What follows belongs to an exercise in optimizing a design on an open flow for small area; a production flow would make more cautious choices. At most, simulation tests tie the RTL to the original design; equivalence was not proved. Some runs may be left out. An edit can pass the tests and still lose a function that they never use. The RTL of runs 2 and 3 was laid out without a check of its function. No activity file was given, so power comes from the tool's default toggle rates.

$ cat design.v
module gshare(
    input clk,
    input areset,
    input  predict_valid,
    input  [6:0] predict_pc,
    output predict_taken,
    output logic [6:0] predict_history,
    input train_valid,
    input train_taken,
    input train_mispredicted,
    input [6:0] train_history,
    input [6:0] train_pc
);
logic [1:0] PHT[128]; 
integer i;
always_ff @(posedge clk or posedge areset) begin
    if (areset) begin
        predict_history <= 7'b0;
        for (int i = 0; i < 128; i = i + 1) begin
            PHT[i] <= 1;
        end
    end
    else begin
        if (train_valid & train_mispredicted) begin
            predict_history <= {train_history[5:0], train_taken};
        end
        else if (predict_valid) begin
            predict_history <= {predict_history[5:0], predict_taken};
        end
        if(train_valid) begin
            if (train_taken)
                PHT[train_pc ^ train_history] <= (PHT[train_pc ^ train_history] == 2'b11) ? 2'b11 : (PHT[train_pc ^ train_history] + 1);
            else
                PHT[train_pc ^ train_history] <= (PHT[train_pc ^ train_history] == 2'b00) ? 2'b00 : (PHT[train_pc ^ train_history] - 1);
        end
    end
end
assign predict_taken = PHT[predict_history ^ predict_pc][1];
endmodule
$ cat run.sh
#!/bin/bash
# synth_recipe.tcl (not shown) runs the flow's synth.tcl, then flattens the netlist and writes it again
# the make line also repeats each setting of config.mk as NAME=value (left out here)
make -C /OpenROAD-flow-scripts/flow DESIGN_CONFIG=/design/flow/config.mk WORK_HOME=/design/flow/orfs CLKGATE_MAP_FILE= SYNTH_SCRIPT=/design/flow/synth_recipe.tcl finish
$ cat config.mk
export PLATFORM = sky130hd
export DESIGN_NAME = gshare
export DESIGN_NICKNAME = gshare
export VERILOG_FILES = /design/flow/design.v
export SDC_FILE = /design/flow/constraint.sdc
export NUM_CORES = 4
export LEC_CHECK = 0
export CAP_MARGIN = 20
export CORE_MARGIN = 2
export CORE_UTILIZATION = 40
export SLEW_MARGIN = 20
$ cat constraint.sdc
create_clock -name core_clock -period 8.0 [get_ports {clk}]
set_input_delay 1.6000 -clock core_clock [delete_from_list [all_inputs] [get_ports {clk}]]
set_output_delay 1.6000 -clock core_clock [all_outputs]
set_load 0.01 [all_outputs]
==> impl_metrics.csv, run 1 <==
group,metric,value,unit
pwr,pwr_density_cell,233,nW/µm²
logic_synthesis,synth_xor_area_frac,0.0199,
cts,tritoncts,"yes",
sta,worstMarginPinSlew,1.25,ns
routing,wirelength,82.2,mm
sta,final_max_slew_viol_count,0,
logic_synthesis,ys_seq_area_frac,0.437,
logic_synthesis,netlist_instances,1892,
worst_setup_path,cp_num_cells,11,
pwr,ir_drop,163,µV
pwr,p_int,2.62,mW
routing,dr.pass1.iters,7,
logic_synthesis,syn-num-nets,1919,
routing,vias,16500,
cells_and_area,regMostFlops,"PHT",
logic_synthesis,synth_most_common_cell,"nand2_1",
cells_and_area,antennaDiodeCount,3,
placed_design,place.gp.congestion,1.05,
worst_setup_path,worstPathMaxFanout,16,
worst_setup_path,crit_path_start_kind,"input pin",
cts,cts_made_buffers,28,
cts,root_buffer,"clkbuf_16",
floorplanning,ioPinCount,35,
cells_and_area,final_area,17800,µm²
worst_hold_path,hold_class,"reg -> reg",
floorplanning,die_y,200,µm
logic_synthesis,ys_ff_latch,263,
global_routing,track_usage,0.404,
routing,topRoutingLayerUsed,"met5",
global_routing,overflow,0,
worst_setup_path,r2r_slack,4.30,ns
worst_hold_path,worstHoldPathCells,2,
cells_and_area,nClkBuffers,44,
sta,holdWs,0.464,ns
floorplanning,initial_utilization,0.408,
cells_and_area,multi_input_area,8370,µm²
pwr,swShare,0.371,
pwr,pg_seq,1.63,mW
placed_design,place_inst,2385,
cts,clk_pin_slew_worst_paths,0.06,ns
worst_setup_path,required,6.40,ns
pwr,power_leakage,6.33,nW
sta,fmax,0.142,GHz
status,status,"timing/DRC/antenna clean",
logic_synthesis,synth.largest_area_cell,"dfrtp_1",
global_routing,grt_most_used_layer,"met2",
logic_synthesis,synthesis.area,15400,µm²
routing,wl_met2,34.8,mm
logic_synthesis,ys.flop_type,"dfrtp_1",
flow_run,max-cap-violations,0,
global_routing,grt_max_degree,174,
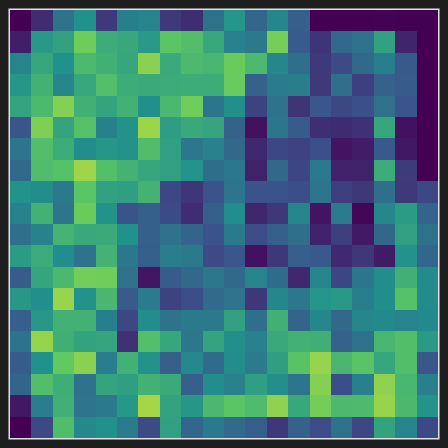
Figure 1: run 1, cell density map.
20 x 20 tiles, from dark purple (low) to yellow (high), 0 to 100% covered.
The mean over all tiles is 43%. The emptiest ninth of the die: top right. 4.0% of the tiles are nearly empty. The fullest tile reaches 86%.

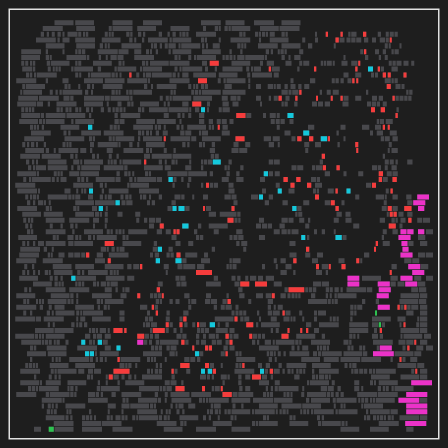
Figure 2: run 1, logic cells by family.
Cyan is AND and OR gates, cells 35, most used and3_1. Magenta is XOR/XNOR gates, cells 29, most used xnor2_2. Green is inverters, cells 3, most used inv_1. Red is NOR gates, cells 142, most used nor2_1.
fraction of area in multi-input gates: 0.470
Non-Filler Instances: 2440
most common cell after layout, fill and taps aside: nand2_1

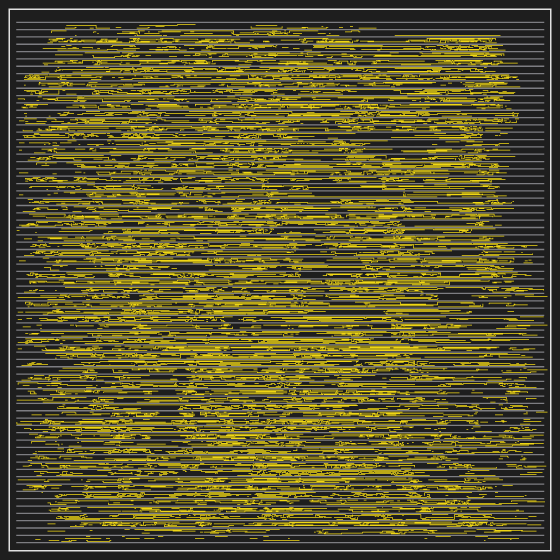
Figure 3: run 1, met1 routing.
Supply wires on this layer in gray.
The longest straight run is 88.8 µm. 1826 nets have wire on it. The wires run mostly horizontal.

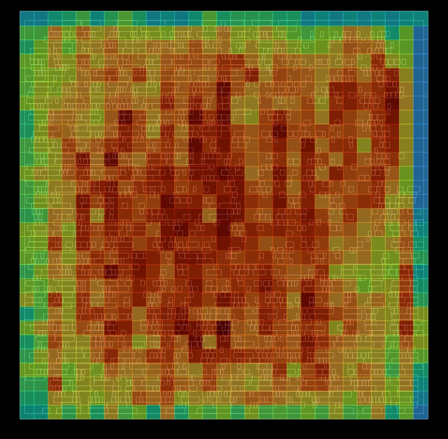
Figure 4: run 1, routing congestion map.
met1 usage: 0.540
fin util: 0.471
met3 Resource Use GR: 0.110
post-DR wirelength/cell: 33.7 µm

Figure 5. Signal wires on met4 (run 1).
Bar = 50 µm. Supply wires on this layer in gray.
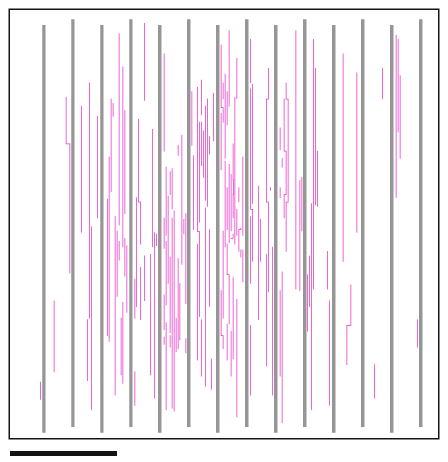

## Run 2: what changed since run 1
==> design.v (replaced) <==
module gshare_aoi222 (input a0, b0, a1, b1, a2, b2, output y);
    assign y = ~((a0 & b0) | (a1 & b1) | (a2 & b2));
endmodule
module gshare_nand2 (input a, b, output y);
    assign y = ~(a & b);
endmodule
module gshare_entry (
    input  dir, stg,
    input  row_kn, row_w,
    input  wd_dir, wd_stg,
    output dir_nx, stg_nx
);
    assign dir_nx = (dir & row_kn) | (row_w & wd_dir);
    assign stg_nx = (stg & row_kn) | (row_w & wd_stg);
endmodule
module gshare_sel8 (
    input  [7:0] sel,
    input  [7:0] d,
    output q
);
    wire [3:0] n;
    gshare_aoi222 u0 (sel[0], d[0], sel[1], d[1], sel[2], d[2], n[0]);
    gshare_aoi222 u1 (sel[3], d[3], sel[4], d[4], sel[5], d[5], n[1]);
    gshare_nand2  u2 (sel[6], d[6], n[2]);
    gshare_nand2  u3 (sel[7], d[7], n[3]);
    assign q = ~&n;
endmodule
module gshare_sel16 (
    input  [15:0] sel,
    input  [15:0] d,
    output q
);
    wire [5:0] n;
    gshare_aoi222 u0 (sel[0],  d[0],  sel[1],  d[1],  sel[2],  d[2],  n[0]);
    gshare_aoi222 u1 (sel[3],  d[3],  sel[4],  d[4],  sel[5],  d[5],  n[1]);
    gshare_aoi222 u2 (sel[6],  d[6],  sel[7],  d[7],  sel[8],  d[8],  n[2]);
    gshare_aoi222 u3 (sel[9],  d[9],  sel[10], d[10], sel[11], d[11], n[3]);
    gshare_aoi222 u4 (sel[12], d[12], sel[13], d[13], sel[14], d[14], n[4]);
    gshare_nand2  u5 (sel[15], d[15], n[5]);
    assign q = ~&n;
endmodule
module gshare(
    input clk,
    input areset,
    input  predict_valid,
    input  [6:0] predict_pc,
    output predict_taken,
    output logic [6:0] predict_history,
    input train_valid,
    input train_taken,
    input train_mispredicted,
    input [6:0] train_history,
    input [6:0] train_pc
);
logic [127:0] dir;
logic [127:0] stg;
logic run;
always_ff @(posedge clk or posedge areset) begin
    if (areset)
        run <= 1'b0;
    else
        run <= 1'b1;
end
wire [6:0] tidx = train_pc ^ train_history;
wire [6:0] pidx = predict_history ^ predict_pc;
wire [15:0] row_p = run ? (16'd1 << pidx[6:3]) : 16'd0;
wire [7:0]  col_p = 8'd1 << pidx[2:0];
wire [7:0] p_col;
genvar g;
generate
    for (g = 0; g < 8; g = g + 1) begin : prd
        wire [15:0] cd;
        for (genvar r = 0; r < 16; r = r + 1) begin : rb
            assign cd[r] = dir[r*8 + g];
        end
        gshare_sel16 u (.sel(row_p), .d(cd), .q(p_col[g]));
    end
endgenerate
wire p_dir;
gshare_sel8 p_sel (.sel(col_p), .d(p_col), .q(p_dir));
assign predict_taken = p_dir;
always_ff @(posedge clk or posedge areset) begin
    if (areset)
        predict_history <= 7'b0;
    else if (train_valid & train_mispredicted)
        predict_history <= {train_history[5:0], train_taken};
    else if (predict_valid)
        predict_history <= {predict_history[5:0], predict_taken};
end
wire [15:0] row_w = train_valid ? (16'd1 << tidx[6:3]) : 16'd0;
wire [15:0] row_r = row_w & {16{run}};
wire [7:0]  col_t = 8'd1 << tidx[2:0];
wire [7:0] old_dir, old_stg;
generate
    for (g = 0; g < 8; g = g + 1) begin : rrow
        wire [15:0] cd, cs;
        for (genvar r = 0; r < 16; r = r + 1) begin : rb
            assign cd[r] = dir[r*8 + g];
            assign cs[r] = stg[r*8 + g];
        end
        gshare_sel16 ud (.sel(row_r), .d(cd), .q(old_dir[g]));
        gshare_sel16 us (.sel(row_r), .d(cs), .q(old_stg[g]));
    end
endgenerate
wire t_dir, t_stg;
gshare_sel8 sd (.sel(col_t), .d(old_dir), .q(t_dir));
gshare_sel8 ss (.sel(col_t), .d(old_stg), .q(t_stg));
wire n_dir = train_taken ? (t_dir | ~t_stg) : (t_dir & t_stg);
wire n_stg = ~(train_taken ^ t_dir);
wire [7:0] wd_dir = (col_t & {8{n_dir}}) | (~col_t & old_dir);
wire [7:0] wd_stg = (col_t & {8{n_stg}}) | (~col_t & old_stg);
wire [15:0] row_kn = ~row_w & {16{run}};
wire [127:0] dir_nx, stg_nx;
generate
    for (g = 0; g < 128; g = g + 1) begin : ent
        gshare_entry u (
            .dir(dir[g]), .stg(stg[g]),
            .row_kn(row_kn[g/8]), .row_w(row_w[g/8]),
            .wd_dir(wd_dir[g%8]), .wd_stg(wd_stg[g%8]),
            .dir_nx(dir_nx[g]), .stg_nx(stg_nx[g]));
    end
endgenerate
always_ff @(posedge clk) begin
    dir <= dir_nx;
    stg <= stg_nx;
end
endmodule
--- a/config.mk
+++ b/config.mk
@@ -9,3 +9,5 @@
 export CORE_MARGIN = 2
 export CORE_UTILIZATION = 40
+export CTS_BUF_LIST = sky130_fd_sc_hd__clkbuf_4
 export SLEW_MARGIN = 20
+export SYNTH_HIERARCHICAL = 1
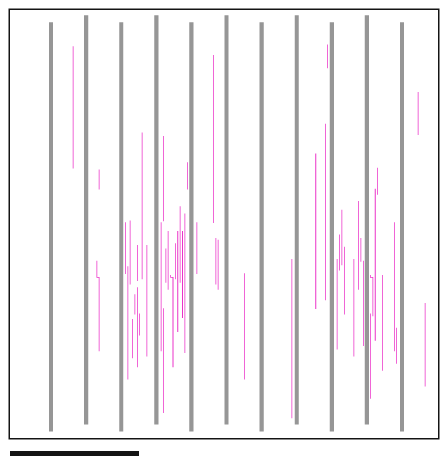
Figure 6: run 2, signal wires on met4.
Bar = 50 µm. Supply wires on this layer in gray.
The layer carries 1560 µm of wire. The wires run mostly vertical. 40 nets have wire on it. The longest straight run is 68.0 µm.
vias: 9607
WL final: 38.3 mm

==> run 2 against run 1 <==
Against the previous run:
- still clean on timing, DRC and antenna
- non-clock buffer count down 64
- via count down 42%
- register-to-register slack worse by 0.73 ns
- sequential share of layout area up 5.6 points
- sequential cell count up 1
- area after synthesis down 32%
- synthesized cell count down 52%
- combinational power down 81%
- largest power group unchanged
==> impl_metrics.csv, run 2 <==
group,metric,value,unit
sta,worstMarginPinSlew,0.979,ns
pwr,ir_drop,127,µV
sta,holdWs,0.484,ns
cts,tritoncts,"yes",
cells_and_area,utilization,0.474,
status,status,"timing/DRC/antenna clean",
logic_synthesis,ys_ff_latch,264,
global_routing,globalRouteMet1Util,0.376,
cts,root_buffer,"clkbuf_4",
cells_and_area,final_area,12300,µm²
worst_setup_path,worstPathArrival,4.52,ns
floorplanning,initial_utilization,0.404,
sta,fmax,0.163,GHz
worst_hold_path,worstHoldPathCells,1,
worst_setup_path,cp-end-kind,"output port",
cells_and_area,sh_seq_area,0.434,
worst_setup_path,cp_slowest_stage_delay,0.52,ns
floorplanning,dieArea,27400,µm²
cts,holdBufCountCts,0,
worst_setup_path,crit_type,"in -> out",
global_routing,grt_pass1_wl,57.2,mm
placed_design,port_buffers,34,
global_routing,grt_most_used_layer,"met2",
cts,clk_pin_slew_worst_paths,0.06,ns
logic_synthesis,ys.flop_type,"dfxtp_1",
routing,ant_nets,0,
sta,finalClockSkew,0.0526,ns
placed_design,dp_hpwl,25.3,mm
routing,wl_met2,17.1,mm
logic_synthesis,synthesis.area,10400,µm²
cells_and_area,multi_input_area_share,0.415,
logic_synthesis,async_flop_share,0.0303,
global_routing,grtUsageMet3,0.0549,
floorplanning,ioPinCount,35,
logic_synthesis,syn-num-nets,937,
cells_and_area,nets,1070,
cts,clkLatencyLatePin,0.70,ns
worst_setup_path,rr_startpoint,"run",
worst_hold_path,hold_class,"reg -> reg",
pwr,pg_comb,0.228,mW
global_routing,track_usage,0.279,
cells_and_area,layout.area.seq,5330,µm²
routing,topRoutingLayerUsed,"met4",
logic_synthesis,netlist_instances,910,
cells_and_area,syn_to_final_growth,17.5,%
cells_and_area,multi_input_area,5080,µm²
cells_and_area,nNonClkBuffers,65,
cts,cts_made_buffers,71,
pwr,pwr_density_cell,224,nW/µm²
routing,dr.pass1.iters,10,
worst_setup_path,required,6.40,ns
global_routing,overflow,0,
logic_synthesis,synth_top_family_by_area,"compound AO/OA/AOI/OAI gates",
pwr,p_int,2.01,mW
cells_and_area,final_cells,1419,
pwr,swShare,0.268,
placed_design,place.gp.congestion,0.967,
logic_synthesis,ys_seq_area_frac,0.510,
worst_setup_path,crit_path_start_kind,"input pin",
worst_setup_path,cp_num_cells,10,
cts,htree_num_levels,3,
placed_design,place_inst,1305,
pwr,power_leakage,4.47,nW
sta,slew_headroom,0.346,
flow_run,max-cap-violations,0,
worst_setup_path,worstPathMaxFanout,8,
floorplanning,taps,335,
cts,cts_sinks,264,
global_routing,grt_max_degree,25,
worst_setup_path,r2r_slack,3.57,ns
logic_synthesis,synth_xor_area_frac,0.0243,
cells_and_area,antennaDiodeCount,1,
pwr,pg_seq,1.35,mW
floorplanning,die_y,165,µm
routing,routedWlPerCell,27.0,µm
sta,final_max_slew_viol_count,0,
cells_and_area,nClkBuffers,103,
cells_and_area,clkCellAreaFrac,0.0691,
logic_synthesis,synth.largest_area_cell,"dfxtp_1",
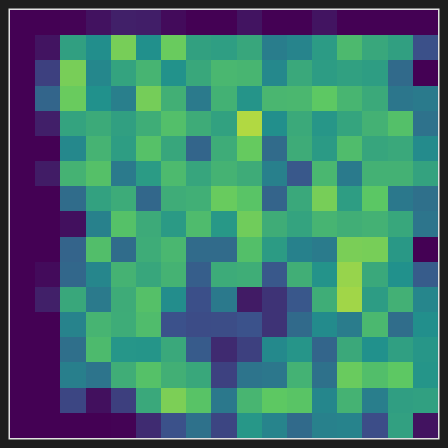
Figure 7: run 2, cell density map.
17 x 17 tiles, from dark purple (low) to yellow (high), 0 to 100% covered.
The fullest tile reaches 88%. 14% of the tiles are nearly empty. The mean over all tiles is 43%. The emptiest ninth of the die: bottom left. 5.5% of the tiles are over 75% full.

Figure 8. Routing congestion map (run 2).
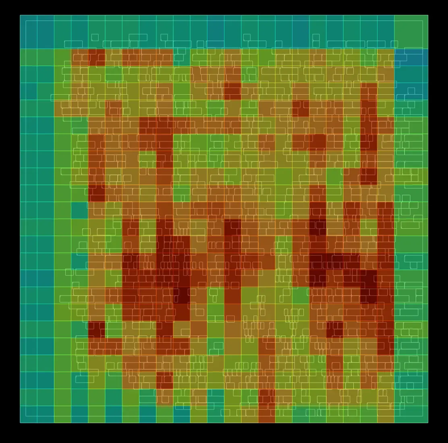

## Run 3: what changed since run 2
--- a/config.mk
+++ b/config.mk
@@ -9,5 +9,5 @@
 export CORE_MARGIN = 2
 export CORE_UTILIZATION = 40
-export CTS_BUF_LIST = sky130_fd_sc_hd__clkbuf_4
+export CTS_BUF_LIST = sky130_fd_sc_hd__clkbuf_2 sky130_fd_sc_hd__clkbuf_4 sky130_fd_sc_hd__clkbuf_8
 export SLEW_MARGIN = 20
 export SYNTH_HIERARCHICAL = 1
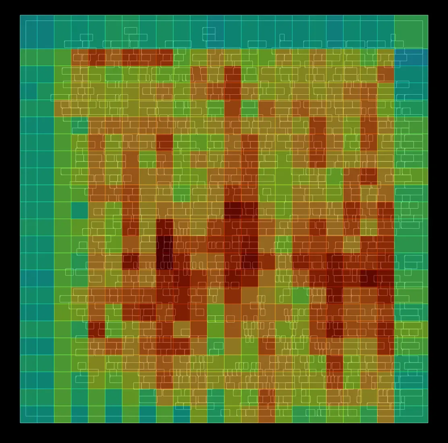
Figure 9: run 3, routing congestion map.
Most Crowded Layer GR: met2
fin util: 0.478
met3 Resource Use GR: 0.0492

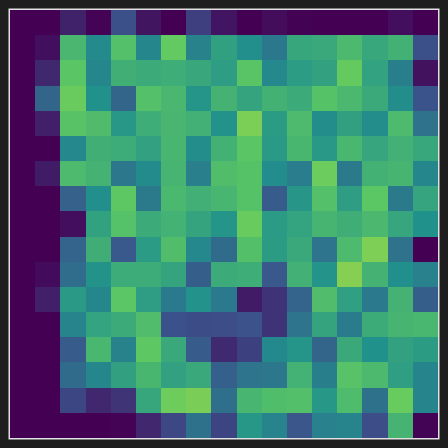
Figure 10: run 3, cell density map.
17 x 17 tiles, from dark purple (low) to yellow (high), 0 to 100% covered.
total core area: 25800 µm²
Starting Density: 0.404

==> run 3 against run 2 <==
Against the previous run:
- still clean on timing, DRC and antenna
- power up 3.8%
- design area up 0.77%
- register-to-register slack better by 0.07 ns
- final cell count down 2.4%
- clock power up 9%
- clock skew down 0.034 ns
- global-route usage down 0.32 points
- die area unchanged
- non-clock buffer count unchanged
- critical path type unchanged
==> impl_metrics.csv, run 3 <==
group,metric,value,unit
status,status,"timing/DRC/antenna clean",
pwr,p_int,2.12,mW
logic_synthesis,synth.largest_area_cell,"dfxtp_1",
cells_and_area,final_area,12400,µm²
worst_setup_path,r2r_slack,3.64,ns
worst_hold_path,worstHoldPathCells,1,
pwr,ir_drop,160,µV
logic_synthesis,synthesis.area,10400,µm²
cts,holdBufCountCts,0,
worst_setup_path,cp_num_cells,10,
logic_synthesis,ys_ff_latch,264,
cells_and_area,sh_seq_area,0.431,
cells_and_area,clkCellAreaFrac,0.0764,
floorplanning,dieArea,27400,µm²
worst_setup_path,cp_slowest_stage_delay,0.53,ns
cells_and_area,multi_input_area,5080,µm²
worst_setup_path,cp-end-kind,"output port",
sta,worstMarginPinSlew,0.964,ns
sta,slew_headroom,0.356,
sta,holdWs,0.483,ns
cells_and_area,nClkBuffers,72,
cts,clkLatencyLatePin,0.57,ns
placed_design,dp_hpwl,25.3,mm
routing,wirelength,38.0,mm
sta,fmax,0.164,GHz
cts,root_buffer,"clkbuf_8",
global_routing,grt_pass1_wl,56.8,mm
cells_and_area,multi_input_area_share,0.412,
cts,clk_pin_slew_worst_paths,0.06,ns
logic_synthesis,synth_top_family_by_area,"compound AO/OA/AOI/OAI gates",
cells_and_area,syn_to_final_growth,18.4,%
floorplanning,ioPinCount,35,
global_routing,grt_max_degree,25,
worst_setup_path,rr_startpoint,"run",
logic_synthesis,ys_seq_area_frac,0.510,
sta,final_max_slew_viol_count,0,
placed_design,place_inst,1305,
worst_setup_path,worstPathArrival,4.51,ns
logic_synthesis,syn-num-nets,937,
logic_synthesis,synth_xor_area_frac,0.0243,
sta,finalClockSkew,0.0186,ns
cts,cts_sinks,264,
placed_design,port_buffers,34,
cts,cts_made_buffers,44,
cts,htree_num_levels,2,
worst_hold_path,hold_class,"reg -> reg",
worst_setup_path,crit_type,"in -> out",
routing,ant_nets,0,
Figure 11. Signal wires on met4 (run 3).
Bar = 50 µm. Supply wires on this layer in gray.
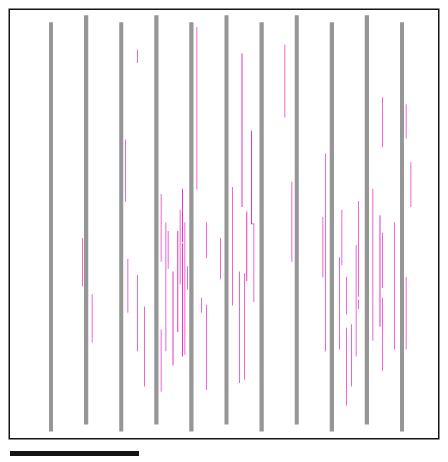

## Run 4: what changed since run 3
==> design.v (replaced) <==
module gshare_entry (
    input  dir, stg,
    input  row_k, col_k,
    input  row_w, col_d, col_s,
    output dir_nx, stg_nx
);
    wire hit = row_k & col_k;
    assign dir_nx    = (dir & ~hit) | (row_w & col_d);
    assign stg_nx = (stg & ~hit) | (row_w & col_s);
endmodule
module gshare_sel8 (
    input  [7:0] sel,
    input  [7:0] d,
    output q
);
    assign q = |(sel & d);
endmodule
module gshare_read (
    input  [15:0]  row,
    input  [7:0]   col,
    input  [127:0] d,
    output q
);
    wire [15:0] r;
    genvar g;
    generate
        for (g = 0; g < 16; g = g + 1) begin : rd
            gshare_sel8 u (.sel(col), .d(d[g*8 +: 8]), .q(r[g]));
        end
    endgenerate
    wire q0, q1;
    gshare_sel8 u0 (.sel(row[7:0]),  .d(r[7:0]),  .q(q0));
    gshare_sel8 u1 (.sel(row[15:8]), .d(r[15:8]), .q(q1));
    assign q = q0 | q1;
endmodule
module gshare(
    input clk,
    input areset,
    input  predict_valid,
    input  [6:0] predict_pc,
    output predict_taken,
    output logic [6:0] predict_history,
    input train_valid,
    input train_taken,
    input train_mispredicted,
    input [6:0] train_history,
    input [6:0] train_pc
);
logic [127:0] dir;
logic [127:0] stg;
logic clr;
always_ff @(posedge clk or posedge areset) begin
    if (areset)
        clr <= 1'b1;
    else
        clr <= 1'b0;
end
wire [6:0] tidx = train_pc ^ train_history;
wire [6:0] pidx = predict_history ^ predict_pc;
wire [15:0] row_p = 16'd1 << pidx[6:3];
wire [7:0]  col_p = 8'd1 << pidx[2:0];
wire p_dir;
gshare_read rd_p (.row(row_p), .col(col_p), .d(dir), .q(p_dir));
assign predict_taken = p_dir & ~clr;
always_ff @(posedge clk or posedge areset) begin
    if (areset)
        predict_history <= 7'b0;
    else if (train_valid & train_mispredicted)
        predict_history <= {train_history[5:0], train_taken};
    else if (predict_valid)
        predict_history <= {predict_history[5:0], predict_taken};
end
wire [15:0] row_t = 16'd1 << tidx[6:3];
wire [7:0]  col_t = 8'd1 << tidx[2:0];
wire r_dir, r_stg;
gshare_read rd_td (.row(row_t), .col(col_t), .d(dir),    .q(r_dir));
gshare_read rd_ts (.row(row_t), .col(col_t), .d(stg), .q(r_stg));
wire t_dir    = r_dir & ~clr;
wire t_stg = r_stg & ~clr;
wire n_dir    = train_taken ? (t_dir | ~t_stg) : (t_dir & t_stg);
wire n_stg = ~(train_taken ^ t_dir);
wire [15:0] row_w = row_t & {16{train_valid}};
wire [15:0] row_k = row_w | {16{clr}};
wire [7:0]  col_k = col_t | {8{clr}};
wire [7:0]  col_d = col_t & {8{n_dir}};
wire [7:0]  col_s = col_t & {8{n_stg}};
wire [127:0] dir_nx, stg_nx;
genvar g;
generate
    for (g = 0; g < 128; g = g + 1) begin : ent
        gshare_entry u (
            .dir(dir[g]), .stg(stg[g]),
            .row_k(row_k[g/8]), .col_k(col_k[g%8]),
            .row_w(row_w[g/8]), .col_d(col_d[g%8]), .col_s(col_s[g%8]),
            .dir_nx(dir_nx[g]), .stg_nx(stg_nx[g]));
    end
endgenerate
always_ff @(posedge clk) begin
    dir    <= dir_nx;
    stg <= stg_nx;
end
endmodule
--- a/config.mk
+++ b/config.mk
@@ -9,5 +9,4 @@
 export CORE_MARGIN = 2
 export CORE_UTILIZATION = 40
-export CTS_BUF_LIST = sky130_fd_sc_hd__clkbuf_2 sky130_fd_sc_hd__clkbuf_4 sky130_fd_sc_hd__clkbuf_8
 export SLEW_MARGIN = 20
 export SYNTH_HIERARCHICAL = 1
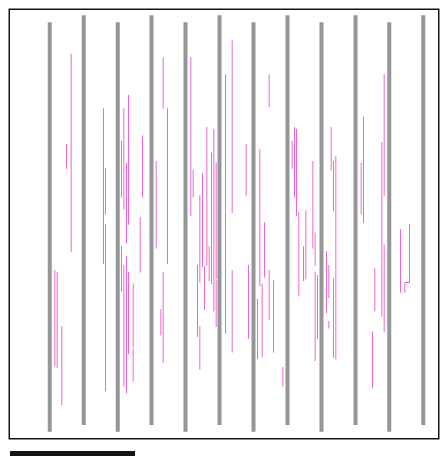
Figure 12: run 4, signal wires on met4.
Bar = 50 µm. Supply wires on this layer in gray.
vias: 10700
WL final: 45.2 mm

==> run 4 against run 3 <==
Against the previous run:
- largest power group unchanged
- sequential cell count is the same
- fmax shrank 5.0%
- via count grew 14%
- global-route usage grew 2.9 points
==> impl_metrics.csv, run 4 <==
group,metric,value,unit
status,status,"timing/DRC/antenna clean",
logic_synthesis,synth_top_family_by_area,"compound AO/OA/AOI/OAI gates",
global_routing,grt_pass1_vias,10200,
logic_synthesis,synth-simple-area-share,0.122,
worst_setup_path,crit_type,"in -> out",
worst_setup_path,rr_worst_depth,10,
worst_setup_path,cp_slowest_stage_delay,0.76,ns
cts,clk_pin_slew_worst_paths,0.06,ns
global_routing,globalRouteMet1Util,0.404,
global_routing,grt_most_used_layer,"met2",
cts,htree_num_levels,1,
logic_synthesis,netlist_instances,1122,
logic_synthesis,synth.avg_cell_area,9.94,µm²
routing,wl_met1,18.3,mm
sta,final_max_slew_viol_count,0,
cells_and_area,final_area,13100,µm²
placed_design,dp_hpwl,28.9,mm
cts,root_buffer,"clkbuf_16",
sta,rsz0062_at_grt,"no",
sta,slew_headroom,0.176,
cts,clkLatencyLatePin,0.55,ns
cells_and_area,flops_and_latches,264,
cts,post_cts_resized,0,
sta,period_share,0.804,
cells_and_area,antennaDiodeCount,0,
logic_synthesis,syn-num-nets,1149,
cts,cts_sinks,264,
cells_and_area,multi_input_area,5800,µm²
pwr,p_int,2.20,mW
floorplanning,core_area,27600,µm²
floorplanning,ioPinCount,35,
pwr,pwr-share-comb,0.128,
worst_setup_path,slowest_stage,"nor2_1",
floorplanning,initial_utilization,0.404,
sta,fmax,0.155,GHz
cells_and_area,syn_to_final_growth,17.7,%
worst_setup_path,worstPathArrival,4.83,ns
cts,holdBufCountCts,0,
logic_synthesis,async_flop_share,0.0303,
cells_and_area,sh_seq_area,0.406,
sta,setup_ws,1.57,ns
floorplanning,placementRows,61,
pwr,p_sw,0.866,mW
global_routing,grt_max_degree,33,
placed_design,port_buffers,34,
floorplanning,dieArea,29200,µm²
pwr,ir_drop,158,µV
worst_setup_path,r2r_slack,4.61,ns
logic_synthesis,synth.largest_area_cell,"dfxtp_1",
cells_and_area,layout.area.seq,5330,µm²
cts,postCtsSetupBuffers,0,
logic_synthesis,synthesis.area,11200,µm²
logic_synthesis,synthTopCellsByArea,"dfxtp_1, a22o_1, a22oi_1",
placed_design,dpl_cell_area,12200,µm²
global_routing,grt_pass1_wl,66.1,mm
cts,cts_made_buffers,28,
sta,finalClockSkew,0.0142,ns
cells_and_area,reg_top3,"dir x128, stg x128, predict_history x7",
cells_and_area,multi_input_area_share,0.442,
sta,holdWs,0.474,ns
worst_setup_path,worstPathMaxFanout,9,
sta,worstMarginPinSlew,1.23,ns
cells_and_area,inv_count,9,
worst_setup_path,critPathLaunch,"predict_pc[2]",
routing,ant_nets,0,
placed_design,place_inst,1556,
logic_synthesis,ys_ff_latch,264,
cells_and_area,nClkBuffers,41,
worst_hold_path,worstHoldPathCells,1,
logic_synthesis,synth-edff-count,0,
logic_synthesis,synth_xor_area_frac,0.0248,
worst_setup_path,cp-end-kind,"output port",
worst_setup_path,cp_num_cells,12,
worst_setup_path,rr_startpoint,"stg[104]",
worst_hold_path,hold_class,"reg -> reg",
cells_and_area,clkCellAreaFrac,0.0700,
logic_synthesis,ys_seq_area_frac,0.477,
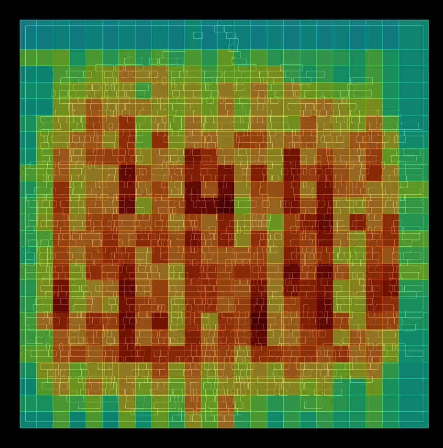
Figure 13: run 4, routing congestion map.
fin util: 0.475
met3 Resource Use GR: 0.0588
met2 GRT Util: 0.472
post-DR wirelength/cell: 28.1 µm
GRT Total Usage: 0.305

Figure 14. Cell density map (run 4).
17 x 17 tiles, from dark purple (low) to yellow (high), 0 to 100% covered.
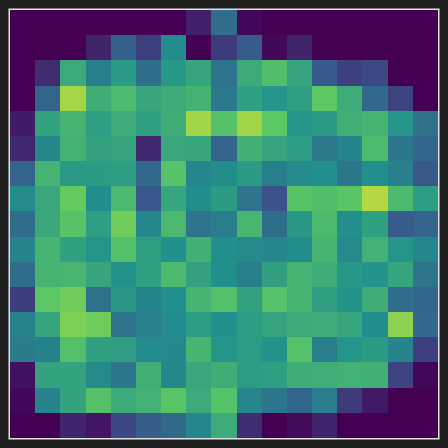

==> run 5: a larger rewrite; changed files in full <==
==> design.v <==
module gshare_inv (input a, output y);
    assign y = ~a;
endmodule
module gshare_nand2 (input a, b, output y);
    assign y = ~(a & b);
endmodule
module gshare_nand3 (input a, b, c, output y);
    assign y = ~(a & b & c);
endmodule
module gshare_nor2 (input a, b, output y);
    assign y = ~(a | b);
endmodule
module gshare_and3 (input a, b, c, output y);
    assign y = a & b & c;
endmodule
module gshare_xor2 (input a, b, output y);
    assign y = a ^ b;
endmodule
module gshare_ao22 (input a0, b0, a1, b1, output y);
    assign y = (a0 & b0) | (a1 & b1);
endmodule
module gshare_aoi222 (input a0, b0, a1, b1, a2, b2, output y);
    assign y = ~((a0 & b0) | (a1 & b1) | (a2 & b2));
endmodule
module gshare_entry (
    input  dir, stg,
    input  row_kn, row_w,
    input  wd_dir, wd_stg,
    output dir_nx, stg_nx
);
    gshare_ao22 ud (dir, row_kn, row_w, wd_dir, dir_nx);
    gshare_ao22 us (stg, row_kn, row_w, wd_stg, stg_nx);
endmodule
module gshare_sel8 (
    input  [7:0] sel,
    input  [7:0] d,
    output q
);
    wire [3:0] n;
    gshare_aoi222 u0 (sel[0], d[0], sel[1], d[1], sel[2], d[2], n[0]);
    gshare_aoi222 u1 (sel[3], d[3], sel[4], d[4], sel[5], d[5], n[1]);
    gshare_nand2  u2 (sel[6], d[6], n[2]);
    gshare_nand2  u3 (sel[7], d[7], n[3]);
    assign q = ~&n;
endmodule
module gshare_sel16 (
    input  [15:0] sel,
    input  [15:0] d,
    output q
);
    wire [5:0] n;
    gshare_aoi222 u0 (sel[0],  d[0],  sel[1],  d[1],  sel[2],  d[2],  n[0]);
    gshare_aoi222 u1 (sel[3],  d[3],  sel[4],  d[4],  sel[5],  d[5],  n[1]);
    gshare_aoi222 u2 (sel[6],  d[6],  sel[7],  d[7],  sel[8],  d[8],  n[2]);
    gshare_aoi222 u3 (sel[9],  d[9],  sel[10], d[10], sel[11], d[11], n[3]);
    gshare_aoi222 u4 (sel[12], d[12], sel[13], d[13], sel[14], d[14], n[4]);
    gshare_nand2  u5 (sel[15], d[15], n[5]);
    assign q = ~&n;
endmodule
module gshare_dec16 (
    input  [3:0]  x,
    input         en,
    output [15:0] q
);
    wire [3:0] xn;
    wire [3:0] hn, ln;
    genvar i;
    generate
        for (i = 0; i < 4; i = i + 1) begin : b
            gshare_inv ui (x[i], xn[i]);
        end
        for (i = 0; i < 4; i = i + 1) begin : p
            gshare_nand3 uh (en, i[1] ? x[3] : xn[3], i[0] ? x[2] : xn[2], hn[i]);
            gshare_nand2 ul (i[1] ? x[1] : xn[1], i[0] ? x[0] : xn[0], ln[i]);
        end
        for (i = 0; i < 16; i = i + 1) begin : o
            gshare_nor2 uo (hn[i / 4], ln[i % 4], q[i]);
        end
    endgenerate
endmodule
module gshare_dec8 (
    input  [2:0] x,
    output [7:0] q
);
    wire [2:0] xn;
    genvar i;
    generate
        for (i = 0; i < 3; i = i + 1) begin : b
            gshare_inv ui (x[i], xn[i]);
        end
        for (i = 0; i < 8; i = i + 1) begin : o
            gshare_and3 uo (i[2] ? x[2] : xn[2], i[1] ? x[1] : xn[1], i[0] ? x[0] : xn[0], q[i]);
        end
    endgenerate
endmodule
module gshare(
    input clk,
    input areset,
    input  predict_valid,
    input  [6:0] predict_pc,
    output predict_taken,
    output logic [6:0] predict_history,
    input train_valid,
    input train_taken,
    input train_mispredicted,
    input [6:0] train_history,
    input [6:0] train_pc
);
logic [127:0] dir;
logic [127:0] stg;
logic run;
always_ff @(posedge clk or posedge areset) begin
    if (areset)
        run <= 1'b0;
    else
        run <= 1'b1;
end
wire clr;
gshare_inv u_clr (run, clr);
genvar g;
wire [6:0] tidx, pidx;
generate
    for (g = 0; g < 7; g = g + 1) begin : ix
        gshare_xor2 ut (train_pc[g], train_history[g], tidx[g]);
        gshare_xor2 up (predict_pc[g], predict_history[g], pidx[g]);
    end
endgenerate
wire [15:0] row_p;
wire [7:0]  col_p;
gshare_dec16 dec_rp (.x(pidx[6:3]), .en(run), .q(row_p));
gshare_dec8  dec_cp (.x(pidx[2:0]), .q(col_p));
wire [7:0] p_col;
generate
    for (g = 0; g < 8; g = g + 1) begin : prd
        wire [15:0] cd;
        for (genvar r = 0; r < 16; r = r + 1) begin : rb
            assign cd[r] = dir[r*8 + g];
        end
        gshare_sel16 u (.sel(row_p), .d(cd), .q(p_col[g]));
    end
endgenerate
gshare_sel8 p_sel (.sel(col_p), .d(p_col), .q(predict_taken));
wire sel_m = train_valid & train_mispredicted;
wire sel_p = ~sel_m & predict_valid;
wire sel_h = ~sel_m & ~predict_valid;
wire [6:0] hist_nx_n, hist_nx;
generate
    for (g = 0; g < 7; g = g + 1) begin : hst
        gshare_aoi222 u (
            sel_m, (g == 0) ? train_taken : train_history[g-1],
            sel_p, (g == 0) ? predict_taken : predict_history[g-1],
            sel_h, predict_history[g],
            hist_nx_n[g]);
        gshare_inv ui (hist_nx_n[g], hist_nx[g]);
    end
endgenerate
always_ff @(posedge clk or posedge areset) begin
    if (areset)
        predict_history <= 7'b0;
    else
        predict_history <= hist_nx;
end
wire [15:0] row_w;
wire [7:0]  col_w;
gshare_dec16 dec_rw (.x(tidx[6:3]), .en(train_valid), .q(row_w));
gshare_dec8  dec_cw (.x(tidx[2:0]), .q(col_w));
wire [7:0] rd_dir, rd_stg;
generate
    for (g = 0; g < 8; g = g + 1) begin : rrow
        wire [15:0] cd, cs;
        for (genvar r = 0; r < 16; r = r + 1) begin : rb
            assign cd[r] = dir[r*8 + g];
            assign cs[r] = stg[r*8 + g];
        end
        gshare_sel16 ud (.sel(row_w), .d(cd), .q(rd_dir[g]));
        gshare_sel16 us (.sel(row_w), .d(cs), .q(rd_stg[g]));
    end
endgenerate
wire r_dir, r_stg;
gshare_sel8 sd (.sel(col_w), .d(rd_dir), .q(r_dir));
gshare_sel8 ss (.sel(col_w), .d(rd_stg), .q(r_stg));
wire t_dir = r_dir & run;
wire t_stg = r_stg & run;
wire n_dir = train_taken ? (t_dir | ~t_stg) : (t_dir & t_stg);
wire n_stg = ~(train_taken ^ t_dir);
wire [7:0]  col_k;
wire [7:0]  wd_dir, wd_stg;
wire [15:0] row_kn;
generate
    for (g = 0; g < 8; g = g + 1) begin : wd
        gshare_nor2 uk (col_w[g], clr, col_k[g]);
        gshare_ao22 ud (col_w[g], n_dir, col_k[g], rd_dir[g], wd_dir[g]);
        gshare_ao22 us (col_w[g], n_stg, col_k[g], rd_stg[g], wd_stg[g]);
    end
    for (g = 0; g < 16; g = g + 1) begin : rk
        gshare_nor2 uk (row_w[g], clr, row_kn[g]);
    end
endgenerate
wire [127:0] dir_nx, stg_nx;
generate
    for (g = 0; g < 128; g = g + 1) begin : ent
        gshare_entry u (
            .dir(dir[g]), .stg(stg[g]),
            .row_kn(row_kn[g/8]), .row_w(row_w[g/8]),
            .wd_dir(wd_dir[g%8]), .wd_stg(wd_stg[g%8]),
            .dir_nx(dir_nx[g]), .stg_nx(stg_nx[g]));
    end
endgenerate
always_ff @(posedge clk) begin
    dir <= dir_nx;
    stg <= stg_nx;
end
endmodule
==> config.mk <==
export PLATFORM = sky130hd
export DESIGN_NAME = gshare
export DESIGN_NICKNAME = gshare
export VERILOG_FILES = /design/flow/design.v
export SDC_FILE = /design/flow/constraint.sdc
export NUM_CORES = 4
export LEC_CHECK = 0
export CAP_MARGIN = 20
export CORE_MARGIN = 2
export CORE_UTILIZATION = 50
export CTS_BUF_LIST = sky130_fd_sc_hd__clkbuf_8 sky130_fd_sc_hd__clkbuf_16
export CTS_CLUSTER_DIAMETER = 70
export CTS_CLUSTER_SIZE = 24
export SLEW_MARGIN = 20
export SYNTH_HIERARCHICAL = 1
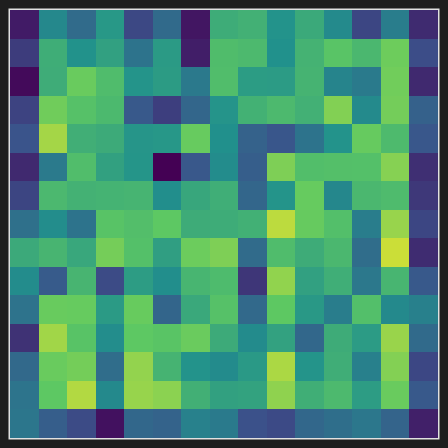
Figure 15: run 5, cell density map.
15 x 15 tiles, from dark purple (low) to yellow (high), 0 to 100% covered.
0.40% of the tiles are nearly empty. The fullest tile reaches 92%. 16% of the tiles are over 75% full. The mean over all tiles is 53%.

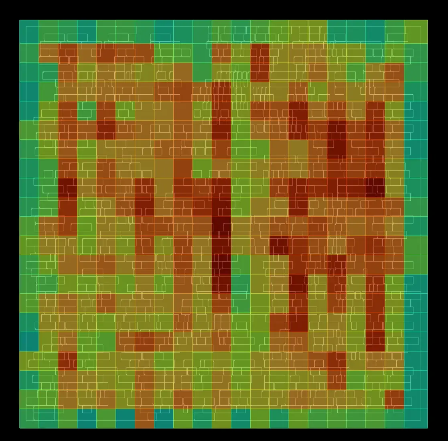
Figure 16: run 5, routing congestion map.
fin util: 0.580
met3 Resource Use GR: 0.0566
post-DR wirelength/cell: 28.2 µm
GRT Total Usage: 0.316
met1 usage: 0.450

==> run 5 against run 4 <==
Against the previous run:
- largest power group unchanged
- clock power shrank 29%
- sequential cell count is the same
- critical path type unchanged
- critical path depth shrank 1
==> impl_metrics.csv, run 5 <==
group,metric,value,unit
status,status,"timing/DRC/antenna clean",
worst_setup_path,rr_startpoint,"dir[99]",
global_routing,grt_pass1_vias,8687,
logic_synthesis,ys_seq_area_frac,0.525,
sta,rsz0062_at_grt,"no",
sta,final_max_slew_viol_count,0,
floorplanning,dieArea,21400,µm²
logic_synthesis,synth.avg_cell_area,11.5,µm²
worst_setup_path,cp-end-kind,"output port",
floorplanning,placementRows,52,
floorplanning,initial_utilization,0.506,
sta,slew_headroom,0.237,
global_routing,grt_most_used_layer,"met2",
logic_synthesis,ys_ff_latch,264,
global_routing,grt_max_degree,34,
worst_setup_path,rr_worst_depth,9,
cells_and_area,antennaDiodeCount,0,
placed_design,dpl_cell_area,11100,µm²
routing,wirelength,35.0,mm
cells_and_area,multi_input_area_share,0.411,
logic_synthesis,synth-simple-area-share,0.0854,
cts,postCtsSetupBuffers,0,
worst_setup_path,worstPathMaxFanout,8,
cts,cts_sinks,264,
sta,holdWs,0.494,ns
cts,post_cts_resized,0,
cells_and_area,multi_input_area,4780,µm²
sta,setup_ws,1.70,ns
routing,wl_met1,14.8,mm
logic_synthesis,async_flop_share,0.0303,
placed_design,port_buffers,34,
logic_synthesis,synthesis.area,10100,µm²
worst_hold_path,hold_class,"reg -> reg",
routing,ant_nets,0,
cells_and_area,reg_top3,"dir x128, stg x128, predict_history x7",
sta,finalClockSkew,0.0165,ns
cts,clk_pin_slew_worst_paths,0.09,ns
cells_and_area,clkCellAreaFrac,0.0461,
logic_synthesis,synth.largest_area_cell,"dfxtp_1",
cts,cts_made_buffers,16,
logic_synthesis,syn-num-nets,910,
logic_synthesis,synthTopCellsByArea,"dfxtp_1, a22o_1, a222oi_1",
floorplanning,core_area,20000,µm²
worst_setup_path,cp_slowest_stage_delay,0.53,ns
cts,clkLatencyLatePin,0.51,ns
cells_and_area,inv_count,23,
pwr,p_sw,0.650,mW
cells_and_area,nClkBuffers,19,
logic_synthesis,synth-edff-count,0,
pwr,p_int,1.84,mW
logic_synthesis,synth_xor_area_frac,0.0130,
sta,worstMarginPinSlew,1.14,ns
cts,htree_num_levels,1,
placed_design,place_inst,1215,
placed_design,dp_hpwl,22.5,mm
cells_and_area,sh_seq_area,0.458,
global_routing,grt_pass1_wl,53.5,mm
cells_and_area,final_area,11600,µm²
pwr,ir_drop,164,µV
worst_hold_path,worstHoldPathCells,1,
Figure 17. Met1 routing (run 5).
Supply wires on this layer in gray.
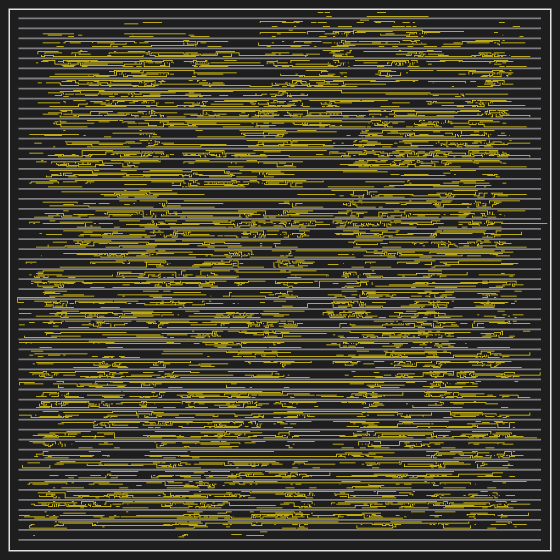

## Run 6: what changed since run 5
--- a/design.v
+++ b/design.v
@@ -13,4 +13,7 @@
 module gshare_and3 (input a, b, c, output y);
     assign y = a & b & c;
+endmodule
+module gshare_and2 (input a, b, output y);
+    assign y = a & b;
 endmodule
 module gshare_xor2 (input a, b, output y);
@@ -76,4 +79,27 @@
         for (i = 0; i < 16; i = i + 1) begin : o
             gshare_nor2 uo (hn[i / 4], ln[i % 4], q[i]);
+        end
+    endgenerate
+endmodule
+module gshare_dec16w (
+    input  [3:0]  x,
+    input         en,
+    output [15:0] q,
+    output [15:0] qn
+);
+    wire [3:0] xn;
+    wire [3:0] h, l;
+    genvar i;
+    generate
+        for (i = 0; i < 4; i = i + 1) begin : b
+            gshare_inv ui (x[i], xn[i]);
+        end
+        for (i = 0; i < 4; i = i + 1) begin : p
+            gshare_and3 uh (en, i[1] ? x[3] : xn[3], i[0] ? x[2] : xn[2], h[i]);
+            gshare_nor2 ul (i[1] ? xn[1] : x[1], i[0] ? xn[0] : x[0], l[i]);
+        end
+        for (i = 0; i < 16; i = i + 1) begin : o
+            gshare_nand2 un (h[i / 4], l[i % 4], qn[i]);
+            gshare_inv   uo (qn[i], q[i]);
         end
     endgenerate
@@ -161,7 +187,7 @@
         predict_history <= hist_nx;
 end
-wire [15:0] row_w;
+wire [15:0] row_w, row_wn;
 wire [7:0]  col_w;
-gshare_dec16 dec_rw (.x(tidx[6:3]), .en(train_valid), .q(row_w));
+gshare_dec16w dec_rw (.x(tidx[6:3]), .en(train_valid), .q(row_w), .qn(row_wn));
 gshare_dec8  dec_cw (.x(tidx[2:0]), .q(col_w));
 wire [7:0] rd_dir, rd_stg;
@@ -194,5 +220,5 @@
     end
     for (g = 0; g < 16; g = g + 1) begin : rk
-        gshare_nor2 uk (row_w[g], clr, row_kn[g]);
+        gshare_and2 uk (row_wn[g], run, row_kn[g]);
     end
 endgenerate
==> flow/run.sh (new file) <==
#!/bin/bash
# The standard layout (standard.sh), with two settings changed:
#  - the input and output ports are buffered with buf_1 cells;
#  - clock tree synthesis uses clkbuf_8/clkbuf_16, clusters of up to 24 sinks
#    within 70 um, and inserts no dummy loads.
# The whole make output goes to standard.log; each ORFS step also keeps its
# own log under orfs/logs/.
set -euo pipefail
bash standard.sh \
  "BUFFER_PORTS_ARGS=-buffer_cell sky130_fd_sc_hd__buf_1" \
  "CTS_ARGS=-sink_clustering_enable -repair_clock_nets -dont_use_dummy_load -buf_list {sky130_fd_sc_hd__clkbuf_8 sky130_fd_sc_hd__clkbuf_16} -sink_clustering_size 24 -sink_clustering_max_diameter 70" \
  finish > standard.log 2>&1
==> standard.sh (new file) <==
#!/bin/bash
# synth_recipe.tcl (not shown) runs the flow's synth.tcl, then flattens the netlist and writes it again
# the make line also repeats each setting of config.mk as NAME=value (left out here)
make -C /OpenROAD-flow-scripts/flow DESIGN_CONFIG=/design/flow/config.mk WORK_HOME=/design/flow/orfs CLKGATE_MAP_FILE= SYNTH_SCRIPT=/design/flow/synth_recipe.tcl "${@:-finish}"
--- a/config.mk
+++ b/config.mk
@@ -9,7 +9,4 @@
 export CORE_MARGIN = 2
 export CORE_UTILIZATION = 50
-export CTS_BUF_LIST = sky130_fd_sc_hd__clkbuf_8 sky130_fd_sc_hd__clkbuf_16
-export CTS_CLUSTER_DIAMETER = 70
-export CTS_CLUSTER_SIZE = 24
 export SLEW_MARGIN = 20
 export SYNTH_HIERARCHICAL = 1
removed: run.sh
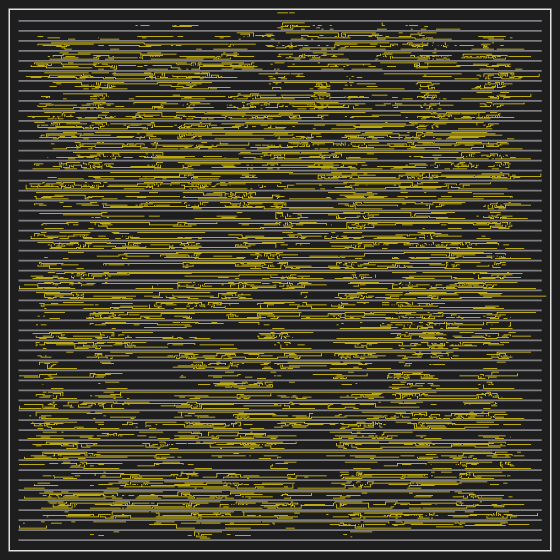
Figure 18: run 6, met1 routing.
Supply wires on this layer in gray.
vias: 9180
WL final: 33.4 mm
met1 usage: 0.429

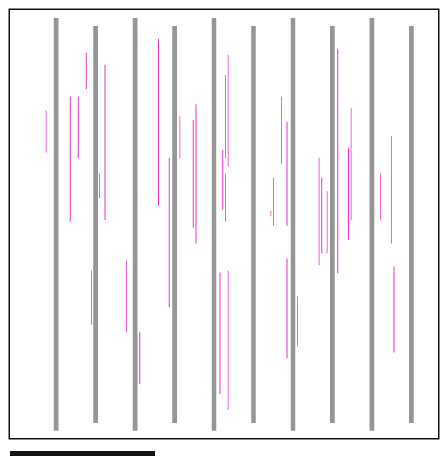
Figure 19: run 6, signal wires on met4.
Bar = 50 µm. Supply wires on this layer in gray.
The layer holds 3.1% of the routed length. The wires run mostly vertical. The layer carries 1050 µm of wire.

==> run 6 against run 5 <==
Against the previous run:
- first-iteration DRC count grew 6.6%
- still clean
- non-clock buffer count shrank 13
- sequential power is essentially flat
- via count shrank 1.2%
- register-to-register slack lost 0.23 ns
==> impl_metrics.csv, run 6 <==
group,metric,value,unit
worst_setup_path,cp_num_cells,11,
placed_design,dpl_cell_area,10800,µm²
cells_and_area,flops_and_latches,264,
worst_setup_path,worstPathMaxFanout,8,
global_routing,track_usage,0.298,
cells_and_area,sh_seq_area,0.474,
routing,drc_errors,0,
cts,cts_made_buffers,16,
cts,clkLatencyLatePin,0.50,ns
pwr,p_int,1.73,mW
logic_synthesis,synth-compound-area-share,0.362,
cells_and_area,fillers,1752,
cells_and_area,clkCellAreaFrac,0.0356,
cts,cts_sinks,264,
logic_synthesis,synth.largest_area_cell,"dfxtp_1",
logic_synthesis,ys_ff_latch,264,
worst_hold_path,hold_class,"reg -> reg",
routing,ant_nets,0,
cells_and_area,syn_to_final_growth,9.62,%
placed_design,dp_slack,2.33,ns
cells_and_area,utilization,0.557,
pwr,seq_power_share,0.579,
pwr,clk-power,0.777,mW
worst_setup_path,slowest_stage,"a222oi_1",
cells_and_area,buf_share,0.0221,
cts,tritoncts,"yes",
logic_synthesis,ys_seq_area_frac,0.520,
routing,wl_met1,14.1,mm
global_routing,grt_most_used_layer,"met2",
sta,finalClockSkew,0.0386,ns
pwr,power_leakage,4.23,nW
cts,clk_pin_slew_worst_paths,0.09,ns
status,status,"timing/DRC/antenna clean",
sta,rsz0062_at_grt,"no",
routing,dr_wl_met3,3.22,mm
floorplanning,initial_utilization,0.508,
worst_setup_path,cp_slowest_stage_delay,0.49,ns
sta,slew_headroom,0.345,
worst_setup_path,rr_startpoint,"dir[49]",
logic_synthesis,syn-num-nets,926,
placed_design,place.gp.congestion,0.899,
worst_setup_path,worstPathArrival,4.13,ns
routing,dr.pass1.iters,9,
global_routing,grt_max_degree,33,
cts,post_cts_resized,0,
logic_synthesis,synthesis.area,10200,µm²
logic_synthesis,synth.distinct_cells,16,
cells_and_area,inv_count,39,
floorplanning,dieArea,21700,µm²
worst_hold_path,hold_end,"stg[82]",
cells_and_area,antennaDiodeCount,0,
floorplanning,taps,270,
logic_synthesis,synth_xor_area_frac,0.0128,
placed_design,dp_hpwl,20.8,mm
cts,clock_path_buffers,3,
floorplanning,core_area,20200,µm²
worst_setup_path,rr_worst_depth,9,
logic_synthesis,synth.area.mux_share,0.00147,
global_routing,grt_pass1_wl,50.7,mm
cells_and_area,final_area,11200,µm²
cells_and_area,reg_top3,"dir x128, stg x128, predict_history x7",
sta,worstMarginPinSlew,0.982,ns
worst_setup_path,rr_endpoint,"stg[47]",
worst_setup_path,crit_type,"in -> out",
worst_hold_path,worstHoldPathCells,1,
worst_setup_path,cp-end-kind,"output port",
sta,holdWs,0.491,ns
cells_and_area,multi_input_area_share,0.425,
flow_run,max-cap-violations,0,
placed_design,place_inst,1219,
placed_design,port_buffers,34,
sta,fin_crit,5.73,ns
pwr,ir_drop,142,µV
sta,final_max_slew_viol_count,0,
pwr,p_sw,0.589,mW
logic_synthesis,synth-simple-area-share,0.0889,
sta,setup_ws,2.27,ns
cells_and_area,nClkBuffers,16,
worst_setup_path,cp-endpoint,"predict_taken",
logic_synthesis,async_flop_share,0.0303,
cts,htree_num_levels,1,
floorplanning,placementRows,52,
logic_synthesis,synthTopCellsByArea,"dfxtp_1, a22o_1, a222oi_1",
global_routing,grt_pass1_vias,8408,
routing,routedWlPerCell,27.1,µm
pwr,finalPower,2.32,mW
pwr,maxPowerGroup,"registers",
cells_and_area,layout-drive-gt1-share,0.0342,
global_routing,grtUsageMet3,0.0416,
cells_and_area,dominant_cells,"registers",
logic_synthesis,synth-edff-count,0,
logic_synthesis,netlist_instances,899,
logic_synthesis,synth.avg_cell_area,11.4,µm²
cts,postCtsSetupBuffers,0,
cells_and_area,multi_input_area,4770,µm²
Figure 20. Cell density map (run 6).
15 x 15 tiles, from dark purple (low) to yellow (high), 0 to 100% covered.
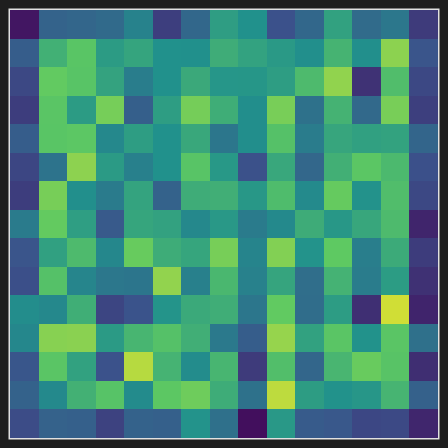

## Run 7: what changed since run 6
--- a/design.v
+++ b/design.v
@@ -86,4 +86,5 @@
     input         en,
     output [15:0] q,
+    output [15:0] qr,
     output [15:0] qn
 );
@@ -102,4 +103,5 @@
             gshare_nand2 un (h[i / 4], l[i % 4], qn[i]);
             gshare_inv   uo (qn[i], q[i]);
+            gshare_inv   ur (qn[i], qr[i]);
         end
     endgenerate
@@ -187,7 +189,7 @@
         predict_history <= hist_nx;
 end
-wire [15:0] row_w, row_wn;
+wire [15:0] row_w, row_r, row_wn;
 wire [7:0]  col_w;
-gshare_dec16w dec_rw (.x(tidx[6:3]), .en(train_valid), .q(row_w), .qn(row_wn));
+gshare_dec16w dec_rw (.x(tidx[6:3]), .en(train_valid), .q(row_w), .qr(row_r), .qn(row_wn));
 gshare_dec8  dec_cw (.x(tidx[2:0]), .q(col_w));
 wire [7:0] rd_dir, rd_stg;
@@ -199,6 +201,6 @@
             assign cs[r] = stg[r*8 + g];
         end
-        gshare_sel16 ud (.sel(row_w), .d(cd), .q(rd_dir[g]));
-        gshare_sel16 us (.sel(row_w), .d(cs), .q(rd_stg[g]));
+        gshare_sel16 ud (.sel(row_r), .d(cd), .q(rd_dir[g]));
+        gshare_sel16 us (.sel(row_r), .d(cs), .q(rd_stg[g]));
     end
 endgenerate
==> flow/run.sh (replaced) <==
#!/bin/bash
# The standard layout (standard.sh), with two settings changed:
#  - the input and output ports are buffered with buf_1 cells;
#  - clock tree synthesis uses a clkbuf_4 root and clkbuf_16 buffers,
#    clusters of up to 26 sinks within 70 um, and inserts no dummy loads.
# The whole make output goes to standard.log; each ORFS step also keeps its
# own log under orfs/logs/.
set -euo pipefail
bash standard.sh \
  "BUFFER_PORTS_ARGS=-buffer_cell sky130_fd_sc_hd__buf_1" \
  "CTS_ARGS=-sink_clustering_enable -repair_clock_nets -dont_use_dummy_load -buf_list sky130_fd_sc_hd__clkbuf_16 -root_buf sky130_fd_sc_hd__clkbuf_4 -sink_clustering_size 26 -sink_clustering_max_diameter 70" \
  finish > standard.log 2>&1
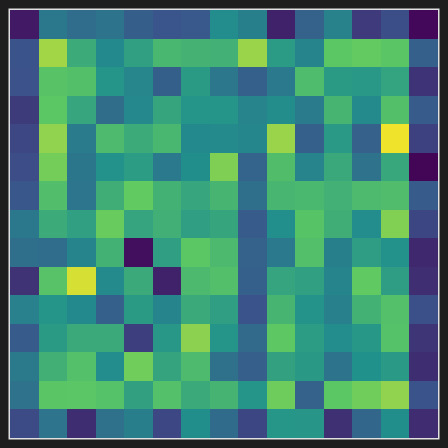
Figure 21: run 7, cell density map.
15 x 15 tiles, from dark purple (low) to yellow (high), 0 to 100% covered.
The fullest tile reaches 98%. 0.40% of the tiles are nearly empty. The mean over all tiles is 50%. 8.0% of the tiles are over 75% full.
Starting Density: 0.509
total core area: 20200 µm²
fin util: 0.550

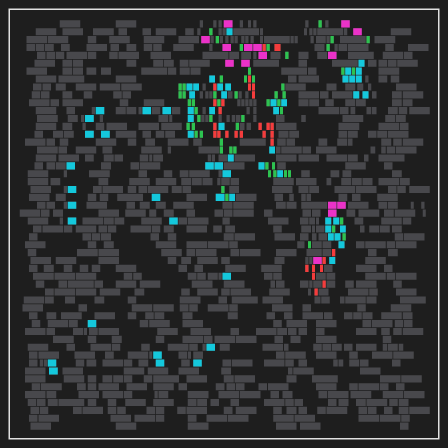
Figure 22: run 7, logic cells by family.
Green is inverters, cells 55, most used inv_1, where top middle. Red is NOR gates, cells 30, most used nor2_1. Cyan is AND and OR gates, cells 61, most used and4_1. Magenta is XOR/XNOR gates, cells 15, most used xor2_1.

==> run 7 against run 6 <==
Against the previous run:
- still clean
- routed wire length up 11%
- sequential cell count did not move
- via count grew 3.3%
- non-clock buffer count fell by 16
- first-iteration DRC count grew 6.1%
- sequential power barely moved
- die area is 0.57% higher
- clock-buffer cell count unchanged
- synthesized cell count increased by 1.8%
==> impl_metrics.csv, run 7 <==
group,metric,value,unit
worst_setup_path,cp_num_cells,11,
cells_and_area,syn_to_final_growth,7.96,%
routing,wl_met1,14.6,mm
worst_hold_path,worstHoldPathCells,1,
cells_and_area,inv_count,55,
placed_design,dp_hpwl,23.6,mm
cts,htree_num_levels,1,
cells_and_area,flops_and_latches,264,
logic_synthesis,ys_seq_area_frac,0.517,
worst_hold_path,hold_end,"stg[29]",
cells_and_area,num-multi-input-gates,596,
routing,ant_nets,0,
logic_synthesis,synth-compound-area-share,0.360,
global_routing,grt_max_degree,27,
sta,worstMarginPinSlew,0.986,ns
logic_synthesis,synth.distinct_cells,16,
logic_synthesis,synthesis.area,10300,µm²
cts,postCtsSetupBuffers,0,
cts,tritoncts,"yes",
worst_setup_path,worstPathArrival,4.18,ns
cts,clk_pin_slew_worst_paths,0.08,ns
placed_design,dpl_cell_area,10800,µm²
sta,final_max_slew_viol_count,0,
cells_and_area,buf_share,0.0115,
cells_and_area,sh_seq_area,0.479,
placed_design,port_buffers,34,
logic_synthesis,synth.area.mux_share,0.00146,
worst_setup_path,slowest_stage,"a222oi_1",
global_routing,track_usage,0.329,
logic_synthesis,synth-edff-count,0,
cells_and_area,multi_input_area,4770,µm²
worst_setup_path,rr_startpoint,"dir[100]",
sta,setup_ws,2.22,ns
placed_design,dp_slack,2.22,ns
pwr,p_int,1.67,mW
flow_run,max-cap-violations,0,
global_routing,grt_pass1_wl,55.4,mm
worst_setup_path,cp-end-kind,"output port",
global_routing,grt_pass1_vias,9058,
cts,post_cts_resized,0,
routing,vias,9485,
routing,drc_errors,0,
cts,clock_path_buffers,3,
pwr,maxPowerGroup,"registers",
sta,rsz0062_at_grt,"no",
floorplanning,placementRows,52,
worst_setup_path,worstPathMaxFanout,8,
logic_synthesis,synth_xor_area_frac,0.0127,
worst_setup_path,cp_slowest_stage_delay,0.58,ns
placed_design,place.gp.congestion,0.981,
logic_synthesis,netlist_instances,915,
cells_and_area,dominant_cells,"registers",
sta,holdWs,0.489,ns
logic_synthesis,ys_ff_latch,264,
cts,cts_sinks,264,
cells_and_area,fillers,1808,
worst_setup_path,cp-endpoint,"predict_taken",
worst_hold_path,hold_class,"reg -> reg",
pwr,seq_power_share,0.592,
pwr,ir_drop,174,µV
logic_synthesis,synth.avg_cell_area,11.3,µm²
cells_and_area,layout-drive-gt1-share,0.0176,
placed_design,place_inst,1219,
worst_setup_path,rr_endpoint,"stg[77]",
pwr,clk-power,0.722,mW
logic_synthesis,synth-simple-area-share,0.0884,
logic_synthesis,synth.largest_area_cell,"dfxtp_1",
floorplanning,taps,270,
logic_synthesis,async_flop_share,0.0303,
logic_synthesis,synthTopCellsByArea,"dfxtp_1, a22o_1, a222oi_1",
cells_and_area,multi_input_area_share,0.429,
cells_and_area,final_area,11100,µm²
pwr,finalPower,2.27,mW
sta,fin_crit,5.78,ns
worst_setup_path,crit_type,"in -> out",
floorplanning,dieArea,21800,µm²
pwr,p_sw,0.597,mW
routing,wirelength,37.1,mm
status,status,"timing/DRC/antenna clean",
logic_synthesis,syn-num-nets,942,
cells_and_area,reg_top3,"dir x128, stg x128, predict_history x7",
sta,slew_headroom,0.343,
cts,cts_made_buffers,16,
Figure 23. Routing congestion map (run 7).
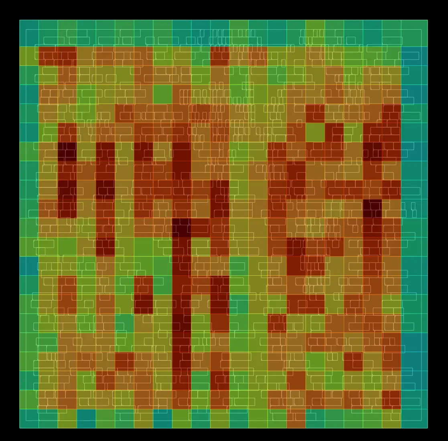

## Run 8: what changed since run 7
==> flow/run.sh (replaced) <==
#!/bin/bash
# The standard layout (standard.sh), with two settings changed:
#  - the input and output ports are buffered with buf_1 cells;
#  - clock tree synthesis uses a clkbuf_4 root and trunk, clkbuf_8 buffers
#    for clusters of up to 16 sinks within 60 um, and inserts no dummy loads.
# The whole make output goes to standard.log; each ORFS step also keeps its
# own log under orfs/logs/.
set -euo pipefail
bash standard.sh \
  "BUFFER_PORTS_ARGS=-buffer_cell sky130_fd_sc_hd__buf_1" \
  "CTS_ARGS=-sink_clustering_enable -repair_clock_nets -dont_use_dummy_load -root_buf sky130_fd_sc_hd__clkbuf_4 -buf_list sky130_fd_sc_hd__clkbuf_4 -sink_clustering_buffer sky130_fd_sc_hd__clkbuf_8 -sink_clustering_size 16 -sink_clustering_max_diameter 60" \
  finish > standard.log 2>&1
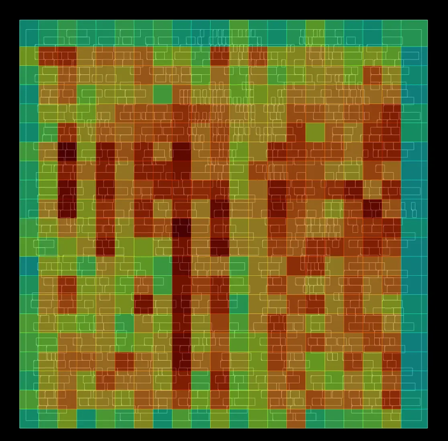
Figure 24: run 8, routing congestion map.
fin util: 0.547
post-DR wirelength/cell: 29.8 µm
met1 usage: 0.435
met3 Resource Use GR: 0.0633

==> run 8 against run 7 <==
Against the previous run:
- fmax is 0.47% lower
- clock-buffer cell count is 6 higher
- non-clock buffer count stayed put
- synthesized cell count stayed put
- first-iteration DRC count is 8.1% lower
- sequential power hardly changed
- global-route usage hardly changed
- area after synthesis stayed put
- combinational power hardly changed
- largest cell class unchanged
==> impl_metrics.csv, run 8 <==
group,metric,value,unit
sta,fin_crit,5.80,ns
logic_synthesis,synth-simple-area-share,0.0884,
worst_setup_path,cp_slowest_stage_delay,0.56,ns
routing,drc_errors,0,
cells_and_area,multi_input_area_share,0.432,
cells_and_area,syn_to_final_growth,7.30,%
floorplanning,initial_utilization,0.509,
logic_synthesis,synth-compound-area-share,0.360,
cells_and_area,dominant_cells,"registers",
cells_and_area,reg_top3,"dir x128, stg x128, predict_history x7",
placed_design,dpl_cell_area,10800,µm²
placed_design,port_buffers,34,
worst_setup_path,rr_endpoint,"stg[81]",
placed_design,place.gp.congestion,0.981,
logic_synthesis,synth.area.mux_share,0.00146,
cells_and_area,flops_and_latches,264,
pwr,p_sw,0.590,mW
placed_design,place_inst,1219,
cells_and_area,buf_share,0.0115,
placed_design,dp_hpwl,23.6,mm
pwr,clk-power,0.640,mW
routing,wl_met1,14.5,mm
floorplanning,placementRows,52,
worst_hold_path,hold_end,"stg[29]",
logic_synthesis,async_flop_share,0.0303,
pwr,p_int,1.59,mW
logic_synthesis,synth.avg_cell_area,11.3,µm²
placed_design,dp_slack,2.22,ns
flow_run,max-cap-violations,0,
worst_hold_path,hold_class,"reg -> reg",
logic_synthesis,synth.distinct_cells,16,
cells_and_area,fillers,1813,
cts,htree_num_levels,1,
global_routing,grt_max_degree,24,
worst_setup_path,cp_num_cells,11,
cts,postCtsSetupBuffers,0,
cells_and_area,layout-drive-gt1-share,0.0237,
logic_synthesis,synth_xor_area_frac,0.0127,
pwr,maxPowerGroup,"registers",
cts,clock_path_buffers,3,
floorplanning,core_area,20200,µm²
worst_setup_path,rr_startpoint,"dir[96]",
logic_synthesis,synthesis.area,10300,µm²
logic_synthesis,synth-edff-count,0,
sta,worstMarginPinSlew,0.968,ns
cells_and_area,sh_seq_area,0.482,
worst_setup_path,worstPathMaxFanout,8,
sta,holdWs,0.491,ns
sta,final_max_slew_viol_count,0,
pwr,seq_power_share,0.614,
routing,ant_nets,0,
cts,tritoncts,"yes",
pwr,finalPower,2.18,mW
sta,slew_headroom,0.354,
routing,wirelength,37.0,mm
cts,post_cts_resized,0,
worst_setup_path,cp-endpoint,"predict_taken",
logic_synthesis,ys_seq_area_frac,0.517,
cells_and_area,inv_count,55,
logic_synthesis,synth.largest_area_cell,"dfxtp_1",
cts,cts_sinks,264,
status,status,"timing/DRC/antenna clean",
logic_synthesis,netlist_instances,915,
global_routing,track_usage,0.329,
floorplanning,taps,270,
cells_and_area,final_area,11100,µm²
logic_synthesis,synthTopCellsByArea,"dfxtp_1, a22o_1, a222oi_1",
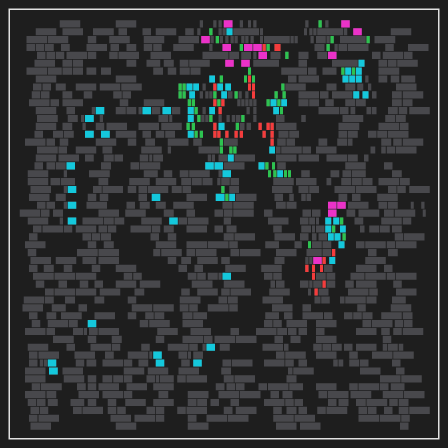
Figure 25: run 8, logic cells by family.
Cyan is AND and OR gates, cells 61, most used and4_1. Green is inverters, cells 55, most used inv_1, where top middle. Magenta is XOR/XNOR gates, cells 15, most used xor2_1. Red is NOR gates, cells 30, most used nor2_1.

Figure 26. Cell density map (run 8).
15 x 15 tiles, from dark purple (low) to yellow (high), 0 to 100% covered.
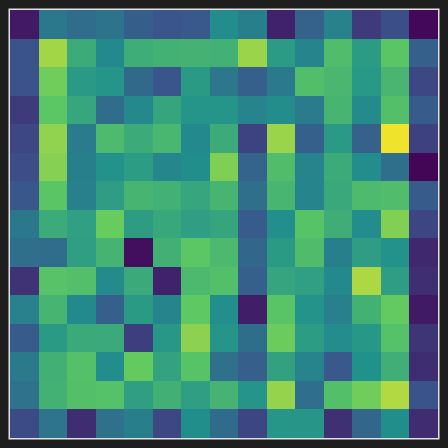

## Run 9: what changed since run 8
--- a/design.v
+++ b/design.v
@@ -112,4 +112,5 @@
 );
     wire [2:0] xn;
+    wire [3:0] hn;
     genvar i;
     generate
@@ -117,6 +118,9 @@
             gshare_inv ui (x[i], xn[i]);
         end
+        for (i = 0; i < 4; i = i + 1) begin : p
+            gshare_nand2 uh (i[1] ? x[2] : xn[2], i[0] ? x[1] : xn[1], hn[i]);
+        end
         for (i = 0; i < 8; i = i + 1) begin : o
-            gshare_and3 uo (i[2] ? x[2] : xn[2], i[1] ? x[1] : xn[1], i[0] ? x[0] : xn[0], q[i]);
+            gshare_nor2 uo (hn[i / 2], i[0] ? xn[0] : x[0], q[i]);
         end
     endgenerate
==> flow/run.sh (replaced) <==
#!/bin/bash
# The standard layout (standard.sh), with two settings changed:
#  - the input and output ports are buffered with buf_1 cells;
#  - clock tree synthesis uses a clkbuf_4 root and trunk, buf_6 buffers for
#    clusters of up to 14 sinks within 60 um, and inserts no dummy loads.
# The whole make output goes to standard.log; each ORFS step also keeps its
# own log under orfs/logs/.
set -euo pipefail
bash standard.sh \
  "BUFFER_PORTS_ARGS=-buffer_cell sky130_fd_sc_hd__buf_1" \
  "CTS_ARGS=-sink_clustering_enable -repair_clock_nets -dont_use_dummy_load -root_buf sky130_fd_sc_hd__clkbuf_4 -buf_list sky130_fd_sc_hd__clkbuf_4 -sink_clustering_buffer sky130_fd_sc_hd__buf_6 -sink_clustering_size 14 -sink_clustering_max_diameter 60" \
  finish > standard.log 2>&1
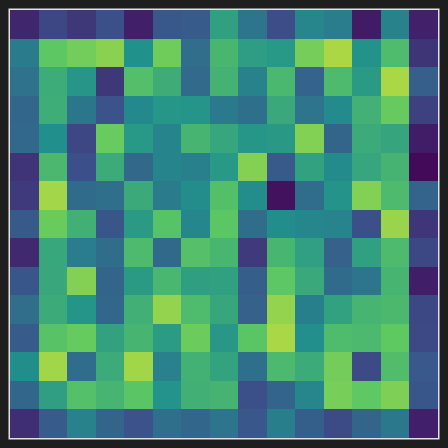
Figure 27: run 9, cell density map.
15 x 15 tiles, from dark purple (low) to yellow (high), 0 to 100% covered.
The mean over all tiles is 49%. 12% of the tiles are over 75% full. The fullest tile reaches 87%.

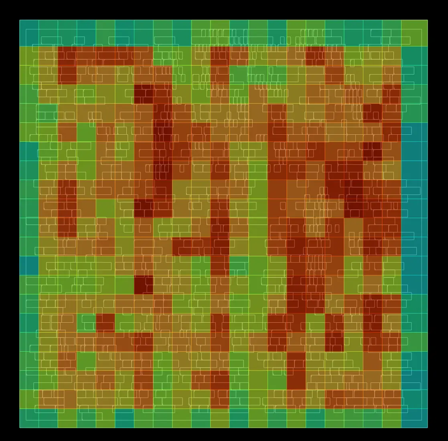
Figure 28: run 9, routing congestion map.
met2 GRT Util: 0.516
met1 usage: 0.446
post-DR wirelength/cell: 29.3 µm
fin util: 0.545

==> run 9 against run 8 <==
Against the previous run:
- area after synthesis barely moved
- non-clock buffer count did not move
- utilization fell by 0.16 points
- sequential power barely moved
- hold slack improved by 0.0022 ns
- synthesized cell count rose by 0.87%
- design area fell by 0.29%
- largest power group unchanged
- power rose by 0.20%
- largest cell class unchanged
- combinational power barely moved
- clock power rose by 1%
- highest routed layer is now met5
- fmax fell by 0.58%
==> impl_metrics.csv, run 9 <==
group,metric,value,unit
cells_and_area,buf_share,0.0116,
global_routing,track_usage,0.327,
routing,dr_wl_met3,3.63,mm
logic_synthesis,synthTopCellsByArea,"dfxtp_1, a22o_1, a222oi_1",
pwr,finalPower,2.19,mW
floorplanning,placementRows,52,
cts,post_cts_resized,0,
worst_setup_path,r2r_slack,4.29,ns
worst_setup_path,rr_endpoint,"stg[113]",
placed_design,dp_hpwl,24.0,mm
cells_and_area,syn_to_final_growth,7.08,%
floorplanning,initial_utilization,0.509,
worst_setup_path,worstPathMaxFanout,8,
logic_synthesis,synth-simple-area-share,0.0875,
cells_and_area,layout_commonest_cell,"a22o_1",
floorplanning,taps,270,
worst_setup_path,crit_type,"in -> out",
logic_synthesis,ys.flop_type,"dfxtp_1",
cells_and_area,nets,1010,
cts,cts_sinks,264,
worst_setup_path,cp_top_family,"simple AND/OR/NAND/NOR gates",
logic_synthesis,ys_ff_latch,264,
worst_setup_path,cp_num_cells,11,
logic_synthesis,synth.area.mux_share,0.00146,
cells_and_area,dominant_cells,"registers",
cells_and_area,final_cell_mix,"a22o_1, dfxtp_1, a222oi_1",
cells_and_area,reg_top3,"dir x128, stg x128, predict_history x7",
placed_design,place_inst,1227,
sta,holdWs,0.493,ns
routing,ant_nets,0,
worst_setup_path,cp_slowest_stage_delay,0.64,ns
routing,drc_errors,0,
routing,vias,9412,
logic_synthesis,synth_top_family_by_area,"compound AO/OA/AOI/OAI gates",
pwr,seq_power_share,0.613,
worst_setup_path,cp-end-kind,"output port",
placed_design,port_buffers,34,
cells_and_area,multi_input_area_share,0.432,
cells_and_area,inv_count,55,
logic_synthesis,ys_top_cells_by_count,"a22o_1, dfxtp_1, a222oi_1, nand2_1, inv_1",
pwr,maxPowerGroup,"registers",
cells_and_area,final_area,11000,µm²
status,status,"timing/DRC/antenna clean",
cts,clock_path_buffers,3,
worst_hold_path,worstHoldPathCells,1,
cells_and_area,flops_and_latches,264,
sta,setup_ws,2.16,ns
placed_design,dp_slack,2.10,ns
global_routing,grtUsageMet3,0.0716,
sta,slew_headroom,0.385,
worst_setup_path,rr_startpoint,"dir[98]",
logic_synthesis,synth.avg_cell_area,11.2,µm²
sta,final_max_slew_viol_count,0,
cts,htree_num_levels,1,
pwr,swShare,0.277,
logic_synthesis,synthesis.area,10300,µm²
cells_and_area,sh_seq_area,0.483,
cells_and_area,nClkBuffers,24,
logic_synthesis,synth-compound-area-share,0.361,
logic_synthesis,syn-num-nets,950,
cells_and_area,fillers,1787,
sta,finalSetupViolations,0,
flow_run,max-cap-violations,0,
logic_synthesis,netlist_instances,923,
logic_synthesis,synth_xor_area_frac,0.0128,
cells_and_area,layout-drive-gt1-share,0.0255,
global_routing,overflow,0,
logic_synthesis,async_flop_share,0.0303,
routing,topRoutingLayerUsed,"met5",
pwr,clk-power,0.647,mW
pwr,pg_seq,1.34,mW
worst_hold_path,hold_end,"stg[81]",
cts,postCtsSetupBuffers,0,
worst_hold_path,hold_class,"reg -> reg",
sta,fin_crit,5.84,ns
logic_synthesis,synth.largest_area_cell,"dfxtp_1",
placed_design,dpl_cell_area,10800,µm²
pwr,p_sw,0.605,mW
pwr,p_int,1.58,mW
worst_setup_path,cp-endpoint,"predict_taken",
cts,holdBufCountCts,0,
cts,tritoncts,"yes",
logic_synthesis,synth-edff-count,0,
pwr,ir_drop,131,µV
cts,cts_made_buffers,24,
sta,finalClockSkew,0.0606,ns
floorplanning,core_area,20200,µm²
global_routing,grt_max_degree,24,
routing,wirelength,36.7,mm
logic_synthesis,synth.distinct_cells,16,
pwr,pg_comb,0.200,mW
placed_design,place.gp.congestion,0.992,
logic_synthesis,ys_seq_area_frac,0.517,
global_routing,grt_pass1_wl,55.4,mm
routing,wl_met1,14.7,mm
sta,worstMarginPinSlew,0.922,ns

==> notes/layouts.md <==
Pictures saved along the way, in no particular order.

Logic cells by family.
(a)
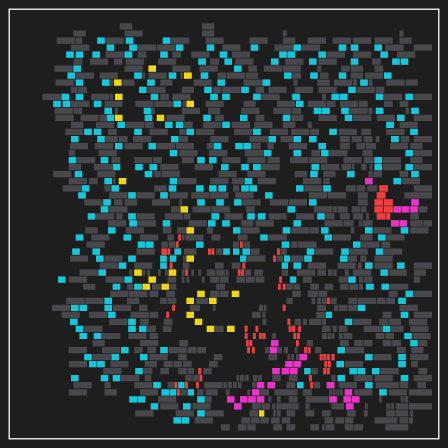
(b)
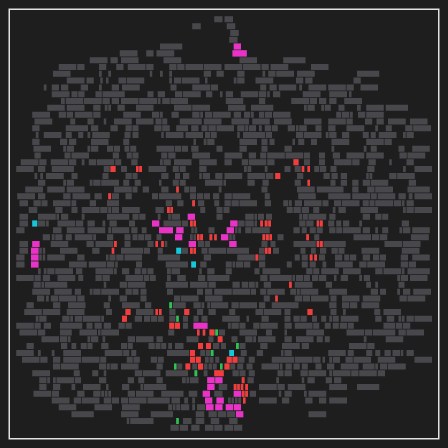
(c)
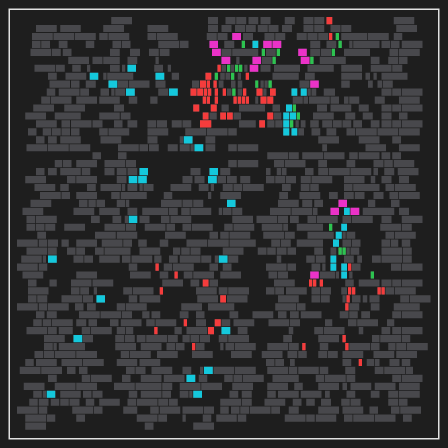
(d)
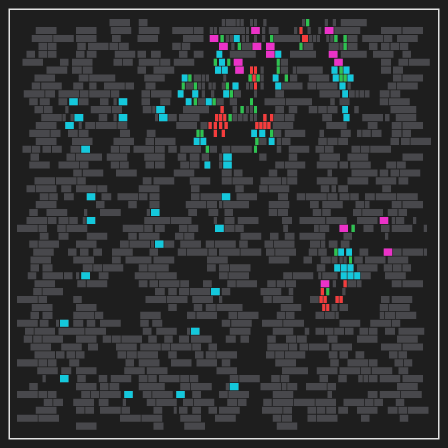
(e)
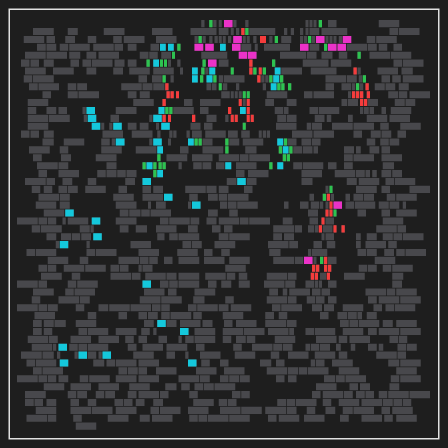
- (b) = run 4
- (d) = run 6
- (e) = run 9
- (c) = run 5
- (a) = run 3

[separate check: timing with driven ports]
The results above use ideal ports. As a check the final layouts listed here were re-extracted and re-timed, cells and wires unchanged.
Step 1 assumes that a clkbuf_16 drives the clock port and a buf_2 every other input.
Step 2 moves the port delays by t, midway between the first and last clock arrival at a register: inputs arrive t later, outputs are due t later. That takes back most of the time a late clock gives input paths.
Three values: no drivers, after step 1, after step 2; two values: the first two.
run	t, ns	setup slack, ns	clock arrival spread, ns	slew at the worst register clock pin (ns)
run 1	0.628	0.934 / 0.899 / 0.899	0.032 / 0.032	0.07 / 0.07
run 2	0.718	1.884 / 1.850 / 1.850	0.052 / 0.053	0.07 / 0.07
run 3	0.611	1.886 / 1.854 / 1.854	0.019 / 0.019	0.07 / 0.07
run 4	0.597	1.567 / 1.541 / 1.420	0.014 / 0.014	0.07 / 0.07
run 5	0.548	1.705 / 1.673 / 1.608	0.016 / 0.017	0.10 / 0.10
run 6	0.530	2.269 / 2.247 / 2.121	0.039 / 0.039	0.09 / 0.09
run 7	0.718	2.223 / 2.200 / 1.967	0.072 / 0.072	0.10 / 0.10
run 8	0.716	2.195 / 2.173 / 2.014	0.041 / 0.040	0.11 / 0.11
run 9	0.706	2.162 / 2.137 / 1.902	0.060 / 0.061	0.11 / 0.11
After both steps setup and hold are still met in every run listed. The setup slack of run 9, which loses most, moves by -0.025 ns with the drivers and by -0.260 ns with both steps.
